Background: an optimization exercise with open tools, aiming at small area. Do not read the settings as production practice.
At most, simulation tests tie the RTL to the original design; equivalence was not proved.
Some runs may be left out. An edit can pass the tests and still lose a function that they never use.
For runs 3 to 7, only the layout was checked, not whether the RTL still works.
In runs 8 to 11 the design's own scripts or RTL, not TritonCTS, make the clock network.
The clock port is modelled as an ideal driver, which makes a skipped or thinned clock tree look cheaper than it is; a real chip needs a root buffer or a tree.

==> design.v <==
module Filter(input CLK,
              input RST,
              input IN,
              output [7:0] OUT);
  reg x, y1;
  reg  [6:0] ph;
  wire first    = ~(ph[0] | ph[2] | ph[3] | ph[4]);
  wire last_in  = ~(ph[1] | ph[2] | ph[5] | ph[6]);
  wire out_edge = ph[0] & ~(ph[1] | ph[2] | ph[6]);
  wire ph_fb    = ph[3] ^ ph[6] ^ last_in;
  reg [4:0] acc;
  reg       flag;
  wire       inc = y1 ? (~x & ~last_in) : IN;
  wire [5:0] sum = {1'b0, acc} + {5'd0, inc};
  always @(posedge CLK or negedge RST) begin
    if (!RST) begin
      x <= 1'b0;
      y1 <= 1'b0;
      ph <= 7'b1000010;
      acc[0] <= 1'b0;
      flag <= 1'b0;
    end else begin
      x <= IN;
      y1 <= x;
      ph <= {ph[5:0], ph_fb};
      acc[0] <= out_edge ? (y1 & ~x) : sum[0];
      flag <= ~first & (flag | (sum[5] & ~out_edge));
    end
  end
  always @(posedge CLK) begin
    acc[4:1] <= first ? {3'd0, acc[0] & inc} : sum[4:1];
  end
  assign OUT = {7'd0, first & flag};
endmodule
==> flow/run.sh <==
#!/bin/bash
# Standard ORFS layout with these changes:
#  - one shared tie cell for the constant outputs (no per-port tie duplication)
#  - port buffers use the smallest buffer cell
#  - clock tree without dummy loads; after CTS the clock port drives the leaf
#    clock buffers directly, and logic cells get their smallest drive strength
#    (flow/post_cts.tcl)
set -euo pipefail
here=$(pwd)
CTS="-sink_clustering_enable -repair_clock_nets -dont_use_dummy_load -buf_list sky130_fd_sc_hd__clkbuf_4 -root_buf sky130_fd_sc_hd__clkbuf_4"
bash standard.sh SKIP_REPAIR_TIE_FANOUT=1 \
  "BUFFER_PORTS_ARGS=-buffer_cell sky130_fd_sc_hd__buf_1" \
  "CTS_ARGS=$CTS" "POST_CTS_TCL=$here/flow/post_cts.tcl" finish > standard.log 2>&1
==> flow/post_cts.tcl <==
# Runs at the end of ORFS's CTS step (POST_CTS_TCL).

set block [ord::get_db_block]
set clk_net [$block findNet CLK]
set loads {}
foreach it [$clk_net getITerms] {
  if {[$it isInputSignal]} { lappend loads $it }
}
if {[llength $loads] == 1} {
  set root [[lindex $loads 0] getInst]
  set out_net ""
  foreach it [$root getITerms] {
    if {[$it isOutputSignal]} { set out_net [$it getNet] }
  }
  set sinks [llength [$out_net getITerms]]
  if {[string match "*clkbuf*" [[$root getMaster] getName]] && $sinks <= 5} {
    puts "post_cts: removing clock root buffer [$root getName]"
    remove_buffers [get_cells [$root getName]]
  }
}

# 2. Give every logic cell the smallest drive strength of its function.
proc cell_area {name} {
  set m [[ord::get_db] findMaster $name]
  if {$m eq "NULL"} { return -1 }
  return [expr {[$m getWidth] * [$m getHeight]}]
}
set dont_use $::env(DONT_USE_CELLS)
foreach inst [$block getInsts] {
  set master [[$inst getMaster] getName]
  if {[$inst isFixed]} { continue }
  if {![regexp {^(sky130_fd_sc_hd__[a-z0-9]+)_([0-9]+)$} $master -> base drive]} { continue }
  if {[string match "*clkbuf*" $base] || [string match "*tap*" $base] || [string match "*conb*" $base]} { continue }
  set best $master
  set best_area [cell_area $master]
  foreach d {0 1 2 4} {
    set cand ${base}_$d
    if {$cand eq $master || [lsearch -exact $dont_use $cand] >= 0} { continue }
    set a [cell_area $cand]
    if {$a > 0 && $a < $best_area} { set best $cand; set best_area $a }
  }
  if {$best ne $master} {
    puts "post_cts: [$inst getName] $master -> $best"
    replace_cell [$inst getName] $best
  }
}

estimate_parasitics -placement
repair_design
repair_timing -setup -hold
detailed_placement
check_placement -verbose
report_worst_slack -max
report_worst_slack -min
==> standard.sh <==
#!/bin/bash
# synth_recipe.tcl (not shown) runs the flow's synth.tcl, then flattens the netlist and writes it again
# the make line also repeats each setting of config.mk as NAME=value (left out here)
make -C /OpenROAD-flow-scripts/flow DESIGN_CONFIG=/design/flow/config.mk WORK_HOME=/design/flow/orfs CLKGATE_MAP_FILE= SYNTH_SCRIPT=/design/flow/synth_recipe.tcl "${@:-finish}"
==> config.mk <==
export PLATFORM = sky130hd
export DESIGN_NAME = Filter
export DESIGN_NICKNAME = Filter
export VERILOG_FILES = /design/flow/design.v
export SDC_FILE = /design/flow/constraint.sdc
export NUM_CORES = 4
export LEC_CHECK = 0
export CAP_MARGIN = 20
export CORE_AREA = 4 4 64 64
export DIE_AREA = 0 0 68 68
export SLEW_MARGIN = 20
==> constraint.sdc <==
create_clock -name core_clock -period 20.0 [get_ports {CLK}]
set_input_delay 4.0000 -clock core_clock [delete_from_list [all_inputs] [get_ports {CLK}]]
set_output_delay 4.0000 -clock core_clock [all_outputs]
set_load 0.01 [all_outputs]
### A small window of the routed layout, run 1

Scale bar: 10 um. Window x 14 to 54, y 0 to 40 um. Cells in grey, sequential cells in the stronger grey; small squares are vias.
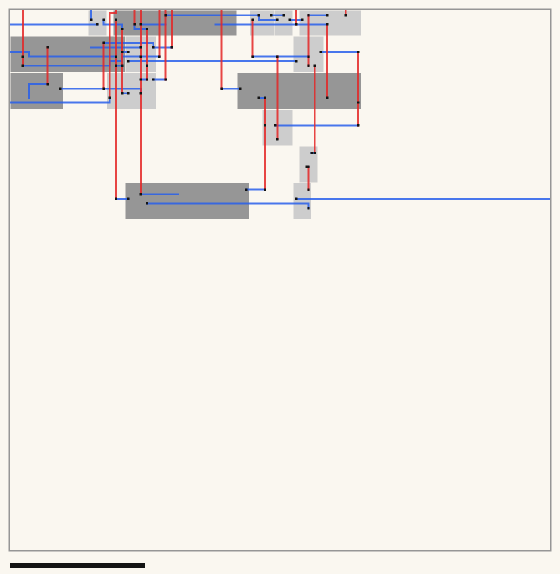
legend:
  blue:
    layer: met1
  red:
    layer: met2
cells with their middle in the window: 14
netlist names of flops here include: `ph` (2)
most frequent: dfrtp_1 (3)
sequential cells in the window: 4

### The metal 2 layer, run 1

Cells faint in the background.
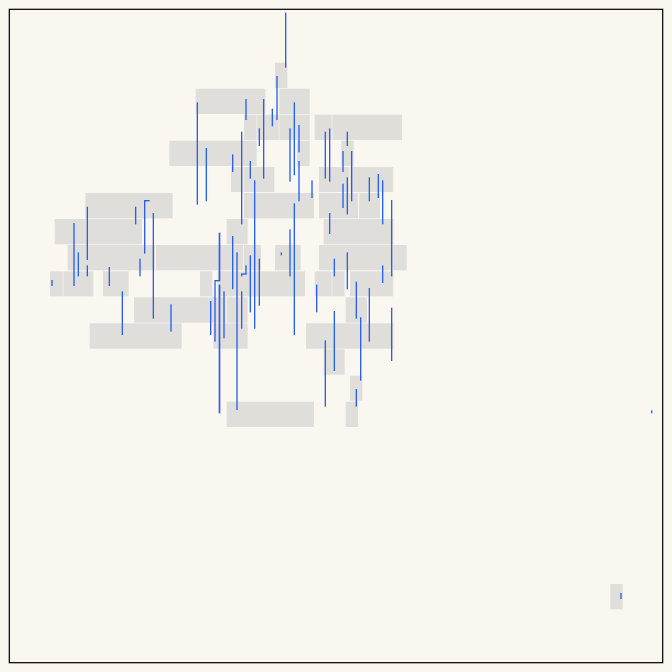
wire length on this layer: 314 um
share of all routed wire: 40%
main direction: vertical

==> summary.md, run 1 <==
| Metric | Value |
|---|---|
| Top_reg_cell synth | `dfrtp_1` |
| Initial DRT Pass Iterations | `2` |
| Vias in the first global route | `roughly 350` |
| Worst r2r src | `ph[2]` |
| Non-clk bufs | `3` |
| Slew @ Worst Pin | `between 0.7 and 0.8 ns` |
| Max FO, Critical Path | `6` |
| Multi-Input Combinational | `25` |
| Number of synthesized flops with an enable pin | `0` |
| Synth cell count leaders | `dfrtp_1, buf_4, nor2_1, dfxtp_1, xnor2_1` |
| Total GRT Usage | `between 4 and 5%` |
| Multi-input logic area | `169 um^2` |
| R2R Path End | `acc[4]` |
| Dpl cells | `90` |
| Most used routing layer | `met2` |
| Crit-path leading delay family | `simple AND/OR/NAND/NOR gates` |
| Vias | `approximately 310` |
| Worst Setup Start Kind | `flip-flop` |
| Commonest non-fill, non-tap cell in the layout | `dfrtp_1` |
| Largest net degree at the start of global routing | `12` |
| Max-Cap Viols | `0` |
| Worst Setup SP | `ph[2]` |
| Max Clk Rate | `roughly 0.18 GHz` |
| Initial antenna violation count | `0` |
| Post-Synthesis Cells | `48` |
| Top cell class by occupied area | `registers` |
| Die area | `4620 um^2` |
| Critical path class | `reg2out` |
| Worst path bufs/invs | `1` |
| Tapcell Cnt | `46` |
| Sequential cell area share | `58.2%` |
| Nets | `53` |
| Setup Skew | `0.00229 ns` |
| Req. time, crit path | `16.00 ns` |
| Clock slew at reported path FFs | `0.08 ns` |
| Initial core utilization | `17.8%` |
| M1 GR Usage | `~5.1%` |
| Unrepaired setup endpoints after global routing | `no` |
| Layout cells sized above 1 | `a little over a tenth` |
| Synth top area cells | `dfrtp_1, dfxtp_1, buf_4` |
| Layout sequential cell count | `15` |
| 1st-iter DRT viols | `1` |
| CTS sink cnt | `15` |
| Crit path to | `OUT[0]` |
| WL met3 | `about 52 um` |
| Routed wire length | `around 780 um` |
| Synth Cell Area | `roughly 610 um^2` |
| Layout area overhead | `0.821%` |
| Arrival time worst endpoint | `approximately 1.6 ns` |
| DIE HEIGHT | `slightly below 70 um` |
| Clock latency on the worst-skew pair | `between 0.1 and 0.15 ns` |
| Top-count cell post-synth | `dfrtp_1` |
| Fin. max-slew vios | `0` |
| FF-to-FF path depth | `7` |
| Worst hold path type | `reg2reg` |
| Register area share after synthesis | `about three fifths` |
| Synth area leader | `dfrtp_1` |
| Mean Syn Cell Area | `roughly 13 um^2` |
| Antenna fix cells | `0` |
| Flops & latches, synth | `15` |
| Synthesized Nets | `53` |
| Post-DR wirelength/cell | `between 8 and 9 um` |
| Setup TNS | `0 ns` |
| Worst setup EP type | `output pin` |
| Vias/cell | `~3.4` |
| Worst hold stages | `0` |
| Antenna viol nets, final | `0` |
| GR Overflow Total | `0` |
| Levels on crit path | `3` |
| Hold Vio Cnt, Final | `0` |
| Period minus WS final | `5.64 ns` |
| Final setup violation count | `0` |
| Clock network share of area | `around 2.4%` |
| Asr flop ratio synth | `roughly 73%` |
| Met2 Resource Use GR | `6.98%` |
| Final worst-path cycle share | `28.2%` |
| Worst path cell trace | `nor4_1, and2_1, buf_1` |
| Non-clock buffer share | `about 1.8%` |
| Layout clock buffers | `2` |
| Max_slew headroom | `a little under half` |
| Crit-path slowest cell | `nor4_1` |
| Synth Warn # | `1` |
| Core ar. | `about 3400 um^2` |
| Die width | `between 60 and 70 um` |
| First-pass GRT wire length | `1460 um` |
| Largest stage delay, worst path | `0.72 ns` |
| Yosys top cell area share | `between 30% and 40%` |
| Met2 routed WL | `~310 um` |
| # rows | `21` |
| FF/Latch Area | `roughly 360 um^2` |
| Outcome | `finished clean` |
| M1 wire length | `around 420 um` |
| Worst hold endpoint | `y1` |
| Final std cells w/o fill | `just over 90` |
| Yosys cell types | `23` |
| Filler Cell Count | `between 300 and 400` |
| Fraction of area in multi-input gates | `roughly 27%` |
| Routability Congestion | `~0.76` |
| Hold Crit Start | `x` |
| Inverters | `1` |
| M3 GR Usage | `1.97%` |
| DRC | `0` |
| Most frequent cells in the layout | `dfrtp_1, nor2_1, dfxtp_1` |
| Highest Signal Layer | `met3` |
### Wires at chosen ports, followed through buffers, run 1

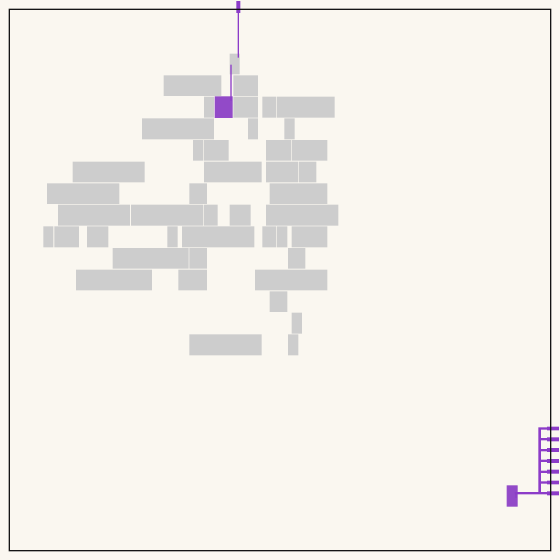
legend:
  purple:
    port: `OUT`
    direction: output
    end_cells: 2
    buffers: 1
    wire: 28.1 um
io pins: 11
IO Port Bufs: 3

-- run 1: cell families (layout without fill, tap and decap cells) --
group | count (synthesis) | after routing | synth area share [%]
AO/OA/AOI/OAI | 3 | 3 | 4.52
XOR/XNOR | 4 | 4 | 5.75
adder cells (fa/ha/maj) | 2 | 2 | 4.11
buffers and inverters | 8 | 6 | 9.24
flip-flops | 15 | 15 | 58.7
multiplexers | 1 | 1 | 1.85
other | 1 | 1 | 0.615
AND/OR/NAND/NOR | 14 | 14 | 15.2
-- run 1: metrics by stage --
| step | setup WS (ns) | instance area, um^2 | hold slack [ns] | utilization (%) |
|---|---|---|---|---|
| after floorplan | 15.00 | 609 | 0.346 | - |
| after global placement | 14.84 | 626 | 0.358 | 18.3 |
| after detailed placement | 14.82 | 626 | 0.359 | 18.3 |
| after global routing | 14.13 | 614 | 0.395 | 18.0 |
| final | 14.36 | 614 | 0.375 | 18.0 |
-- run 1: sequential cells by signal, indices dropped and copies added, names as in the netlist --
| name | flops |
|---|---|
| y1 | 1 |
| ph | 7 |
| flag | 1 |
| acc | 5 |
| x | 1 |
==> run 1 -> run 2 <==
--- a/config.mk
+++ b/config.mk
@@ -7,5 +7,5 @@
 export LEC_CHECK = 0
 export CAP_MARGIN = 20
-export CORE_AREA = 4 4 64 64
-export DIE_AREA = 0 0 68 68
+export CORE_MARGIN = 2
+export CORE_UTILIZATION = 40
 export SLEW_MARGIN = 20
### The metal 2 layer, run 2

Cells faint in the background.
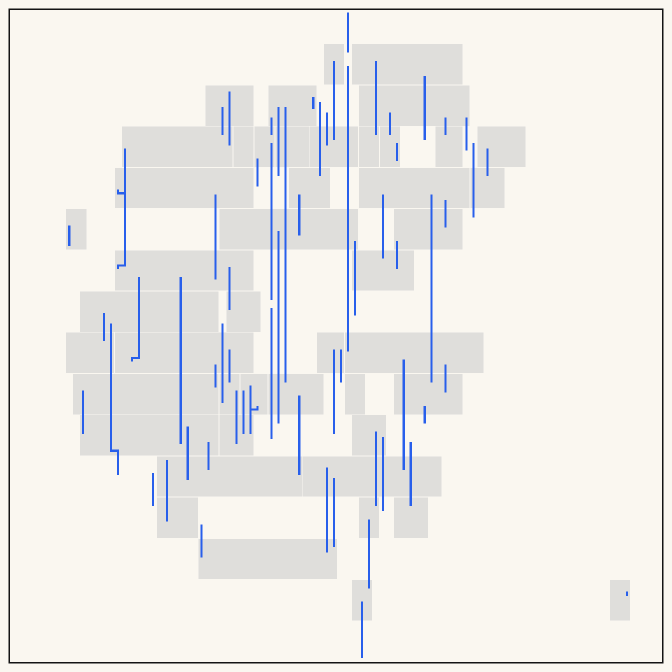
wire length on this layer: 278 um
nets with wire on the layer: 44

### Wires at chosen ports, followed through buffers, run 2

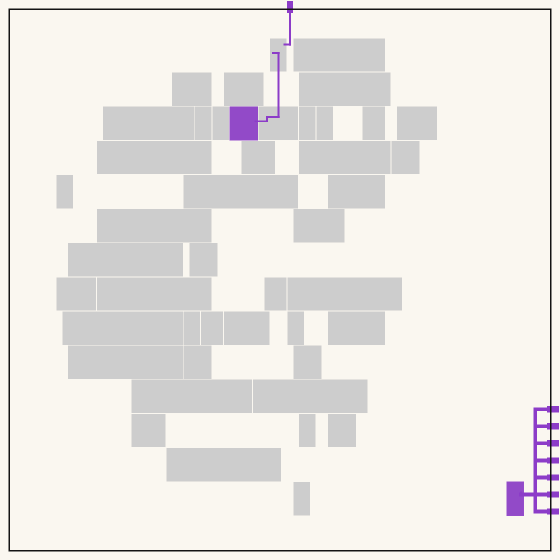
legend:
  purple:
    port: `OUT`
    direction: output
    end_cells: 2
    buffers: 1
    wire: 26.6 um

==> run 2 against run 1 <==
  * Still clean on timing, DRC and antenna
  * Sequential share of layout area is 3.8 points higher
  * Cell area is 6.1% lower
  * Register-to-register slack hardly changed
  * Maximum frequency is 0.51% lower
  * Critical path depth stayed put
  * Setup slack worse by 0.029 ns
  * Clock skew is 0.0053 ns higher
  * Critical endpoint unchanged
  * Highest routed layer is now met4
==> summary.md, run 2 <==
| Metric | Value |
|---|---|
| Outcome | `finished clean` |
| Flops & latches, synth | `15` |
| Worst setup EP type | `output pin` |
| Antenna viol nets, final | `0` |
| Vias/cell | `about 5` |
| Max FO, Critical Path | `6` |
| Asr flop ratio synth | `between 70% and 80%` |
| Yosys top cell area share | `around 37%` |
| Antenna fix cells | `0` |
| Simple-gate area share of the yosys netlist | `between 10% and 20%` |
| Period minus WS final | `5.67 ns` |
| Max Clk Rate | `0.176 GHz` |
| Routability Congestion | `roughly 0.6` |
| Worst hold endpoint | `y1` |
| Final worst-path cycle share | `28.3%` |
| Setup Skew | `around 0.0076 ns` |
| Slew @ Worst Pin | `about 0.83 ns` |
| R2R Path End | `acc[4]` |
| DIE HEIGHT | `~43 um` |
| Post-DR wirelength/cell | `10.9 um` |
| Yosys cell types | `23` |
| Die area | `between 1500 and 2000 um^2` |
| Synth Cell Area | `between 600 and 700 um^2` |
| Biggest register | `ph` |
| Final Util | `about two fifths` |
| Initial core utilization | `between 40 and 50%` |
| Layout cells sized above 1 | `a little over a tenth` |
| Total GRT Usage | `9.27%` |
| Worst hold stages | `0` |
| Main combinational cell family by area after synthesis | `simple AND/OR/NAND/NOR gates` |
| Final WS setup | `approximately 14 ns` |
| Commonest non-fill, non-tap cell in the layout | `dfrtp_1` |
| Die width | `roughly 43 um` |
| Critical path class | `reg2out` |
| Crit-path slowest cell | `nor4_1` |
| Top-count cell post-synth | `dfrtp_1` |
| Unrepaired setup endpoints after global routing | `no` |
| Synth Warn # | `1` |
| Pre-CTS setup slack | `14.82 ns` |
| Largest net degree at the start of global routing | `12` |
| Layout area overhead | `-5.34%` |
| Mean Syn Cell Area | `12.7 um^2` |
| Largest registers | `ph x7, acc x5` |
| Nets | `between 50 and 60` |
| # rows | `14` |
| Synth cell count leaders | `dfrtp_1, buf_4, nor2_1, dfxtp_1, xnor2_1` |
| Max-Cap Viols | `0` |
| Vias in the first global route | `a little over 300` |
| Fin. max-slew vios | `0` |
| Worst path bufs/invs | `1` |
| Initial antenna violation count | `0` |
| Clock latency on the worst-skew pair | `0.14 ns` |
| Worst r2r src | `ph[2]` |
| Worst Setup Start Kind | `flip-flop` |
| Io pins | `11` |
| Routed wire length | `between 600 and 700 um` |
| Levels on crit path | `3` |
| Crit-path leading delay family | `simple AND/OR/NAND/NOR gates` |
| Setup TNS | `0 ns` |
| Synth Area in XOR/XNOR | `about 5.7%` |
| Post-Synthesis Cells | `48` |
| Max FFs per register | `7` |
| Worst path cell trace | `nor4_1, and2_1, buf_1` |
| Register area share after synthesis | `58.7%` |
| FF-to-FF path depth | `7` |
| IO Port Bufs | `3` |
| DRC | `0` |
| GR Overflow Total | `0` |
| Max_slew headroom | `between 40% and 50%` |
| First-pass GRT wire length | `about 1200 um` |
| Clock slew at reported path FFs | `about 0.070 ns` |
| Initial DRT Pass Iterations | `4` |
| Hold Crit Start | `x` |
| 1st-iter DRT viols | `2` |
| Hold Vio Cnt, Final | `0` |
| Arrival time worst endpoint | `between 1.5 and 2 ns` |
| Worst hold path type | `reg2reg` |
| Mux cell area share after synthesis | `1.85%` |
| Number of synthesized flops with an enable pin | `0` |
| Synthesized Nets | `53` |
| Top_reg_cell synth | `dfrtp_1` |
| Dpl cells | `60` |
| Largest stage delay, worst path | `0.74 ns` |
| Crit path to | `OUT[0]` |
| Final std cells w/o fill | `just over 60` |
| Req. time, crit path | `around 16 ns` |
| Synth Area in Compound Gates | `4.52%` |
| Final setup violation count | `0` |
| Most frequent cells in the layout | `dfrtp_1, nor2_1, dfxtp_1` |
| Vias | `about 300` |
| Post-Synth Adder-Cell Area | `just over 4%` |
| Synth top area cells | `dfrtp_1, dfxtp_1, buf_4` |
| Worst Setup SP | `ph[2]` |
| CTS sink cnt | `15` |
| Core ar. | `approximately 1500 um^2` |
| Synth area leader | `dfrtp_1` |
## run 2: cell counts in the layout (fill, tap and decap cells not counted)
Identical to the previous run, type by type.
## run 2: cell type report
type	count	area [um^2]
multi-input cells	25	169
inverters	1	3.75
well taps	16	20.0
clock buffers	2	15.0
repair buffers	3	11.3
fillers	154	895
flip-flops and latches	15	358
## run 2: logic make-up after synthesis
logic type | Yosys count
compound gates | 3
simple gates | 14
other cells | 1
xor+xnor | 4
buf+inv | 8
fa+ha+maj | 2
mux | 1
flops | 15
## run 2: routing by layer
metal  track usage [%]  part of all wire, %
met1              11.0                   49
met2              13.6                   41
met3              2.55                  6.2
met4              7.88                  3.1
met5                 0                    0
## run 2: through the flow
step / hold WS [ns] / area (um^2)
global route: 0.391 / 577
detailed placement: 0.359 / 588
global placement: 0.350 / 588
floorplan: 0.346 / 609
finish: 0.371 / 577
==> run 2 -> run 3 <==
==> design.v (replaced) <==
module Filter(input CLK,
              input RST,
              input IN,
              output [7:0] OUT);
  reg x, y1, y2;
  reg       ph;
  reg [5:0] cnt;
  reg [4:0] acc;
  reg       flag;
  wire [6:0] cnt_inc = {1'b0, cnt} + {6'd0, ~ph};
  wire       last = cnt_inc[6];           
  wire ea = IN & ~y1 & ~last;
  wire eb = y2 & ~y1 & ~last;
  wire [4:0] base = ph ? 5'd0 : acc;
  wire [5:0] sum  = {1'b0, base} + {5'd0, ea} + {5'd0, eb};
  always @(posedge CLK or negedge RST) begin
    if (!RST) begin
      x <= 1'b0;
      y1 <= 1'b0;
      y2 <= 1'b0;
      ph <= 1'b1;
      cnt <= 6'd0;
      flag <= 1'b0;
    end else begin
      x <= IN;
      y1 <= x;
      y2 <= y1;
      ph <= last;
      cnt <= cnt_inc[5:0];
      flag <= (flag & ~ph) | sum[5];
    end
  end
  always @(posedge CLK) begin
    acc <= sum[4:0];
  end
  assign OUT = {7'd0, ph & flag};
endmodule
==> flow/run.sh (replaced) <==
#!/bin/bash
# Standard ORFS layout with three changes:
#  - one shared tie cell for the constant outputs (no per-port tie duplication)
#  - port buffers use the smallest buffer cell
#  - clock tree without dummy loads
set -euo pipefail
CTS="-sink_clustering_enable -repair_clock_nets -dont_use_dummy_load"
bash standard.sh SKIP_REPAIR_TIE_FANOUT=1 \
  "BUFFER_PORTS_ARGS=-buffer_cell sky130_fd_sc_hd__buf_1" \
  "CTS_ARGS=$CTS" finish > standard.log 2>&1
removed: flow/post_cts.tcl
### Wires at chosen ports, followed through buffers, run 3

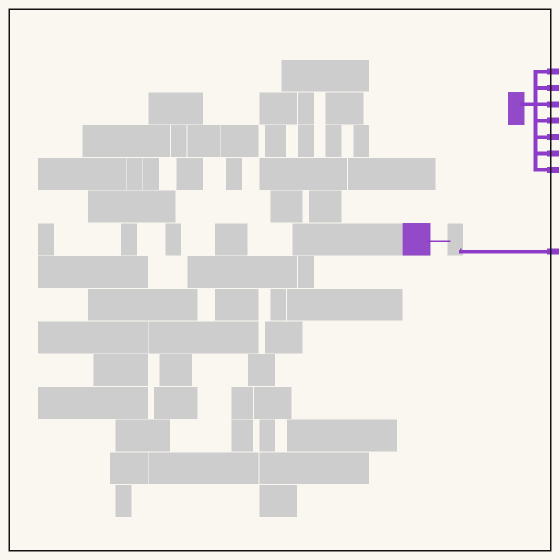
legend:
  purple:
    port: `OUT`
    direction: output
    end_cells: 2
    buffers: 1
    wire: 25.1 um

### The metal 2 layer, run 3

Cells faint in the background.
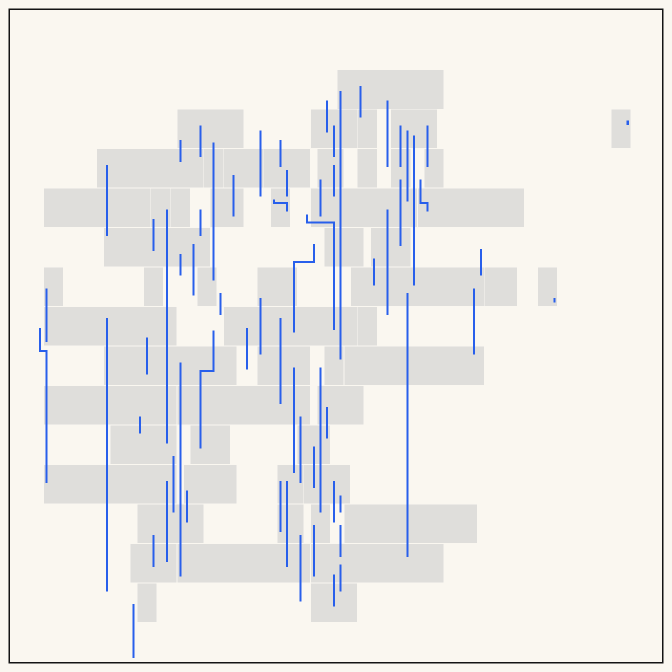
wire length on this layer: 308 um
share of all routed wire: 40%
longest straight run: 18.7 um

==> run 3 against run 2 <==
  * Sequential share of layout area fell by 5.9 points
  * Setup slack better by 0.55 ns
  * First-iteration DRC count increased by 50%
==> summary.md, run 3 <==
| Metric | Value |
|---|---|
| Outcome | `finished clean` |
| Final instance area | `around 670 um^2` |
| Asr flop ratio synth | `between 60 and 70%` |
| IO Port Bufs | `3` |
| Levels on crit path | `2` |
| Antenna fix cells | `0` |
| Yosys cell types | `20` |
| Largest registers | `cnt x6, acc x5` |
| Final worst-path cycle share | `around a quarter` |
| Die area | `a little over 2000 um^2` |
| M1 GR Usage | `13.9%` |
| Worst Setup Start Kind | `flip-flop` |
| Worst path bufs/invs | `1` |
| Layout area overhead | `0.187%` |
| Commonest non-fill, non-tap cell in the layout | `dfrtp_1` |
| Worst setup EP type | `output pin` |
| Slew @ Worst Pin | `~0.56 ns` |
| Sequential cell area share | `around 56%` |
| Clock latency on the worst-skew pair | `between 0.2 and 0.3 ns` |
| Most frequent cells in the layout | `dfrtp_1, nand2_1, dfxtp_1` |
| Critical path class | `reg2out` |
| Pre-CTS setup slack | `about 15 ns` |
| Most used routing layer | `met1` |
| Die width | `44.9 um` |
| Total GRT Usage | `a little over a tenth` |
| Met2 Resource Use GR | `13.3%` |
| Filler Cell Count | `155` |
| Core ar. | `~1500 um^2` |
| Top-count cell post-synth | `dfrtp_1` |
| Setup Skew | `about 0.0056 ns` |
| Dpl cells | `70` |
| Max Clk Rate | `around 0.2 GHz` |
| Antenna viol nets, final | `0` |
| DRC | `0` |
| CTS sink cnt | `16` |
| Inverters | `3` |
| Post-Synthesis Cells | `58` |
| Crit path to | `OUT[0]` |
| Top_reg_cell synth | `dfrtp_1` |
| Max_slew headroom | `62.9%` |
| FF/Latch Area | `between 300 and 400 um^2` |
| Non-clk bufs | `3` |
| Largest net degree at the start of global routing | `12` |
| Synth cell count leaders | `dfrtp_1, buf_4, nand2_1, dfxtp_1` |
| Synth Cell Area | `approximately 670 um^2` |
| Crit-path leading delay family | `flip-flops` |
| Mean Syn Cell Area | `roughly 12 um^2` |
| Synth Warn # | `1` |
| WL met3 | `44 um` |
| Final WS setup | `approximately 15 ns` |
| Synth top area cells | `dfrtp_1, dfxtp_1, buf_4` |
| FF-to-FF path depth | `12` |
| Max FFs per register | `6` |
| DIE HEIGHT | `about 45 um` |
| Post-DR wirelength/cell | `roughly 10 um` |
| Setup TNS | `0 ns` |
| Worst hold slack | `roughly 0.36 ns` |
| Req. time, crit path | `around 16 ns` |
| Flops & latches, synth | `16` |
| Multi-Input Combinational | `32` |
| Unrepaired setup endpoints after global routing | `no` |
| Largest stage delay, worst path | `slightly below 0.6 ns` |
| Final setup violation count | `0` |
| Initial antenna violation count | `0` |
| Layout clock buffers | `3` |
| Crit-path slowest cell | `dfstp_2` |
| Worst path cell trace | `and2_1, buf_1` |
| Fraction of area in multi-input gates | `between 30% and 40%` |
| M1 wire length | `roughly 410 um` |
| Top cell class by occupied area | `registers` |
| Biggest register | `cnt` |
| Yosys top cell area share | `about 37%` |
| Multi-input logic area | `between 200 and 250 um^2` |
| First-pass GRT wire length | `roughly 1400 um` |
| Nets | `66` |
| Synthesized Nets | `65` |
| Period minus WS final | `between 5 and 6 ns` |
| Initial core utilization | `between 40% and 50%` |
| Worst hold path type | `reg2reg` |
| M3 GR Usage | `about 4.8%` |
| Max-Cap Viols | `0` |
| Routed wire length | `about 770 um` |
| R2R Path End | `acc[4]` |
| Clock slew at reported path FFs | `0.09 ns` |
| Clock network share of area | `between 3 and 4%` |
| Vias | `approximately 330` |
| Hold Vio Cnt, Final | `0` |
| Layout cells sized above 1 | `a little over a tenth` |
| Final std cells w/o fill | `73` |
| Worst r2r src | `ph` |
| Met2 routed WL | `308 um` |
| Final Util | `between 40% and 50%` |
| Max FO, Critical Path | `5` |
| Vias in the first global route | `340` |
| Layout sequential cell count | `16` |
| Highest Signal Layer | `met3` |
| Fin. max-slew vios | `0` |
| Placed Area | `648 um^2` |
| 1st-iter DRT viols | `3` |
-- run 3: cell count changes in the layout (fill, tap and decap cells not counted), moves of 2 or more --
cell / change
inv_1: +2
nand2_1: +5
nand3_1: +2
nor4_1: -2
xor2_1: +3
-- run 3: kinds of logic after synthesis --
kind of cell	after synthesis	share of synthesized area, %
AO/OA/AOI/OAI	2	2.62
XOR/XNOR	7	9.16
adder cells (fa/ha/maj)	4	8.60
buffers and inverters	10	9.53
flip-flops	16	56.3
other	1	0.560
AND/OR/NAND/NOR	18	13.3
-- run 3: worst min path at each step --
| stage | start | endpoint | slack (ns) | cells past startpoint |
|---|---|---|---|---|
| floorplan | x | y1 | 0.33 | 0 |
| global placement | x | y1 | 0.33 | 0 |
| detailed placement | x | y1 | 0.34 | 0 |
| CTS | x | y1 | 0.36 | 0 |
| global route | x | y1 | 0.37 | 0 |
| finish | x | y1 | 0.36 | 0 |
==> run 3 -> run 4 <==
==> design.v (replaced) <==
module Filter(input CLK,
              input RST,
              input IN,
              output [7:0] OUT);
  reg x, y1;
  reg       ph;
  reg [5:0] cnt;
  wire [6:0] cnt_inc = {1'b0, cnt} + {6'd0, ~ph};
  wire       last_in = cnt_inc[6];    
  reg [5:0] acc;
  reg       dec;
  wire inc = y1 ? (~x & ~last_in) : (IN & ~ph);
  wire [5:0] acc_next = ph ? {5'd0, y1 & ~x} : acc + {5'd0, inc};
  always @(posedge CLK or negedge RST) begin
    if (!RST) begin
      x <= 1'b0;
      y1 <= 1'b0;
      ph <= 1'b0;
      cnt <= 6'd0;
      acc <= 6'd0;
      dec <= 1'b0;
    end else begin
      x <= IN;
      y1 <= x;
      ph <= last_in;
      cnt <= cnt_inc[5:0];
      acc <= acc_next;
      dec <= ph & acc[5];
    end
  end
  assign OUT = {7'd0, dec};
endmodule
### Metal layers overlaid, run 4

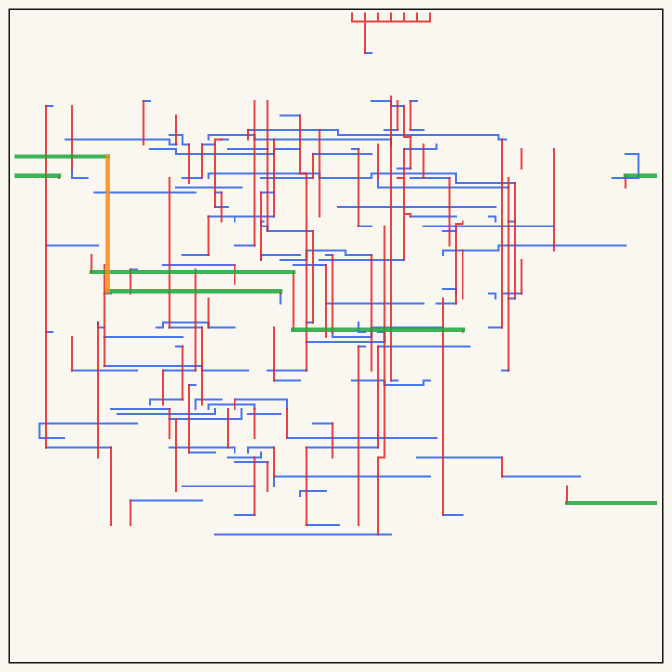
legend:
  red:
    layer: met2
    wire_length: 417 um
  orange:
    layer: met4
    wire_length: 9.50 um
  green:
    layer: met3
    wire_length: 56.1 um
  blue:
    layer: met1
    wire_length: 431 um
Vias: 364
Total GRT Usage: 12.2%
routed wire length: 913 um
post-DR wirelength/cell: 12.2 um

==> run 4 against run 3 <==
  * Flip-flop and latch count stayed put
  * Via count up 11%
  * Global-route usage grew 1.7 points
  * Cell area rose by 4.7%
  * Area after synthesis increased by 5.6%
  * Register-to-register slack better by 0.34 ns
  * Utilization is 2.0 points lower
  * Highest routed layer is now met4
  * Maximum frequency rose by 4.0%
  * Count of clock-buffer cells in the layout is the same
  * Critical path depth increased by 6
  * Wire length is 19% higher
==> summary.md, run 4 <==
| Metric | Value |
|---|---|
| Outcome | `finished clean` |
| Vias/cell | `4.85` |
| Max-Cap Viols | `0` |
| Asr flop ratio synth | `100%` |
| Critical path class | `in2reg` |
| Worst setup EP type | `flip-flop` |
| Arrival time worst endpoint | `between 5 and 6 ns` |
| Flops & latches, synth | `16` |
| Period minus WS final | `about 4.9 ns` |
| Register area share after synthesis | `~57%` |
| Worst hold slack | `0.374 ns` |
| Filler Cell Count | `~160` |
| Initial core utilization | `between 40% and 50%` |
| Core ar. | `roughly 1700 um^2` |
| Synth area leader | `dfrtp_1` |
| R2R Path End | `acc[4]` |
| First-pass GRT wire length | `1650 um` |
| Sequential cell area share | `about 57%` |
| Worst r2r src | `ph` |
| Slew @ Worst Pin | `~0.85 ns` |
| DIE HEIGHT | `approximately 46 um` |
| IO Port Bufs | `3` |
| Die width | `46.0 um` |
| Worst path cell trace | `buf_1, inv_1, o32ai_1, ha_1, ha_1, nand3_1, xor2_1, nor2_1` |
| Yosys cell types | `18` |
| Max Clk Rate | `0.203 GHz` |
| Yosys top cell area share | `between 50% and 60%` |
| Antenna viol nets, final | `0` |
| Setup Skew | `~0.0056 ns` |
| Max_slew headroom | `43.3%` |
| Top cell class by occupied area | `registers` |
| Placed Area | `a little under 700 um^2` |
| Most frequent cells in the layout | `dfrtp_1, nor2_1` |
| GR Overflow Total | `0` |
| Top_reg_cell synth | `dfrtp_1` |
| Largest stage delay, worst path | `approximately 0.26 ns` |
| FF/Latch Area | `around 400 um^2` |
| Non-clock buffer share | `under 10%` |
| Crit-path slowest cell | `o32ai_1` |
| Clock slew at reported path FFs | `~0.090 ns` |
| Crit-path leading delay family | `adder cells` |
| Synth cell count leaders | `dfrtp_1, buf_4, nor2_1` |
| FF-to-FF path depth | `11` |
| Nets | `67` |
| Worst hold stages | `0` |
| Fraction of area in multi-input gates | `~34%` |
| # rows | `15` |
| Top-count cell post-synth | `dfrtp_1` |
| Worst hold endpoint | `y1` |
| Final std cells w/o fill | `75` |
| Dpl cells | `72` |
| Final WS setup | `~15 ns` |
| Multi-Input Combinational | `34` |
| Synthesized Nets | `67` |
| Layout area overhead | `-0.708%` |
| Inverters | `2` |
| Initial DRT Pass Iterations | `2` |
| Non-clk bufs | `3` |
| Mean Syn Cell Area | `between 10 and 15 um^2` |
| Worst hold path type | `reg2reg` |
| Pre-CTS setup slack | `approximately 15 ns` |
| Synth Cell Area | `slightly above 700 um^2` |
| Initial antenna violation count | `0` |
| Final instance area | `702 um^2` |
### Wires at chosen ports, followed through buffers, run 4

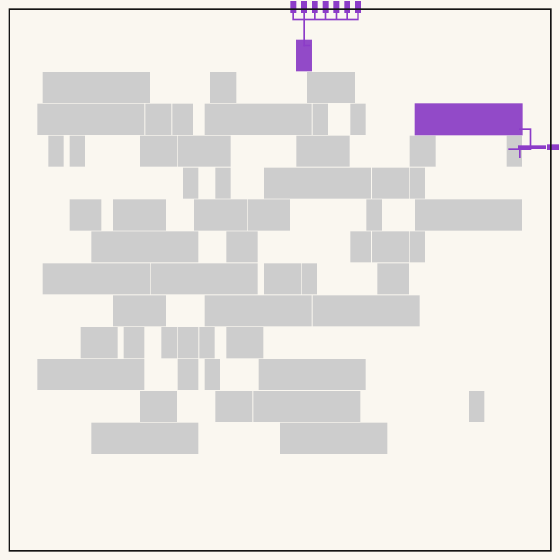
legend:
  purple:
    port: `OUT`
    direction: output
    end_cells: 2
    buffers: 1
    wire: 19.6 um

[run 4: per-layer routing]
layer | part of all wire, % | global-route usage [%] | vias up
li1 | - | - | 184
met1 | 47 | 13.4 | 170
met2 | 46 | 18.6 | 8
met3 | 6.1 | 7.54 | 2
met4 | 0.99 | 5.14 | 0
met5 | 0 | 0 | -
[run 4: how the worst max path moves through the flow]
stage | slack (ns) | endpoint
3_5_place_dp | 14.77 | acc[4]
5_1_grt | 14.94 | acc[4]
4_1_cts | 15.07 | acc[4]
2_1_floorplan | 14.96 | acc[4]
6_report | 15.07 | acc[4]
3_3_place_gp | 14.79 | acc[4]
[run 4: cell families after synthesis]
group / after synthesis / share of synthesized area (%)
fa+ha+maj: 4 / 7.08
buf+inv: 10 / 9.56
simple gates: 19 / 14.0
xor+xnor: 7 / 8.67
compound gates: 3 / 3.54
flops: 16 / 56.6
other cells: 1 / 0.530
==> run 4 -> run 5 <==
--- a/flow/run.sh
+++ b/flow/run.sh
@@ -5,5 +5,5 @@
 #  - clock tree without dummy loads
 set -euo pipefail
-CTS="-sink_clustering_enable -repair_clock_nets -dont_use_dummy_load"
+CTS="-sink_clustering_enable -repair_clock_nets -dont_use_dummy_load -sink_clustering_size 30 -sink_clustering_max_diameter 200 -buf_list sky130_fd_sc_hd__clkbuf_4 -root_buf sky130_fd_sc_hd__clkbuf_4"
 bash standard.sh SKIP_REPAIR_TIE_FANOUT=1 \
   "BUFFER_PORTS_ARGS=-buffer_cell sky130_fd_sc_hd__buf_1" \
### The clock network, run 5

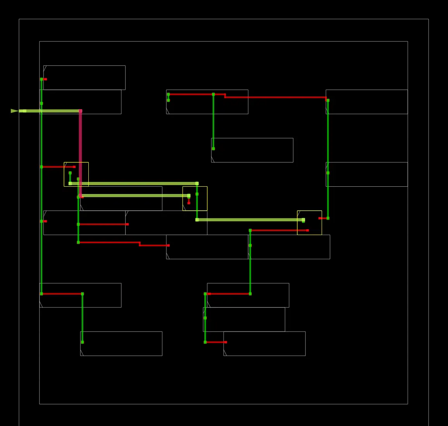
CTS sink cnt: 16
clock latency on the worst-skew pair: 0.28 ns
Layout clock buffers: 3
clock buffer count from CTS: 3

==> run 5 against run 4 <==
  * Utilization stayed put
  * Wire length stayed put
  * Still clean
  * Critical endpoint unchanged
==> summary.md, run 5 <==
| Metric | Value |
|---|---|
| Layout area overhead | `-0.708%` |
| Req. time, crit path | `approximately 20 ns` |
| Synth top area cells | `dfrtp_1, buf_4, ha_1` |
| Routed wire length | `between 900 and 1000 um` |
| Non-clock buffer share | `1.60%` |
| Hold Crit Start | `x` |
| Top_reg_cell synth | `dfrtp_1` |
| Vias/cell | `4.85` |
| Synth area leader | `dfrtp_1` |
| Worst Setup Start Kind | `primary input` |
| Critical path class | `in2reg` |
| Fin. max-slew vios | `0` |
| Total GRT Usage | `between 10% and 20%` |
| Asr flop ratio synth | `100%` |
| Routability Congestion | `roughly 0.7` |
| Max Clk Rate | `a little over 0.2 GHz` |
| M1 GR Usage | `between 10% and 20%` |
| Final worst-path cycle share | `24.6%` |
| Vias | `roughly 360` |
| Antenna fix cells | `0` |
| Outcome | `finished clean` |
| Synthesized Nets | `67` |
| Top cell class by occupied area | `registers` |
| Final instance area | `about 700 um^2` |
| Inverters | `2` |
| FF/Latch Area | `about 400 um^2` |
| Commonest non-fill, non-tap cell in the layout | `dfrtp_1` |
| Fraction of area in multi-input gates | `between 30 and 40%` |
| Final Util | `between 40% and 50%` |
| M3 GR Usage | `approximately 7.5%` |
| Vias in the first global route | `384` |
| Max FO, Critical Path | `2` |
| Post-Synthesis Cells | `60` |
| Clock slew at reported path FFs | `about 0.090 ns` |
| Most frequent cells in the layout | `dfrtp_1, nor2_1` |
| Initial antenna violation count | `0` |
| Synth Warn # | `1` |
| Layout cells sized above 1 | `~10%` |
| Die width | `around 46 um` |
| DIE HEIGHT | `about 46 um` |
| Synth cell count leaders | `dfrtp_1, buf_4, nor2_1` |
| Setup TNS | `0 ns` |
| Worst hold slack | `0.374 ns` |
| Worst Setup SP | `IN` |
| GR Overflow Total | `0` |
| Yosys cell types | `18` |
| Final setup violation count | `0` |
| Largest net degree at the start of global routing | `17` |
| Met2 Resource Use GR | `between 10% and 20%` |
| Worst hold stages | `0` |
| Number of synthesized flops with an enable pin | `0` |
| Most used routing layer | `met2` |
| FF-to-FF path depth | `11` |
| # rows | `15` |
| Pre-CTS setup slack | `14.77 ns` |
| Post-DR wirelength/cell | `12.2 um` |
| Multi-input logic area | `239 um^2` |
| Initial DRT Pass Iterations | `2` |
| Slew @ Worst Pin | `between 0.8 and 0.9 ns` |
| Worst hold path type | `reg2reg` |
| Hold Vio Cnt, Final | `0` |
| Clock network share of area | `approximately 3.2%` |
| Flops & latches, synth | `16` |
### Cell outlines without signal wires, run 5

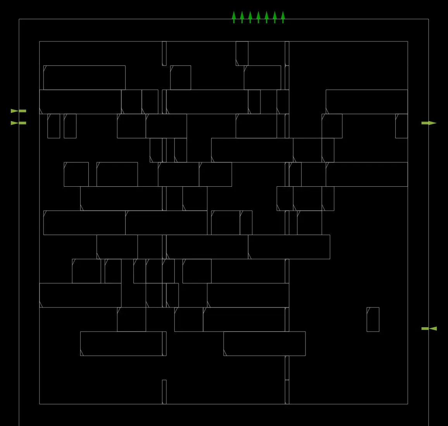
layout sequential cell count: 16
Filler Cell Count: 164
Tapcell Cnt: 17

## run 5: cell counts after synthesis
Identical to the previous run, type by type.
## run 5: critical path, stage by stage
cell     delay (ns)
buf_1          0.08
inv_1          0.05
o32ai_1        0.26
ha_1           0.23
ha_1           0.20
nand3_1        0.10
xor2_1         0.13
nor2_1         0.05
## run 5: logic make-up (layout without fill, tap and decap cells)
| kind of cell | after synthesis | after routing | synth area share, % |
|---|---|---|---|
| compound gates | 3 | 3 | 3.54 |
| xor+xnor | 7 | 7 | 8.67 |
| fa+ha+maj | 4 | 4 | 7.08 |
| buf+inv | 10 | 8 | 9.56 |
| flops | 16 | 16 | 56.6 |
| other cells | 1 | 1 | 0.530 |
| simple gates | 19 | 19 | 14.0 |
## run 5: layer usage
layer	part of all wire [%]	vias to the layer above
li1	-	184
met4	0.99	0
met2	46	8
met3	6.1	2
met5	0	-
met1	47	170
==> run 5 -> run 6 <==
==> design.v (replaced) <==
module Filter(input CLK,
              input RST,
              input IN,
              output [7:0] OUT);
  reg x, y1;
  reg  [6:0] ph;
  wire last_in  = ~(ph[1] | ph[2] | ph[5] | ph[6]);
  wire out_edge = ph[0] & ~(ph[1] | ph[2] | ph[6]);
  wire ph_fb    = ph[3] ^ ph[6] ^ last_in;
  reg [5:0] acc;
  reg       dec;
  wire inc = y1 ? (~x & ~last_in) : (IN & ~out_edge);
  wire [5:0] acc_next = out_edge ? {5'd0, y1 & ~x} : acc + {5'd0, inc};
  always @(posedge CLK or negedge RST) begin
    if (!RST) begin
      x <= 1'b0;
      y1 <= 1'b0;
      ph <= 7'b1000010;
      acc <= 6'd0;
      dec <= 1'b0;
    end else begin
      x <= IN;
      y1 <= x;
      ph <= {ph[5:0], ph_fb};
      acc <= acc_next;
      dec <= out_edge & acc[5];
    end
  end
  assign OUT = {7'd0, dec};
endmodule
==> flow/run.sh (replaced) <==
#!/bin/bash
# Standard ORFS layout with three changes:
#  - one shared tie cell for the constant outputs (no per-port tie duplication)
#  - port buffers use the smallest buffer cell
#  - clock tree without dummy loads
set -euo pipefail
CTS="-sink_clustering_enable -repair_clock_nets -dont_use_dummy_load"
bash standard.sh SKIP_REPAIR_TIE_FANOUT=1 \
  "BUFFER_PORTS_ARGS=-buffer_cell sky130_fd_sc_hd__buf_1" \
  "CTS_ARGS=$CTS" finish > standard.log 2>&1
### Wires at chosen ports, followed through buffers, run 6

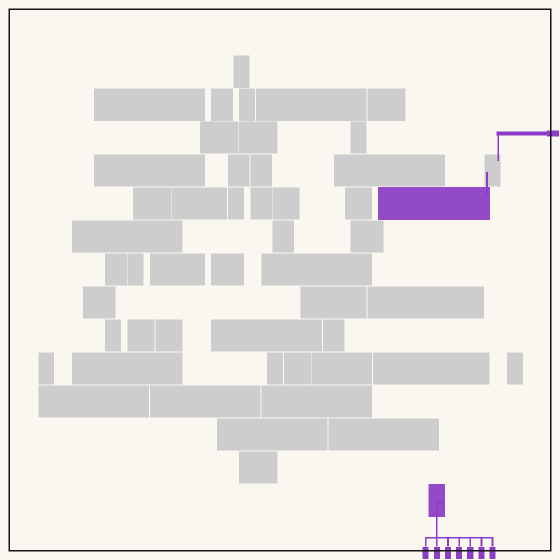
legend:
  purple:
    port: `OUT`
    direction: output
    end_cells: 2
    buffers: 1
    wire: 21.4 um

==> run 6 against run 5 <==
  * First-iteration DRC count is 67% higher
  * Cell count down 11%
  * Flip-flop and latch count did not move
  * Maximum frequency rose by 2.0%
  * Cell area is 7.3% lower
  * Die area down 6.5%
  * Hold slack lost 0.046 ns
  * Critical path type unchanged
  * Wire length is 13% lower
==> summary.md, run 6 <==
| Metric | Value |
|---|---|
| Max FFs per register | `7` |
| FF/Latch Area | `~400 um^2` |
| Req. time, crit path | `20.16 ns` |
| CTS sink cnt | `16` |
| Tapcell Cnt | `16` |
| CP dominant cell by count | `ha_1` |
| Biggest register | `ph` |
| Hold Vio Cnt, Final | `0` |
| Vias | `340` |
| Die area | `1980 um^2` |
| Commonest non-fill, non-tap cell in the layout | `dfrtp_1` |
| Synth area leader | `dfrtp_1` |
| Mean Syn Cell Area | `roughly 12 um^2` |
| Max Clk Rate | `just over 0.2 GHz` |
| DIE HEIGHT | `roughly 45 um` |
| Final instance area | `about 650 um^2` |
| Number of synthesized flops with an enable pin | `0` |
| Fin. max-slew vios | `0` |
| Worst hold slack | `roughly 0.33 ns` |
| Period minus WS final | `between 4 and 5 ns` |
| Clock network share of area | `roughly 3.5%` |
| Top_reg_cell synth | `dfrtp_1` |
| # rows | `14` |
| Pre-CTS setup slack | `14.87 ns` |
| Clock buffer count from CTS | `3` |
| Core ar. | `~1500 um^2` |
| Synthesized Nets | `slightly below 60` |
| Initial DRT Pass Iterations | `3` |
| Largest net degree at the start of global routing | `17` |
| IO Port Bufs | `3` |
| Max FO, Critical Path | `3` |
| Antenna fix cells | `0` |
| Unrepaired setup endpoints after global routing | `no` |
| Arrival time worst endpoint | `approximately 5 ns` |
| Largest stage delay, worst path | `about 0.21 ns` |
| Final WS setup | `around 15 ns` |
| Initial antenna violation count | `0` |
| Top-count cell post-synth | `dfrtp_1` |
| Final setup violation count | `0` |
| Worst path cell trace | `buf_1, nand2_1, o22ai_1, ha_1, ha_1, nand3_1, xor2_1, nor2_1` |
| Synth Cell Area | `657 um^2` |
| Final worst-path cycle share | `between 20% and 30%` |
| Setup TNS | `0 ns` |
| Outcome | `finished clean` |
| Vias/cell | `about 5` |
| Yosys cell types | `22` |
| Io pins | `11` |
| Synth Warn # | `1` |
| Slew @ Worst Pin | `about 0.86 ns` |
| Final Util | `42.7%` |
| Layout cells sized above 1 | `between 10% and 20%` |
| Final std cells w/o fill | `67` |
| Nets | `58` |
| Routability Congestion | `between 0.6 and 0.7` |
| 1st-iter DRT viols | `5` |
| Worst setup EP type | `flip-flop` |
| Multi-Input Combinational | `29` |
| Layout sequential cell count | `16` |
| Clock slew at reported path FFs | `around 0.090 ns` |
### The metal 2 layer, run 6

Cells faint in the background.
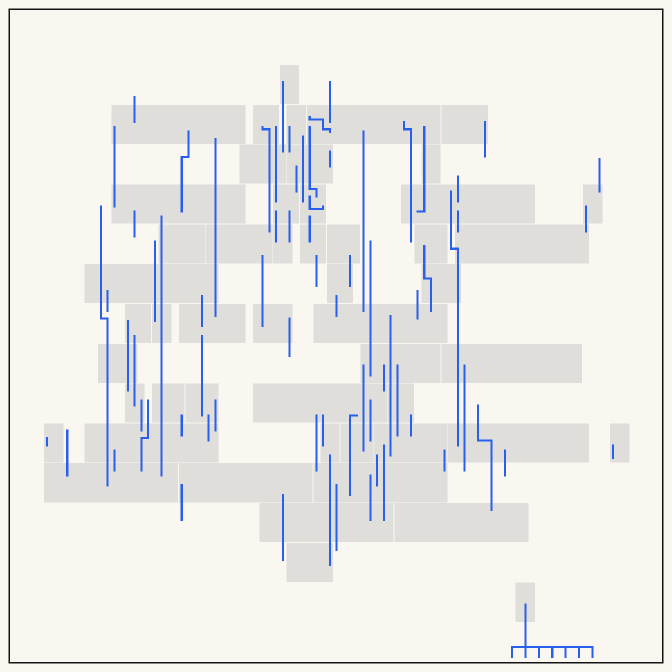
main direction: vertical
wire length on this layer: 331 um
longest straight run: 17.7 um

run 6: routing by layer:
metal	wire, um	share of wire, %	global-route usage (%)
met5	0	0	0
met4	0	0	5.45
met3	31	3.9	7.76
met2	331	42	11.9
met1	428	54	14.7
run 6: cell families after synthesis:
group           after synthesis  share of synthesized area (%)
buf+inv                       8                           9.14
xor+xnor                      4                           5.33
flops                        16                           61.3
fa+ha+maj                     2                           3.81
simple gates                 18                           16.6
other cells                   1                          0.571
compound gates                4                           3.24
run 6: path summary, 6_finish.rpt:
path	start	to	cells past startpoint
max	IN	acc[4]	8
min	ph[4]	ph[5]	0
max reg2reg	ph[2]	acc[4]	8
min reg2reg	ph[4]	ph[5]	0
max in group asynchronous	RST	y1	1
min in group asynchronous	RST	ph[0]	1
run 6: worst reg2reg max path, cell delays in order (launching register included):
cell and delay, ns:
dfrtp_1 0.44, or4b_4 0.56, nand2_1 0.09, o22ai_1 0.07, ha_1 0.22, ha_1 0.21, nand3_1 0.11, xor2_1 0.15
nor2_1 0.05
==> run 6 -> run 7 <==
==> flow/run.sh (replaced) <==
#!/bin/bash
# Standard ORFS layout with these changes:
#  - one shared tie cell for the constant outputs (no per-port tie duplication)
#  - port buffers use the smallest buffer cell
#  - clock tree without dummy loads
#  - power recovery (downsizing cells with slack) after global routing
set -euo pipefail
CTS="-sink_clustering_enable -repair_clock_nets -dont_use_dummy_load -sink_clustering_size 30 -sink_clustering_max_diameter 200 -buf_list sky130_fd_sc_hd__clkbuf_8 -root_buf sky130_fd_sc_hd__clkbuf_8"
bash standard.sh SKIP_REPAIR_TIE_FANOUT=1 RECOVER_POWER=100 \
  "BUFFER_PORTS_ARGS=-buffer_cell sky130_fd_sc_hd__buf_1" \
  "CTS_ARGS=$CTS" finish > standard.log 2>&1
### Metal layers overlaid, run 7

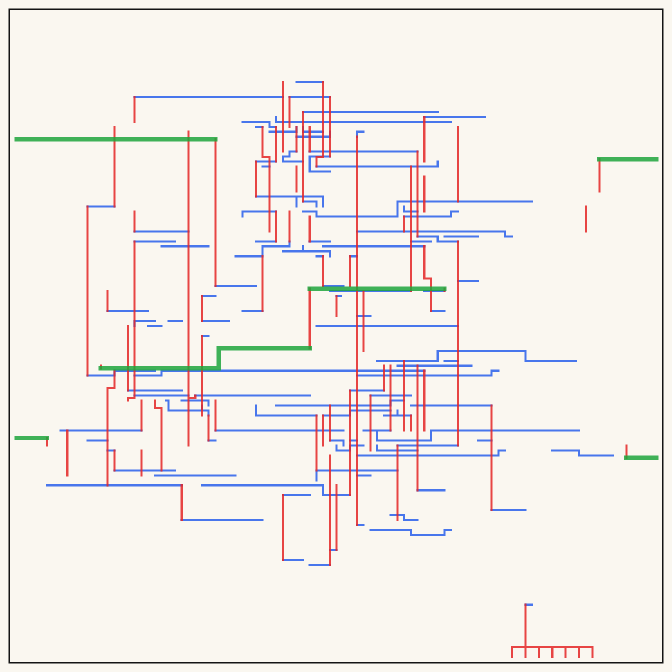
legend:
  green:
    layer: met3
    wire_length: 46.4 um
  red:
    layer: met2
    wire_length: 330 um
  blue:
    layer: met1
    wire_length: 422 um

==> run 7 against run 6 <==
  * Flip-flop and latch count stayed put
  * Sequential share of layout area down 1.1 points
  * Synthesized cell count stayed put
  * Clock skew is 0.0071 ns lower
==> summary.md, run 7 <==
| Metric | Value |
|---|---|
| 1st-iter DRT viols | `7` |
| Worst path cell trace | `buf_1, nand2_1, o22ai_1, ha_1, ha_1, nand3_1, xor2_1, nor2_1` |
| CP dominant cell by count | `ha_1` |
| Crit-path slowest cell | `ha_1` |
| Antenna viol nets, final | `0` |
| Synth cell count leaders | `dfrtp_1, buf_4, nor2_1, nand2_1, nand3_1` |
| Worst path bufs/invs | `1` |
| Worst setup EP type | `flip-flop` |
| Worst hold path type | `reg2reg` |
| DRC | `0` |
| Worst hold endpoint | `ph[5]` |
| Post-Synthesis Cells | `53` |
| Critical path class | `in2reg` |
| Antenna fix cells | `0` |
| Largest registers | `ph x7, acc x6` |
| Max FO, Critical Path | `3` |
| Initial antenna violation count | `0` |
| Die width | `approximately 45 um` |
| Worst Setup SP | `IN` |
| Largest net degree at the start of global routing | `17` |
| Max-Cap Viols | `0` |
| Post-DR wirelength/cell | `between 10 and 15 um` |
| # rows | `14` |
| Routability Congestion | `~0.66` |
| Biggest register | `ph` |
| Mux cell area share after synthesis | `0%` |
| Req. time, crit path | `20.10 ns` |
| Worst hold stages | `0` |
| Asr flop ratio synth | `100%` |
| Total GRT Usage | `10.7%` |
| Worst hold slack | `about 0.33 ns` |
| Final WS setup | `about 15 ns` |
| Crit path to | `acc[4]` |
| Yosys cell types | `22` |
| Crit-path leading delay family | `adder cells` |
| Synth Warn # | `1` |
| Most frequent cells in the layout | `dfrtp_1, nor2_1, nand2_1, nand3_1, clkbuf_8` |
| Max Clk Rate | `0.205 GHz` |
| Post-detail-place hpwl | `around 560 um` |
| Worst r2r src | `ph[2]` |
| Synth top area cells | `dfrtp_1, buf_4, dfstp_2` |
| Layout area overhead | `0.762%` |
| Max FFs per register | `7` |
| Setup TNS | `0 ns` |
| Hold Crit Start | `ph[4]` |
| Pre-CTS setup slack | `about 15 ns` |
| Nets | `58` |
| Unrepaired setup endpoints after global routing | `no` |
| Io pins | `11` |
| Period minus WS final | `slightly below 5 ns` |
| Die area | `a little under 2000 um^2` |
| Top-count cell post-synth | `dfrtp_1` |
| Commonest non-fill, non-tap cell in the layout | `dfrtp_1` |
| Placed Area | `628 um^2` |
| Flops & latches, synth | `16` |
| Final worst-path cycle share | `between 20% and 30%` |
| Setup Skew | `approximately 0.011 ns` |
| Clock latency on the worst-skew pair | `around 0.25 ns` |
| Hold Vio Cnt, Final | `0` |
| Synth Cell Area | `about 660 um^2` |
| Register area share after synthesis | `approximately three fifths` |
| Outcome | `finished clean` |
| Vias | `338` |
| Synth Area in Compound Gates | `~3.2%` |
| Number of synthesized flops with an enable pin | `0` |
| Layout cells sized above 1 | `a little under an eighth` |
| Arrival time worst endpoint | `between 4 and 5 ns` |
| GR Overflow Total | `0` |
| Clock buffer count from CTS | `3` |
| Vias in the first global route | `slightly above 300` |
| Clock slew at reported path FFs | `approximately 0.060 ns` |
| IO Port Bufs | `3` |
| Final instance area | `~660 um^2` |
| Final setup violation count | `0` |
| Synth area leader | `dfrtp_1` |
| Post-Synth Adder-Cell Area | `under 10%` |
| Filler Cell Count | `140` |
| Max_slew headroom | `42.7%` |
| Routed wire length | `798 um` |
| FF-to-FF path depth | `8` |
| Largest stage delay, worst path | `0.21 ns` |
| Top_reg_cell synth | `dfrtp_1` |
| Simple-gate area share of the yosys netlist | `approximately 17%` |
| CTS sink cnt | `16` |
| First-pass GRT wire length | `1390 um` |
| Slew @ Worst Pin | `~0.86 ns` |
| Yosys top cell area share | `53.3%` |
| Synthesized Nets | `between 50 and 60` |
| Main combinational cell family by area after synthesis | `simple AND/OR/NAND/NOR gates` |
### Cell area per tile, run 7

9 x 9 tiles, from dark blue (low) to red (high), 0 to 100% covered.
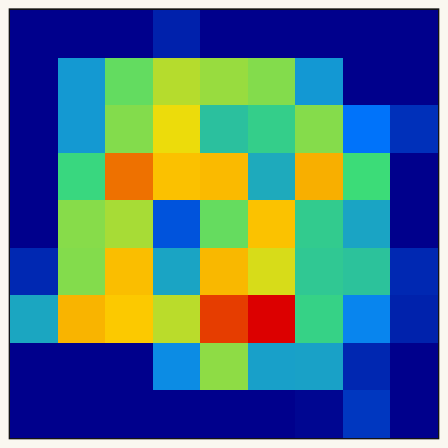
densest ninth of the die: centre
mean over tiles: 32%
fullest tile: 100%
nearly empty tiles: 35%
Core ar.: 1520 um^2
initial core utilization: 43.1%
Final Util: 43.4%

==> run 7: logic make-up (layout without fill, tap and decap cells) <==
logic type | count (synthesis) | after routing
AOI/OAI and AO/OA | 4 | 4
DFF | 16 | 16
other | 1 | 1
and+or+nand+nor | 18 | 18
xor gates and xnor gates | 4 | 4
buffers and inverters | 8 | 6
adders and majority gates | 2 | 2
==> run 7: final cells by class <==
cell class / instances / area, um^2 / area share, %
sequential: 16 / 403 / 60.9
multi-input combinational: 29 / 186 / 28.2
clock buffer: 3 / 41.3 / 6.24
tap: 16 / 20.0 / 3.02
timing repair buffer: 3 / 11.3 / 1.70
==> run 7: metal layers <==
| layer | track usage, % | vias up | share of wire (%) |
|---|---|---|---|
| met3 | 7.76 | 0 | 5.8 |
| met5 | 0 | - | 0 |
| met4 | 5.45 | 0 | 0 |
| met2 | 11.9 | 8 | 41 |
| met1 | 14.7 | 163 | 53 |
| li1 | - | 167 | - |
### Wires at chosen ports, followed through buffers, run 7

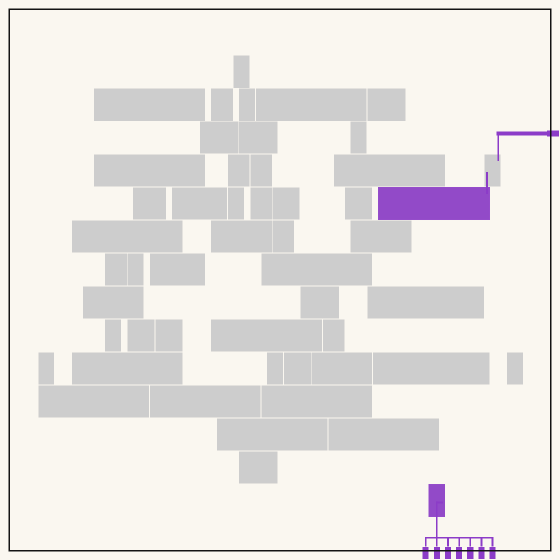

==> run 8: a larger rewrite; changed files in full <==
==> design.v <==
module Filter(input CLK,
              input RST,
              input IN,
              output [7:0] OUT);
  reg x, y1;
  reg  [6:0] ph;
  wire first    = ~(ph[0] | ph[2] | ph[3] | ph[4]);
  wire last_in  = ~(ph[1] | ph[2] | ph[5] | ph[6]);
  wire out_edge = ph[0] & ~(ph[1] | ph[2] | ph[6]);
  wire ph_fb    = ph[3] ^ ph[6] ^ last_in;
  reg [4:0] acc;
  reg       flag;
  wire       inc = y1 ? (~x & ~last_in) : IN;
  wire [5:0] sum = {1'b0, acc} + {5'd0, inc};
  always @(posedge CLK or negedge RST) begin
    if (!RST) begin
      x <= 1'b0;
      y1 <= 1'b0;
      ph <= 7'b1000010;
      acc[0] <= 1'b0;
      flag <= 1'b0;
    end else begin
      x <= IN;
      y1 <= x;
      ph <= {ph[5:0], ph_fb};
      acc[0] <= out_edge ? (y1 & ~x) : sum[0];
      flag <= ~first & (flag | (sum[5] & ~out_edge));
    end
  end
  always @(posedge CLK) begin
    acc[4:1] <= first ? {3'd0, acc[0] & inc} : sum[4:1];
  end
  assign OUT = {7'd0, first & flag};
endmodule
==> flow/run.sh <==
#!/bin/bash
# Standard ORFS layout with these changes:
#  - one shared tie cell for the constant outputs (no per-port tie duplication)
#  - port buffers use the smallest buffer cell
#  - clock tree without dummy loads; after CTS one clock buffer drives all
#    registers, and logic cells get their smallest drive strength
#    (flow/post_cts.tcl)
set -euo pipefail
here=$(pwd)
CTS="-sink_clustering_enable -repair_clock_nets -dont_use_dummy_load -buf_list sky130_fd_sc_hd__clkbuf_4 -root_buf sky130_fd_sc_hd__clkbuf_4"
bash standard.sh SKIP_REPAIR_TIE_FANOUT=1 \
  "BUFFER_PORTS_ARGS=-buffer_cell sky130_fd_sc_hd__buf_1" \
  "CTS_ARGS=$CTS" "POST_CTS_TCL=$here/flow/post_cts.tcl" finish > standard.log 2>&1
==> flow/post_cts.tcl <==
# Runs at the end of ORFS's CTS step (POST_CTS_TCL).

# 1. The design has few registers: drive them all from one clock buffer.
#    CTS built a root buffer feeding leaf buffers; the leaf buffers are
#    removed so the root drives every register, and the root is upsized when
#    the registers' clock-pin slew would be too high.
set block [ord::get_db_block]
set clk_net [$block findNet CLK]
set loads {}
foreach it [$clk_net getITerms] {
  if {[$it isInputSignal]} { lappend loads $it }
}
if {[llength $loads] == 1} {
  set root [[lindex $loads 0] getInst]
  if {[string match "*clkbuf*" [[$root getMaster] getName]]} {
    set out_net ""
    foreach it [$root getITerms] {
      if {[$it isOutputSignal]} { set out_net [$it getNet] }
    }
    set leaves {}
    foreach it [$out_net getITerms] {
      if {[$it isInputSignal] && [string match "*clkbuf*" [[[$it getInst] getMaster] getName]]} {
        lappend leaves [[$it getInst] getName]
      }
    }
    foreach l $leaves {
      puts "post_cts: removing leaf clock buffer $l"
      remove_buffers [get_cells $l]
    }
  }
}

proc max_clk_slew {} {
  set mx 0
  foreach inst [[ord::get_db_block] getInsts] {
    if {[string match "*__df*" [[$inst getMaster] getName]]} {
      set s [get_property [get_pins [$inst getName]/CLK] slew_max]
      if {$s > $mx} { set mx $s }
    }
  }
  return $mx
}
estimate_parasitics -placement
puts "post_cts: clock-pin slew [max_clk_slew]"
if {[info exists root] && [max_clk_slew] > 0.110} {
  foreach b {sky130_fd_sc_hd__clkbuf_8 sky130_fd_sc_hd__clkbuf_16} {
    replace_cell [$root getName] $b
    estimate_parasitics -placement
    puts "post_cts: root as $b, clock-pin slew [max_clk_slew]"
    if {[max_clk_slew] <= 0.110} { break }
  }
}

# 2. Give every logic cell the smallest drive strength of its function.
proc cell_area {name} {
  set m [[ord::get_db] findMaster $name]
  if {$m eq "NULL"} { return -1 }
  return [expr {[$m getWidth] * [$m getHeight]}]
}
set dont_use $::env(DONT_USE_CELLS)
foreach inst [$block getInsts] {
  set master [[$inst getMaster] getName]
  if {[$inst isFixed]} { continue }
  if {![regexp {^(sky130_fd_sc_hd__[a-z0-9]+)_([0-9]+)$} $master -> base drive]} { continue }
  if {[string match "*clkbuf*" $base] || [string match "*tap*" $base] || [string match "*conb*" $base]} { continue }
  set best $master
  set best_area [cell_area $master]
  foreach d {0 1 2 4} {
    set cand ${base}_$d
    if {$cand eq $master || [lsearch -exact $dont_use $cand] >= 0} { continue }
    set a [cell_area $cand]
    if {$a > 0 && $a < $best_area} { set best $cand; set best_area $a }
  }
  if {$best ne $master} {
    puts "post_cts: [$inst getName] $master -> $best"
    replace_cell [$inst getName] $best
  }
}

estimate_parasitics -placement
repair_design
repair_timing -setup -hold
detailed_placement
check_placement -verbose
puts "post_cts: final clock-pin slew [max_clk_slew]"
report_worst_slack -max
report_worst_slack -min
==> config.mk <==
export PLATFORM = sky130hd
export DESIGN_NAME = Filter
export DESIGN_NICKNAME = Filter
export VERILOG_FILES = /design/flow/design.v
export SDC_FILE = /design/flow/constraint.sdc
export NUM_CORES = 4
export LEC_CHECK = 0
export CAP_MARGIN = 20
export CORE_AREA = 4 4 64 64
export DIE_AREA = 0 0 68 68
export SLEW_MARGIN = 20
### Wires at chosen ports, followed through buffers, run 8

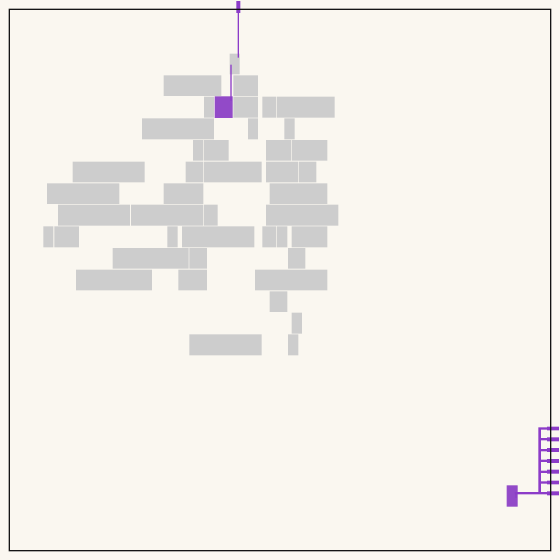
legend:
  purple:
    port: `OUT`
    direction: output
    end_cells: 2
    buffers: 1
    wire: 28.1 um

==> run 8 against run 7 <==
  * Non-clock buffer count stayed put
  * Flip-flop and latch count is 1 lower
  * Clock skew is 0.011 ns lower
  * Cell area is 7.4% lower
  * Maximum frequency is 14% lower
==> summary.md, run 8 <==
| Metric | Value |
|---|---|
| Vias in the first global route | `343` |
| 1st-iter DRT viols | `5` |
| Initial DRT Pass Iterations | `2` |
| Layout clock buffers | `1` |
| Worst hold path type | `reg2reg` |
| Antenna viol nets, final | `0` |
| Outcome | `finished clean` |
| Fraction of area in multi-input gates | `between 20 and 30%` |
| Initial antenna violation count | `0` |
| Number of synthesized flops with an enable pin | `0` |
| Routed wire length | `approximately 800 um` |
| DRC | `0` |
| Final setup violation count | `0` |
| Io pins | `11` |
| Routability Congestion | `around 0.76` |
| # rows | `21` |
| Synth Cell Area | `about 610 um^2` |
| Register area share after synthesis | `58.7%` |
| Top cell class by occupied area | `registers` |
| Yosys cell types | `23` |
| Largest stage delay, worst path | `0.71 ns` |
| Critical path class | `reg2out` |
| Total GRT Usage | `approximately 4.8%` |
| Worst path bufs/invs | `1` |
| Period minus WS final | `5.64 ns` |
| Commonest non-fill, non-tap cell in the layout | `dfrtp_1` |
| Hold Vio Cnt, Final | `0` |
| R2R Path End | `acc[4]` |
| Simple-gate area share of the yosys netlist | `15.2%` |
| Sequential cell area share | `between 50 and 60%` |
| Fin. max-slew vios | `0` |
| Dpl cells | `90` |
| FF-to-FF path depth | `7` |
| GR Overflow Total | `0` |
| Final WS setup | `around 14 ns` |
| Post-DR wirelength/cell | `8.76 um` |
| Biggest register | `ph` |
| Non-clk bufs | `3` |
| Worst setup EP type | `output pin` |
| Main combinational cell family by area after synthesis | `simple AND/OR/NAND/NOR gates` |
| Yosys top cell area share | `about 37%` |
| Max Clk Rate | `between 0.15 and 0.2 GHz` |
| Tapcell Cnt | `46` |
| Setup Skew | `around 0.00075 ns` |
| Clock network share of area | `2.24%` |
| Synth cell count leaders | `dfrtp_1, buf_4, nor2_1, dfxtp_1, xnor2_1` |
| Die width | `68 um` |
| Synth Area in XOR/XNOR | `between 5 and 6%` |
| Core ar. | `about 3400 um^2` |
| Filler Cell Count | `388` |
| Clock latency on the worst-skew pair | `around 0.15 ns` |
| Hold Crit Start | `x` |
| Post-Synth Adder-Cell Area | `approximately 4%` |
| Worst hold stages | `0` |
| Crit-path leading delay family | `simple AND/OR/NAND/NOR gates` |
| Layout cells sized above 1 | `~8.9%` |
| Multi-Input Combinational | `25` |
| Largest registers | `ph x7, acc x5` |
| FF/Latch Area | `between 300 and 400 um^2` |
| Max-Cap Viols | `0` |
| Nets | `between 50 and 60` |
| Synth area leader | `dfrtp_1` |
| Pre-CTS setup slack | `about 15 ns` |
| Max FFs per register | `7` |
| Max FO, Critical Path | `6` |
| Multi-input logic area | `roughly 170 um^2` |
| Flops & latches, synth | `15` |
| Arrival time worst endpoint | `1.64 ns` |
| Largest net degree at the start of global routing | `16` |
| Layout area overhead | `0.616%` |
| Synth top area cells | `dfrtp_1, dfxtp_1, buf_4` |
| Req. time, crit path | `16.00 ns` |
| Top-count cell post-synth | `dfrtp_1` |
| Top_reg_cell synth | `dfrtp_1` |
| Unrepaired setup endpoints after global routing | `no` |
| Vias | `310` |
| Synth Warn # | `1` |
| Layout sequential cell count | `15` |
| CTS sink cnt | `15` |
| Post-Synthesis Cells | `48` |
| IO Port Bufs | `3` |
| Worst hold endpoint | `y1` |
| Clock slew at reported path FFs | `roughly 0.09 ns` |
| Worst path cell trace | `nor4_1, and2_1, buf_1` |
| Max_slew headroom | `between 40% and 50%` |
| First-pass GRT wire length | `1410 um` |
| Worst Setup Start Kind | `flip-flop` |
| Final std cells w/o fill | `91` |
| Inverters | `1` |
| Die area | `4620 um^2` |
| Slew @ Worst Pin | `0.782 ns` |
| Most frequent cells in the layout | `dfrtp_1, nor2_1, dfxtp_1` |
| Worst r2r src | `ph[2]` |
| Crit-path slowest cell | `nor4_1` |
| Mux cell area share after synthesis | `~1.8%` |
| Final worst-path cycle share | `~28%` |
### A small window of the routed layout, run 8

Scale bar: 10 um. Window x 14 to 54, y 0 to 40 um. Cells in grey, sequential cells in the stronger grey; small squares are vias.
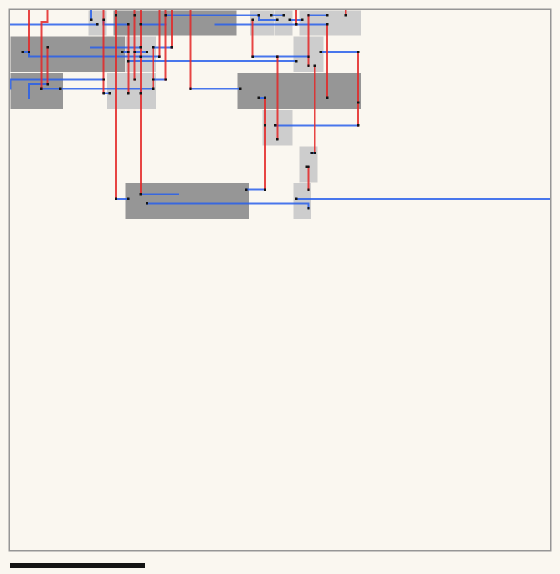
legend:
  blue:
    layer: met1
  red:
    layer: met2
sequential cells in the window: 4
cells with their middle in the window: 14
most frequent: dfrtp_1 (3)
netlist names of flops here include: `ph` (2)

==> run 8: cell types whose count changed in the layout (fill, tap and decap cells not counted), sizes merged, moves of 2 or more <==
cell	previous run	this run
clkbuf	4	1
dfrtp	14	9
nand3	3	1
dfxtp	0	4
nand2	3	1
==> run 8: stage by stage <==
stage / utilization (%) / hold WS [ns] / area [um^2]
2_1_floorplan: - / 0.346 / 609
3_3_place_gp: 18.3 / 0.358 / 626
3_5_place_dp: 18.3 / 0.359 / 626
5_1_grt: 17.9 / 0.387 / 613
6_report: 17.9 / 0.375 / 613
==> run 8: per-layer routing <==
metal	GRT usage, %	vias up	part of all wire, %	wire length, um
met2	8.42	4	45	362
met3	0.985	0	4.5	36
met5	0	-	0	0
li1	-	150	-	-
met4	0.248	0	0	0
met1	6.41	156	50	398
==> run 8: how the worst max path moves through the flow <==
stage / start / end / slack, ns / depth (start not counted)
floorplan: ph[2] / OUT[0] / 15.00 / 2
global placement: ph[2] / OUT[0] / 14.84 / 3
detailed placement: ph[2] / OUT[0] / 14.82 / 3
global route: ph[2] / OUT[0] / 14.11 / 3
finish: ph[2] / OUT[0] / 14.36 / 3
### The metal 2 layer, run 8

Cells faint in the background.
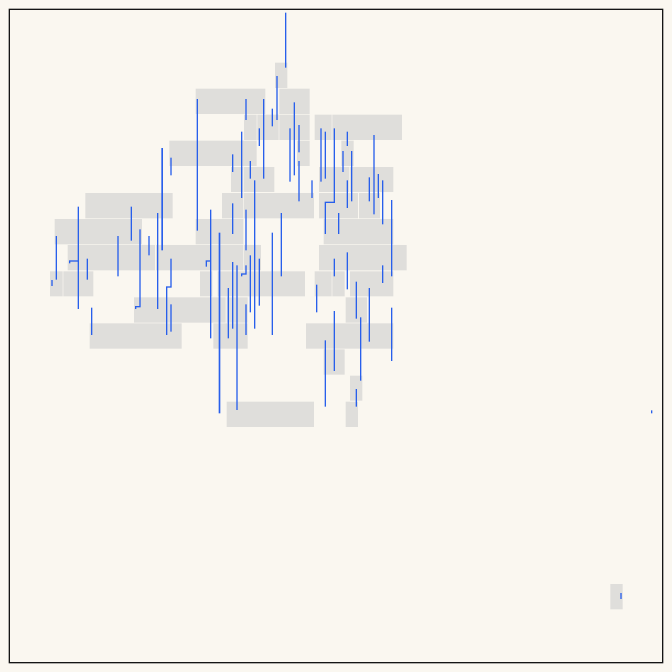

==> run 8 -> run 9 <==
--- a/config.mk
+++ b/config.mk
@@ -9,3 +9,4 @@
 export CORE_AREA = 4 4 64 64
 export DIE_AREA = 0 0 68 68
+export PLACE_DENSITY = 0.9
 export SLEW_MARGIN = 20
### The metal 2 layer, run 9

Cells faint in the background.
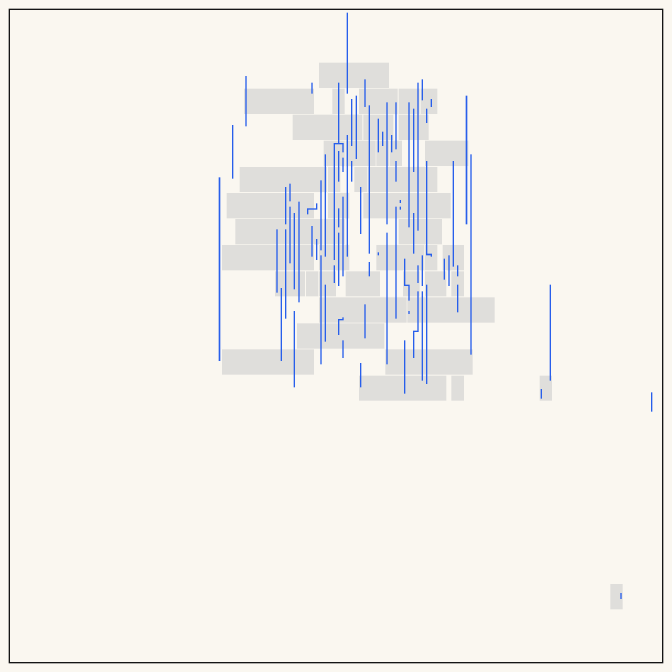
nets with wire on the layer: 47
share of all routed wire: 48%
longest straight run: 20.7 um
main direction: vertical
wire length on this layer: 456 um
routed wire length: 953 um
Vias: 329
met2 Resource Use GR: 8.54%

### A small window of the routed layout, run 9

Scale bar: 10 um. Window x 14 to 54, y 0 to 40 um. Cells in grey, sequential cells in the stronger grey; small squares are vias.
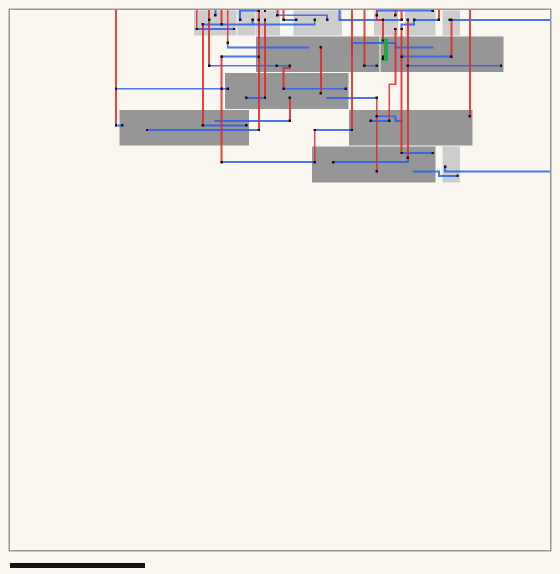
legend:
  red:
    layer: met2
  blue:
    layer: met1
  green:
    layer: met3
netlist names of flops here include: `ph` (3)
sequential cells in the window: 6
cells with their middle in the window: 14
most frequent: dfrtp_1 (5)

==> run 9 against run 8 <==
  * Still clean
  * Wire length up 20%
  * Utilization unchanged
  * Critical path depth unchanged
  * Area after synthesis unchanged
  * Setup slack worse by 0.067 ns
  * Clock skew rose by 0.0020 ns
  * Hold slack improved by 0.017 ns
  * Count of clock-buffer cells in the layout did not move
  * Flip-flop and latch count did not move
  * Critical path type unchanged
  * Critical endpoint unchanged
  * Largest cell class unchanged
  * Highest routed layer unchanged
==> summary.md, run 9 <==
| Metric | Value |
|---|---|
| DIE HEIGHT | `approximately 68 um` |
| Max_slew headroom | `43.3%` |
| Vias in the first global route | `329` |
| Period minus WS final | `about 5.7 ns` |
| Hold Vio Cnt, Final | `0` |
| Synth cell count leaders | `dfrtp_1, buf_4, nor2_1, dfxtp_1, xnor2_1` |
| Synth Warn # | `1` |
| Max FO, Critical Path | `6` |
| Post-Synthesis Cells | `between 40 and 50` |
| Nets | `52` |
| CTS sink cnt | `15` |
| Worst setup EP type | `output pin` |
| Top-count cell post-synth | `dfrtp_1` |
| Setup TNS | `0 ns` |
| Max FFs per register | `7` |
| Die area | `around 4600 um^2` |
| Worst path cell trace | `nor4_1, and2_1, buf_1` |
| Io pins | `11` |
| Unrepaired setup endpoints after global routing | `no` |
| First-pass GRT wire length | `roughly 1600 um` |
| Final instance area | `between 600 and 700 um^2` |
| M1 GR Usage | `approximately 7.5%` |
| GR Overflow Total | `0` |
| Placed Area | `about 630 um^2` |
| Most used routing layer | `met2` |
| Initial DRT Pass Iterations | `5` |
| Synth top area cells | `dfrtp_1, dfxtp_1, buf_4` |
| Crit-path slowest cell | `nor4_1` |
| Post-DR wirelength/cell | `about 10 um` |
| Number of synthesized flops with an enable pin | `0` |
| Final setup violation count | `0` |
| Total GRT Usage | `5.61%` |
| # rows | `21` |
| Top_reg_cell synth | `dfrtp_1` |
| Biggest register | `ph` |
| Yosys top cell area share | `a little under two fifths` |
| Slew @ Worst Pin | `between 0.8 and 0.9 ns` |
| Antenna viol nets, final | `0` |
| Core ar. | `3420 um^2` |
| Asr flop ratio synth | `between 70% and 80%` |
| Final WS setup | `about 14 ns` |
| Largest stage delay, worst path | `roughly 0.76 ns` |
| Layout area overhead | `0.616%` |
| Clock slew at reported path FFs | `roughly 0.08 ns` |
| Pre-CTS setup slack | `14.83 ns` |
| Routability Congestion | `~0.67` |
| Register area share after synthesis | `slightly below 60%` |
| Fin. max-slew vios | `0` |
| Worst hold stages | `0` |
| Worst Setup Start Kind | `flip-flop` |
| Clock latency on the worst-skew pair | `between 0.1 and 0.15 ns` |
| FF-to-FF path depth | `7` |
| Req. time, crit path | `16.00 ns` |
| Antenna fix cells | `0` |
| Arrival time worst endpoint | `around 1.7 ns` |
| Synthesized Nets | `between 50 and 60` |
| Flops & latches, synth | `15` |
| Layout cells sized above 1 | `under 10%` |
| Vias/cell | `around 3.6` |
| Dpl cells | `90` |
| Largest registers | `ph x7, acc x5` |
| Yosys cell types | `23` |
| Most frequent cells in the layout | `dfrtp_1, nor2_1, dfxtp_1` |
| Final Util | `about 18%` |
| Commonest non-fill, non-tap cell in the layout | `dfrtp_1` |
| Final worst-path cycle share | `about 29%` |
| Synth area leader | `dfrtp_1` |
| Worst hold slack | `0.392 ns` |
| Critical path class | `reg2out` |
| 1st-iter DRT viols | `22` |
| Initial core utilization | `between 10% and 20%` |
| Die width | `between 60 and 70 um` |
| Initial antenna violation count | `0` |
| Setup Skew | `~0.0028 ns` |
| Synth Cell Area | `just over 600 um^2` |
| M3 GR Usage | `between 2 and 2.5%` |
| Final std cells w/o fill | `91` |
| Outcome | `finished clean` |
| Worst hold path type | `reg2reg` |
| Largest net degree at the start of global routing | `16` |
| Max Clk Rate | `between 0.15 and 0.2 GHz` |
| IO Port Bufs | `3` |
| Mean Syn Cell Area | `between 10 and 15 um^2` |
| Max-Cap Viols | `0` |
| DRC | `0` |
-- run 9: logic make-up after synthesis --
kind of cell    Yosys count  share of synthesized area (%)
flops                    15                           58.7
simple gates             14                           15.2
buf+inv                   8                           9.24
xor+xnor                  4                           5.75
compound gates            3                           4.52
fa+ha+maj                 2                           4.11
other cells               1                          0.615
mux                       1                           1.85
-- run 9: layout make-up --
cell class | count | area (um^2)
multi-input cells | 25 | 169
flip-flops and latches | 15 | 358
repair buffers | 3 | 11.3
fillers | 380 | 2800
clock buffers | 1 | 13.8
well taps | 46 | 57.6
inverters | 1 | 3.75
-- run 9: worst paths after layout --
path,startpoint,endpoint,slack (ns)
worst min register to register,x,y1,0.39
worst min-delay path,x,y1,0.39
min in group asynchronous,RST,y1,3.81
worst max-delay path,ph[2],OUT[0],14.30
worst max register to register,ph[2],acc[4],18.20
max in group asynchronous,RST,ph[1],15.82
-- run 9: layer usage --
metal | routed length [um] | vias to the layer above
li1 | - | 148
met1 | 409 | 171
met2 | 455 | 10
met3 | 88 | 0
met4 | 0 | 0
met5 | 0 | -
-- run 9: critical path, delay by kind of cell, from the launching register on --
kind          cells  cell delay (ns)
flops             1             0.42
simple gates      2             0.99
buf+inv           1             0.15
==> run 9 -> run 10 <==
==> flow/run.sh (replaced) <==
#!/bin/bash
# Standard ORFS layout with these changes:
#  - after the standard synthesis, its combinational logic is re-mapped by
#    ABC for area (flow/remap.ys.tcl with the smallest result of the
#    flow/area*.abc scripts); its registers, tie
#    cell and output buffers stay as the standard synthesis made them
#  - one shared tie cell for the constant outputs (no per-port tie duplication)
#  - port buffers use the smallest buffer cell
#  - clock tree without dummy loads; after CTS one clock buffer drives all
#    registers, and logic cells get their smallest drive strength
#    (flow/post_cts.tcl)
set -euo pipefail
here=$(pwd)
res=$here/orfs/results/$FLOW_PLATFORM/Filter/base
CTS="-sink_clustering_enable -repair_clock_nets -dont_use_dummy_load -buf_list sky130_fd_sc_hd__clkbuf_4 -root_buf sky130_fd_sc_hd__clkbuf_4"
ARGS=(SKIP_REPAIR_TIE_FANOUT=1
  "BUFFER_PORTS_ARGS=-buffer_cell sky130_fd_sc_hd__buf_1"
  "CTS_ARGS=$CTS" "POST_CTS_TCL=$here/flow/post_cts.tcl")

# 1. standard synthesis
bash standard.sh "${ARGS[@]}" synth > standard_synth.log 2>&1

# 2. area re-map of the logic
lib=$FLOW_HOME/platforms/$FLOW_PLATFORM/lib/sky130_fd_sc_hd__tt_025C_1v80.lib
dont_use=$(grep -o 'sky130_fd_sc_hd__[a-z0-9_]*' $FLOW_HOME/platforms/$FLOW_PLATFORM/config.mk | grep -E 'lpflow|probe' | sort -u | tr '\n' ' ')
cp $res/1_2_yosys.v $here/1_2_yosys.standard.v
best=""; best_area=""
for n in 1 2 3; do
  REMAP_LIB=$lib REMAP_NETLIST=$here/1_2_yosys.standard.v REMAP_TOP=$FLOW_TOP \
    REMAP_DONT_USE="$dont_use" REMAP_SCRIPT=$here/flow/area$n.abc REMAP_OUT=$here/1_2_yosys.remap$n.v \
    yosys -c $here/flow/remap.ys.tcl > remap$n.log 2>&1 || continue
  a=$(grep "Chip area" remap$n.log | tail -1 | awk '{print $NF}')
  echo "remap script area$n.abc: area $a"
  if [[ -z "$best" ]] || awk -v a="$a" -v b="$best_area" 'BEGIN{exit !(a < b)}'; then
    best=$n; best_area=$a
  fi
done
echo "using area$best.abc"
cp $here/1_2_yosys.remap$best.v $here/1_2_yosys.remap.v
cp $here/1_2_yosys.remap.v $res/1_2_yosys.v
rm -f $res/1_synth.odb $res/1_synth.sdc

# 3. the rest of the standard layout
bash standard.sh "${ARGS[@]}" finish > standard.log 2>&1
==> flow/area1.abc (new file) <==
strash
dch -f
amap
topo
==> flow/area2.abc (new file) <==
strash
dch -f
&get -n
&nf -R 1000
&put
topo
==> flow/area3.abc (new file) <==
strash
dch -f
map -a
topo
==> flow/remap.ys.tcl (new file) <==
# Re-map the combinational logic of the standard synthesis's netlist for
# area. Registers, tie cells and the output buffers are kept as they are
# (same instances, names and cell types).
yosys -import
set lib $::env(REMAP_LIB)
set netlist $::env(REMAP_NETLIST)
read_liberty -ignore_miss_func $lib
blackbox sky130_fd_sc_hd__df* sky130_fd_sc_hd__conb_1 sky130_fd_sc_hd__buf_4
read_verilog $netlist
hierarchy -top $::env(REMAP_TOP)
flatten
opt_clean -purge
set dont_use {}
foreach c [split $::env(REMAP_DONT_USE)] {
  if {$c ne ""} { lappend dont_use -dont_use $c }
}
abc -liberty $lib {*}$dont_use -script $::env(REMAP_SCRIPT)
opt_clean -purge
splitnets
# left out here: clean up, hide names made inside functions
stat -liberty $lib
write_verilog -noattr -noexpr -nohex -nodec $::env(REMAP_OUT)
--- a/config.mk
+++ b/config.mk
@@ -9,4 +9,3 @@
 export CORE_AREA = 4 4 64 64
 export DIE_AREA = 0 0 68 68
-export PLACE_DENSITY = 0.9
 export SLEW_MARGIN = 20
==> run 10 against run 9 <==
  * Still clean
  * Area after synthesis is 6.2% lower
  * Maximum frequency grew 1.7%
  * Clock skew about the same
  * Wire length is 24% lower
  * Count of clock-buffer cells in the layout did not move
  * Register-to-register slack about the same
  * Critical path type unchanged
  * Critical endpoint unchanged
==> summary.md, run 10 <==
| Metric | Value |
|---|---|
| Hold Crit Start | `ph[4]` |
| Worst Setup Start Kind | `flip-flop` |
| Vias | `315` |
| Biggest register | `ph` |
| Worst hold endpoint | `ph[5]` |
| FF/Latch Area | `between 300 and 400 um^2` |
| Largest registers | `ph x7, acc x5` |
| Mean Syn Cell Area | `about 11 um^2` |
| Die area | `approximately 4600 um^2` |
| Layout cells sized above 1 | `under 10%` |
| Clock latency on the worst-skew pair | `0.14 ns` |
| Total GRT Usage | `4.65%` |
| R2R Path End | `flag` |
| CTS sink cnt | `15` |
| GR Overflow Total | `0` |
| Final WS setup | `14.39 ns` |
| Io pins | `11` |
| Filler Cell Count | `around 380` |
| Worst hold stages | `0` |
| Core ar. | `~3400 um^2` |
| Slew @ Worst Pin | `about 0.77 ns` |
| Unrepaired setup endpoints after global routing | `no` |
| Largest stage delay, worst path | `0.68 ns` |
| Routability Congestion | `approximately 0.73` |
| Req. time, crit path | `between 15 and 20 ns` |
| Antenna fix cells | `0` |
| Hold Vio Cnt, Final | `0` |
| Max FFs per register | `7` |
| Most frequent cells in the layout | `nor2_1, dfrtp_1, dfxtp_1` |
| Layout area overhead | `5.25%` |
| Crit-path slowest cell | `nor4_1` |
| Final Util | `17.6%` |
| Worst setup EP type | `output pin` |
| Die width | `68 um` |
| Pre-CTS setup slack | `approximately 15 ns` |
| Routed wire length | `just over 700 um` |
| Initial DRT Pass Iterations | `4` |
| Post-detail-place hpwl | `a little under 600 um` |
| Worst path bufs/invs | `1` |
| Final instance area | `about 600 um^2` |
| Synth Warn # | `1` |
| Multi-input logic area | `154 um^2` |
| Max-Cap Viols | `0` |
| Largest net degree at the start of global routing | `16` |
| FF-to-FF path depth | `8` |
| 1st-iter DRT viols | `18` |
| Outcome | `finished clean` |
| Max FO, Critical Path | `6` |
| Vias in the first global route | `around 320` |
| Synth Cell Area | `roughly 570 um^2` |
| IO Port Bufs | `3` |
| Post-Synthesis Cells | `53` |
| Arrival time worst endpoint | `1.61 ns` |
| DRC | `0` |
| Initial antenna violation count | `0` |
| Antenna viol nets, final | `0` |
| Initial core utilization | `between 10% and 20%` |
| Worst Setup SP | `ph[0]` |
| Fin. max-slew vios | `0` |
| Max Clk Rate | `0.178 GHz` |
| First-pass GRT wire length | `about 1300 um` |
| Final setup violation count | `0` |
| Nets | `55` |
| Setup TNS | `0 ns` |
| # rows | `21` |
| Crit-path leading delay family | `simple AND/OR/NAND/NOR gates` |
| Critical path class | `reg2out` |
| Period minus WS final | `roughly 5.6 ns` |
| Post-DR wirelength/cell | `between 7 and 8 um` |
| Synthesized Nets | `between 50 and 60` |
| Worst r2r src | `ph[2]` |
| Worst hold path type | `reg2reg` |
| Max_slew headroom | `around 48%` |
| Setup Skew | `about 0.0024 ns` |
| Vias/cell | `around 3.3` |
| Final worst-path cycle share | `around 28%` |
| DIE HEIGHT | `68 um` |
| Clock slew at reported path FFs | `about 0.080 ns` |
| Placed Area | `slightly below 600 um^2` |
| Worst path cell trace | `nor4_1, and2_0, buf_1` |
run 10: area by class of cell:
type,count,share of cell area (%)
Inverter,2,1.25
Clock buffer,1,2.29
Sequential cell,15,59.5
Multi-Input combinational cell,29,25.6
Tap cell,46,9.56
Timing Repair Buffer,3,1.87
run 10: worst max-delay path by stage:
| stage | endpoint | slack, ns | cells after the start |
|---|---|---|---|
| 2_1_floorplan | OUT[0] | 14.78 | 2 |
| 3_3_place_gp | OUT[0] | 14.56 | 3 |
| 3_5_place_dp | OUT[0] | 14.53 | 3 |
| 5_1_grt | OUT[0] | 14.19 | 3 |
| 6_report | OUT[0] | 14.39 | 3 |
run 10: through the flow:
stage	instances	hold slack (ns)
6_report	96	0.388
3_3_place_gp	95	0.366
3_5_place_dp	95	0.368
5_1_grt	96	0.410
2_1_floorplan	53	0.354
run 10: metal layers:
metal / vias up / track usage (%) / wire, um
met5: - / 0 / 0
met4: 0 / 1.74 / 8
met3: 2 / 1.97 / 65
li1: 161 / - / -
met2: 10 / 7.82 / 328
met1: 142 / 5.21 / 325
### The metal 2 layer, run 10

Cells faint in the background.
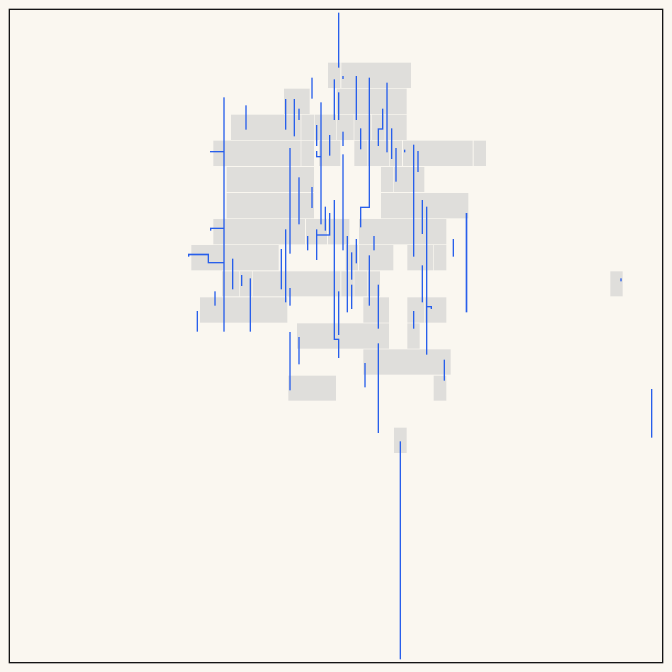
main direction: vertical
share of all routed wire: 45%
nets with wire on the layer: 43
wire length on this layer: 328 um

### A small window of the routed layout, run 10

Scale bar: 10 um. Window x 14 to 54, y 0 to 40 um. Cells in grey, sequential cells in the stronger grey; small squares are vias.
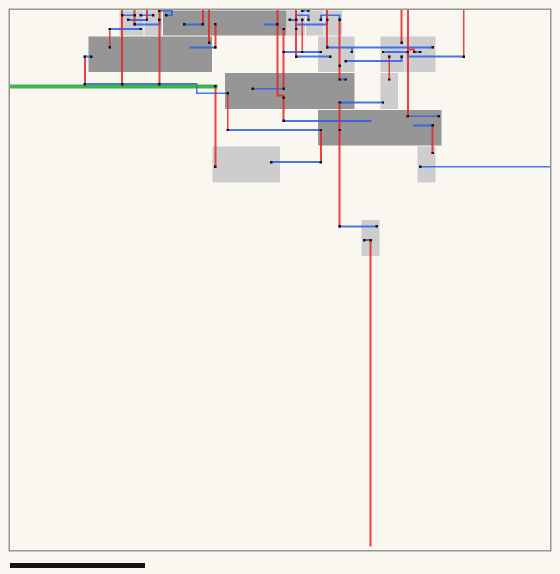
legend:
  red:
    layer: met2
  green:
    layer: met3
  blue:
    layer: met1
cells with their middle in the window: 16
netlist names of flops here include: `ph` (3), `x` (1)
most frequent: nor2_1 (3), dfrtp_1 (3)
sequential cells in the window: 4

==> run 10 -> run 11 <==
--- a/design.v
+++ b/design.v
@@ -5,8 +5,8 @@
   reg x, y1;
   reg  [6:0] ph;
-  wire first    = ~(ph[0] | ph[2] | ph[3] | ph[4]);
-  wire last_in  = ~(ph[1] | ph[2] | ph[5] | ph[6]);
-  wire out_edge = ph[0] & ~(ph[1] | ph[2] | ph[6]);
-  wire ph_fb    = ph[3] ^ ph[6] ^ last_in;
+  wire first    = ph[0] & ~ph[2] & ~ph[3] & ~ph[6];
+  wire last_in  = ~ph[0] & ~ph[1] & ~ph[4] & ~ph[5];
+  wire out_edge = ~ph[0] & ~ph[1] & ~ph[5] & ~ph[6];
+  wire ph_fb    = ph[2] ^ ph[6] ^ 1'b1 ^ (ph[2] & ~ph[3] & ~ph[5]);
   reg [4:0] acc;
   reg       flag;
@@ -17,5 +17,5 @@
       x <= 1'b0;
       y1 <= 1'b0;
-      ph <= 7'b1000010;
+      ph <= 7'b0100001;
       acc[0] <= 1'b0;
       flag <= 1'b0;
--- a/flow/run.sh
+++ b/flow/run.sh
@@ -26,5 +26,5 @@
 cp $res/1_2_yosys.v $here/1_2_yosys.standard.v
 best=""; best_area=""
-for n in 1 2 3; do
+for n in 1 2 3 4 5; do
   REMAP_LIB=$lib REMAP_NETLIST=$here/1_2_yosys.standard.v REMAP_TOP=$FLOW_TOP \
     REMAP_DONT_USE="$dont_use" REMAP_SCRIPT=$here/flow/area$n.abc REMAP_OUT=$here/1_2_yosys.remap$n.v \
==> flow/area4.abc (new file) <==
strash
&get -n
&deepsyn -J 200 -T 120
&put
strash
dch -f
amap
topo
==> flow/area5.abc (new file) <==
strash
&get -n
&deepsyn -J 200 -T 120
&put
strash
dch -f
&get -n
&nf -R 1000
&put
topo
### Cell area per tile, run 11

7 x 7 tiles, from dark blue (low) to red (high), 0 to 100% covered.
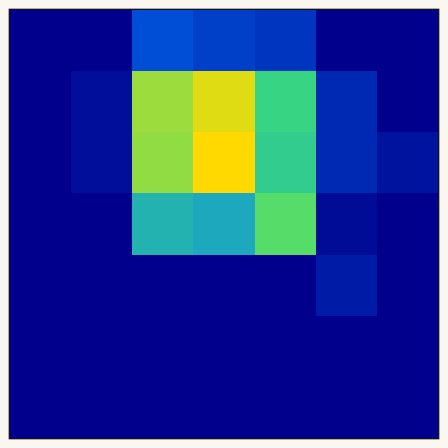
densest ninth of the die: top centre
fullest tile: 75%
mean over tiles: 12%
nearly empty tiles: 61%
tiles over 75% full: 2.0%
initial core utilization: 16.5%
Core ar.: 3420 um^2
Final Util: 17.4%

### The metal 2 layer, run 11

Cells faint in the background.
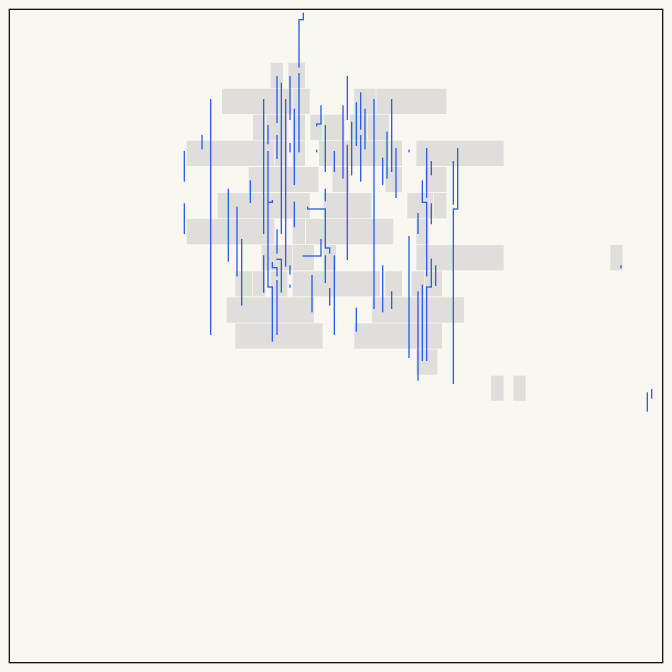
longest straight run: 24.5 um
nets with wire on the layer: 47
Vias: 335
routed wire length: 871 um
met2 Resource Use GR: 7.82%

==> run 11 against run 10 <==
  * Count of clock-buffer cells in the layout did not move
  * Synthesized cell count unchanged
  * Flip-flop and latch count is the same
  * Cell count is the same
  * Largest cell class unchanged
==> summary.md, run 11 <==
| Metric | Value |
|---|---|
| Worst setup EP type | `output pin` |
| Synth Warn # | `1` |
| Io pins | `11` |
| Synth Cell Area | `564 um^2` |
| Worst r2r src | `ph[0]` |
| Vias/cell | `between 3 and 4` |
| Final setup violation count | `0` |
| Biggest register | `ph` |
| Arrival time worst endpoint | `1.82 ns` |
| Worst hold path type | `reg2reg` |
| Max Clk Rate | `roughly 0.17 GHz` |
| Crit-path leading delay family | `simple AND/OR/NAND/NOR gates` |
| Layout area overhead | `5.32%` |
| DRC | `0` |
| Worst hold stages | `0` |
| 1st-iter DRT viols | `18` |
| Max-Cap Viols | `0` |
| Worst hold slack | `~0.38 ns` |
| Unrepaired setup endpoints after global routing | `no` |
| Outcome | `finished clean` |
| Req. time, crit path | `16.00 ns` |
| Max FFs per register | `7` |
| Total GRT Usage | `under 10%` |
| Antenna fix cells | `0` |
| Max FO, Critical Path | `6` |
| Final std cells w/o fill | `96` |
| Placed Area | `between 500 and 600 um^2` |
| Final instance area | `roughly 600 um^2` |
| Final worst-path cycle share | `about 29%` |
| Post-DR wirelength/cell | `roughly 9.1 um` |
| Clock latency on the worst-skew pair | `about 0.14 ns` |
| Multi-input logic area | `about 150 um^2` |
| IO Port Bufs | `3` |
| FF-to-FF path depth | `8` |
| Post-Synthesis Cells | `53` |
| Die area | `between 4000 and 5000 um^2` |
| Post-detail-place hpwl | `646 um` |
| Hold Crit Start | `ph[4]` |
| Vias in the first global route | `approximately 350` |
| Final WS setup | `around 14 ns` |
| Most frequent cells in the layout | `nor2_1, dfrtp_1, o21ai_0, dfxtp_1` |
| Routability Congestion | `around 0.8` |
| Mean Syn Cell Area | `about 11 um^2` |
| # rows | `21` |
| R2R Path End | `acc[4]` |
| First-pass GRT wire length | `1500 um` |
| Worst path bufs/invs | `1` |
| Largest net degree at the start of global routing | `16` |
| Dpl cells | `between 90 and 100` |
| Levels on crit path | `3` |
| Largest stage delay, worst path | `around 0.75 ns` |
| Filler Cell Count | `just under 400` |
| Initial antenna violation count | `0` |
| Fin. max-slew vios | `0` |
| Hold Vio Cnt, Final | `0` |
| Setup Skew | `0.000507 ns` |
| Initial DRT Pass Iterations | `4` |
| Die width | `about 70 um` |
| Max_slew headroom | `37.2%` |
| Clock slew at reported path FFs | `~0.090 ns` |
| Antenna viol nets, final | `0` |
| DIE HEIGHT | `approximately 70 um` |
| Synthesized Nets | `56` |
| Largest registers | `ph x7, acc x5` |
| Worst hold endpoint | `ph[5]` |
| Pre-CTS setup slack | `approximately 14 ns` |
| GR Overflow Total | `0` |
| FF/Latch Area | `358 um^2` |
| Setup TNS | `0 ns` |
| Critical path class | `reg2out` |
| Layout cells sized above 1 | `under 10%` |
| CTS sink cnt | `15` |
| Slew @ Worst Pin | `about 0.93 ns` |
| Nets | `55` |
| Worst Setup Start Kind | `flip-flop` |
| Period minus WS final | `5.82 ns` |
| Crit-path slowest cell | `nor4b_1` |
| Worst path cell trace | `nor4b_1, and2_0, buf_1` |
[run 11: layer usage]
layer	wire, um	GRT usage (%)
met1	372	7.21
met2	411	7.82
met3	88	2.13
met4	0	0.993
met5	0	0
[run 11: worst reg2reg max path, stage by stage, from the launching register on]
cell and delay (ns):
dfstp_2 0.38, or3_1 0.38, o21ai_0 0.15, o21ai_0 0.13
and2_0 0.24, and3_1 0.22, and2_0 0.19, o21ai_0 0.22
nor2_1 0.08
[run 11: area by class of cell]
| cell class | count | share of cell area (%) |
|---|---|---|
| sequential | 15 | 60.2 |
| tap | 46 | 9.68 |
| clock buffer | 1 | 2.32 |
| timing repair buffer | 3 | 1.89 |
| multi-input combinational | 30 | 25.3 |
| inverter | 1 | 0.632 |
[run 11: worst max path at each step]
stage	from	endpoint	slack (ns)
floorplan	ph[0]	OUT[0]	14.66
global placement	ph[0]	OUT[0]	14.49
detailed placement	ph[0]	OUT[0]	14.33
global route	ph[0]	OUT[0]	13.95
finish	ph[0]	OUT[0]	14.18

[static timing again, ports no longer ideal]
How much do the figures lean on ideal ports? The routed layouts below were timed once more, with nothing changed but the port constraints.
Step 1 (the two cells are an assumption about what drives the block):
set clk [get_ports {CLK}]
set_driving_cell -lib_cell sky130_fd_sc_hd__clkbuf_16 $clk
set_driving_cell -lib_cell sky130_fd_sc_hd__buf_2 [delete_from_list [all_inputs] $clk]
Step 2 times the ports against the registers' clock, not the clock port: input delays grow and output delays shrink by t, the midpoint of the rising clock arrivals with the driver on.
Three values: ideal, step 1, step 2; two values: the first two.
| run | t, ns | setup WS [ns] | worst setup path at the end | worst data-port slew with drivers (ns) | pins driven straight from the clock port |
|---|---|---|---|---|---|
| run 1 | 0.164 | 14.359 / 14.337 / 14.501 | register to output | 0.04 | 2 |
| run 2 | 0.163 | 14.330 / 14.305 / 14.468 | register to output | 0.03 | 2 |
| run 3 | 0.289 | 14.876 / 14.859 / 14.844 | input to register | 0.03 | 1 |
| run 4 | 0.295 | 15.075 / 15.071 / 14.776 | input to register | 0.03 | 1 |
| run 5 | 0.295 | 15.075 / 15.071 / 14.776 | input to register | 0.03 | 1 |
| run 6 | 0.287 | 15.169 / 15.166 / 14.878 | input to register | 0.03 | 1 |
| run 7 | 0.260 | 15.126 / 15.125 / 14.865 | input to register | 0.03 | 1 |
| run 8 | 0.165 | 14.362 / 14.343 / 14.507 | register to output | 0.04 | 1 |
| run 9 | 0.166 | 14.295 / 14.273 / 14.438 | register to output | 0.04 | 1 |
| run 10 | 0.165 | 14.393 / 14.371 / 14.536 | register to output | 0.04 | 1 |
| run 11 | 0.167 | 14.182 / 14.160 / 14.327 | register to output | 0.04 | 1 |
After both steps setup and hold are still met in every run listed.
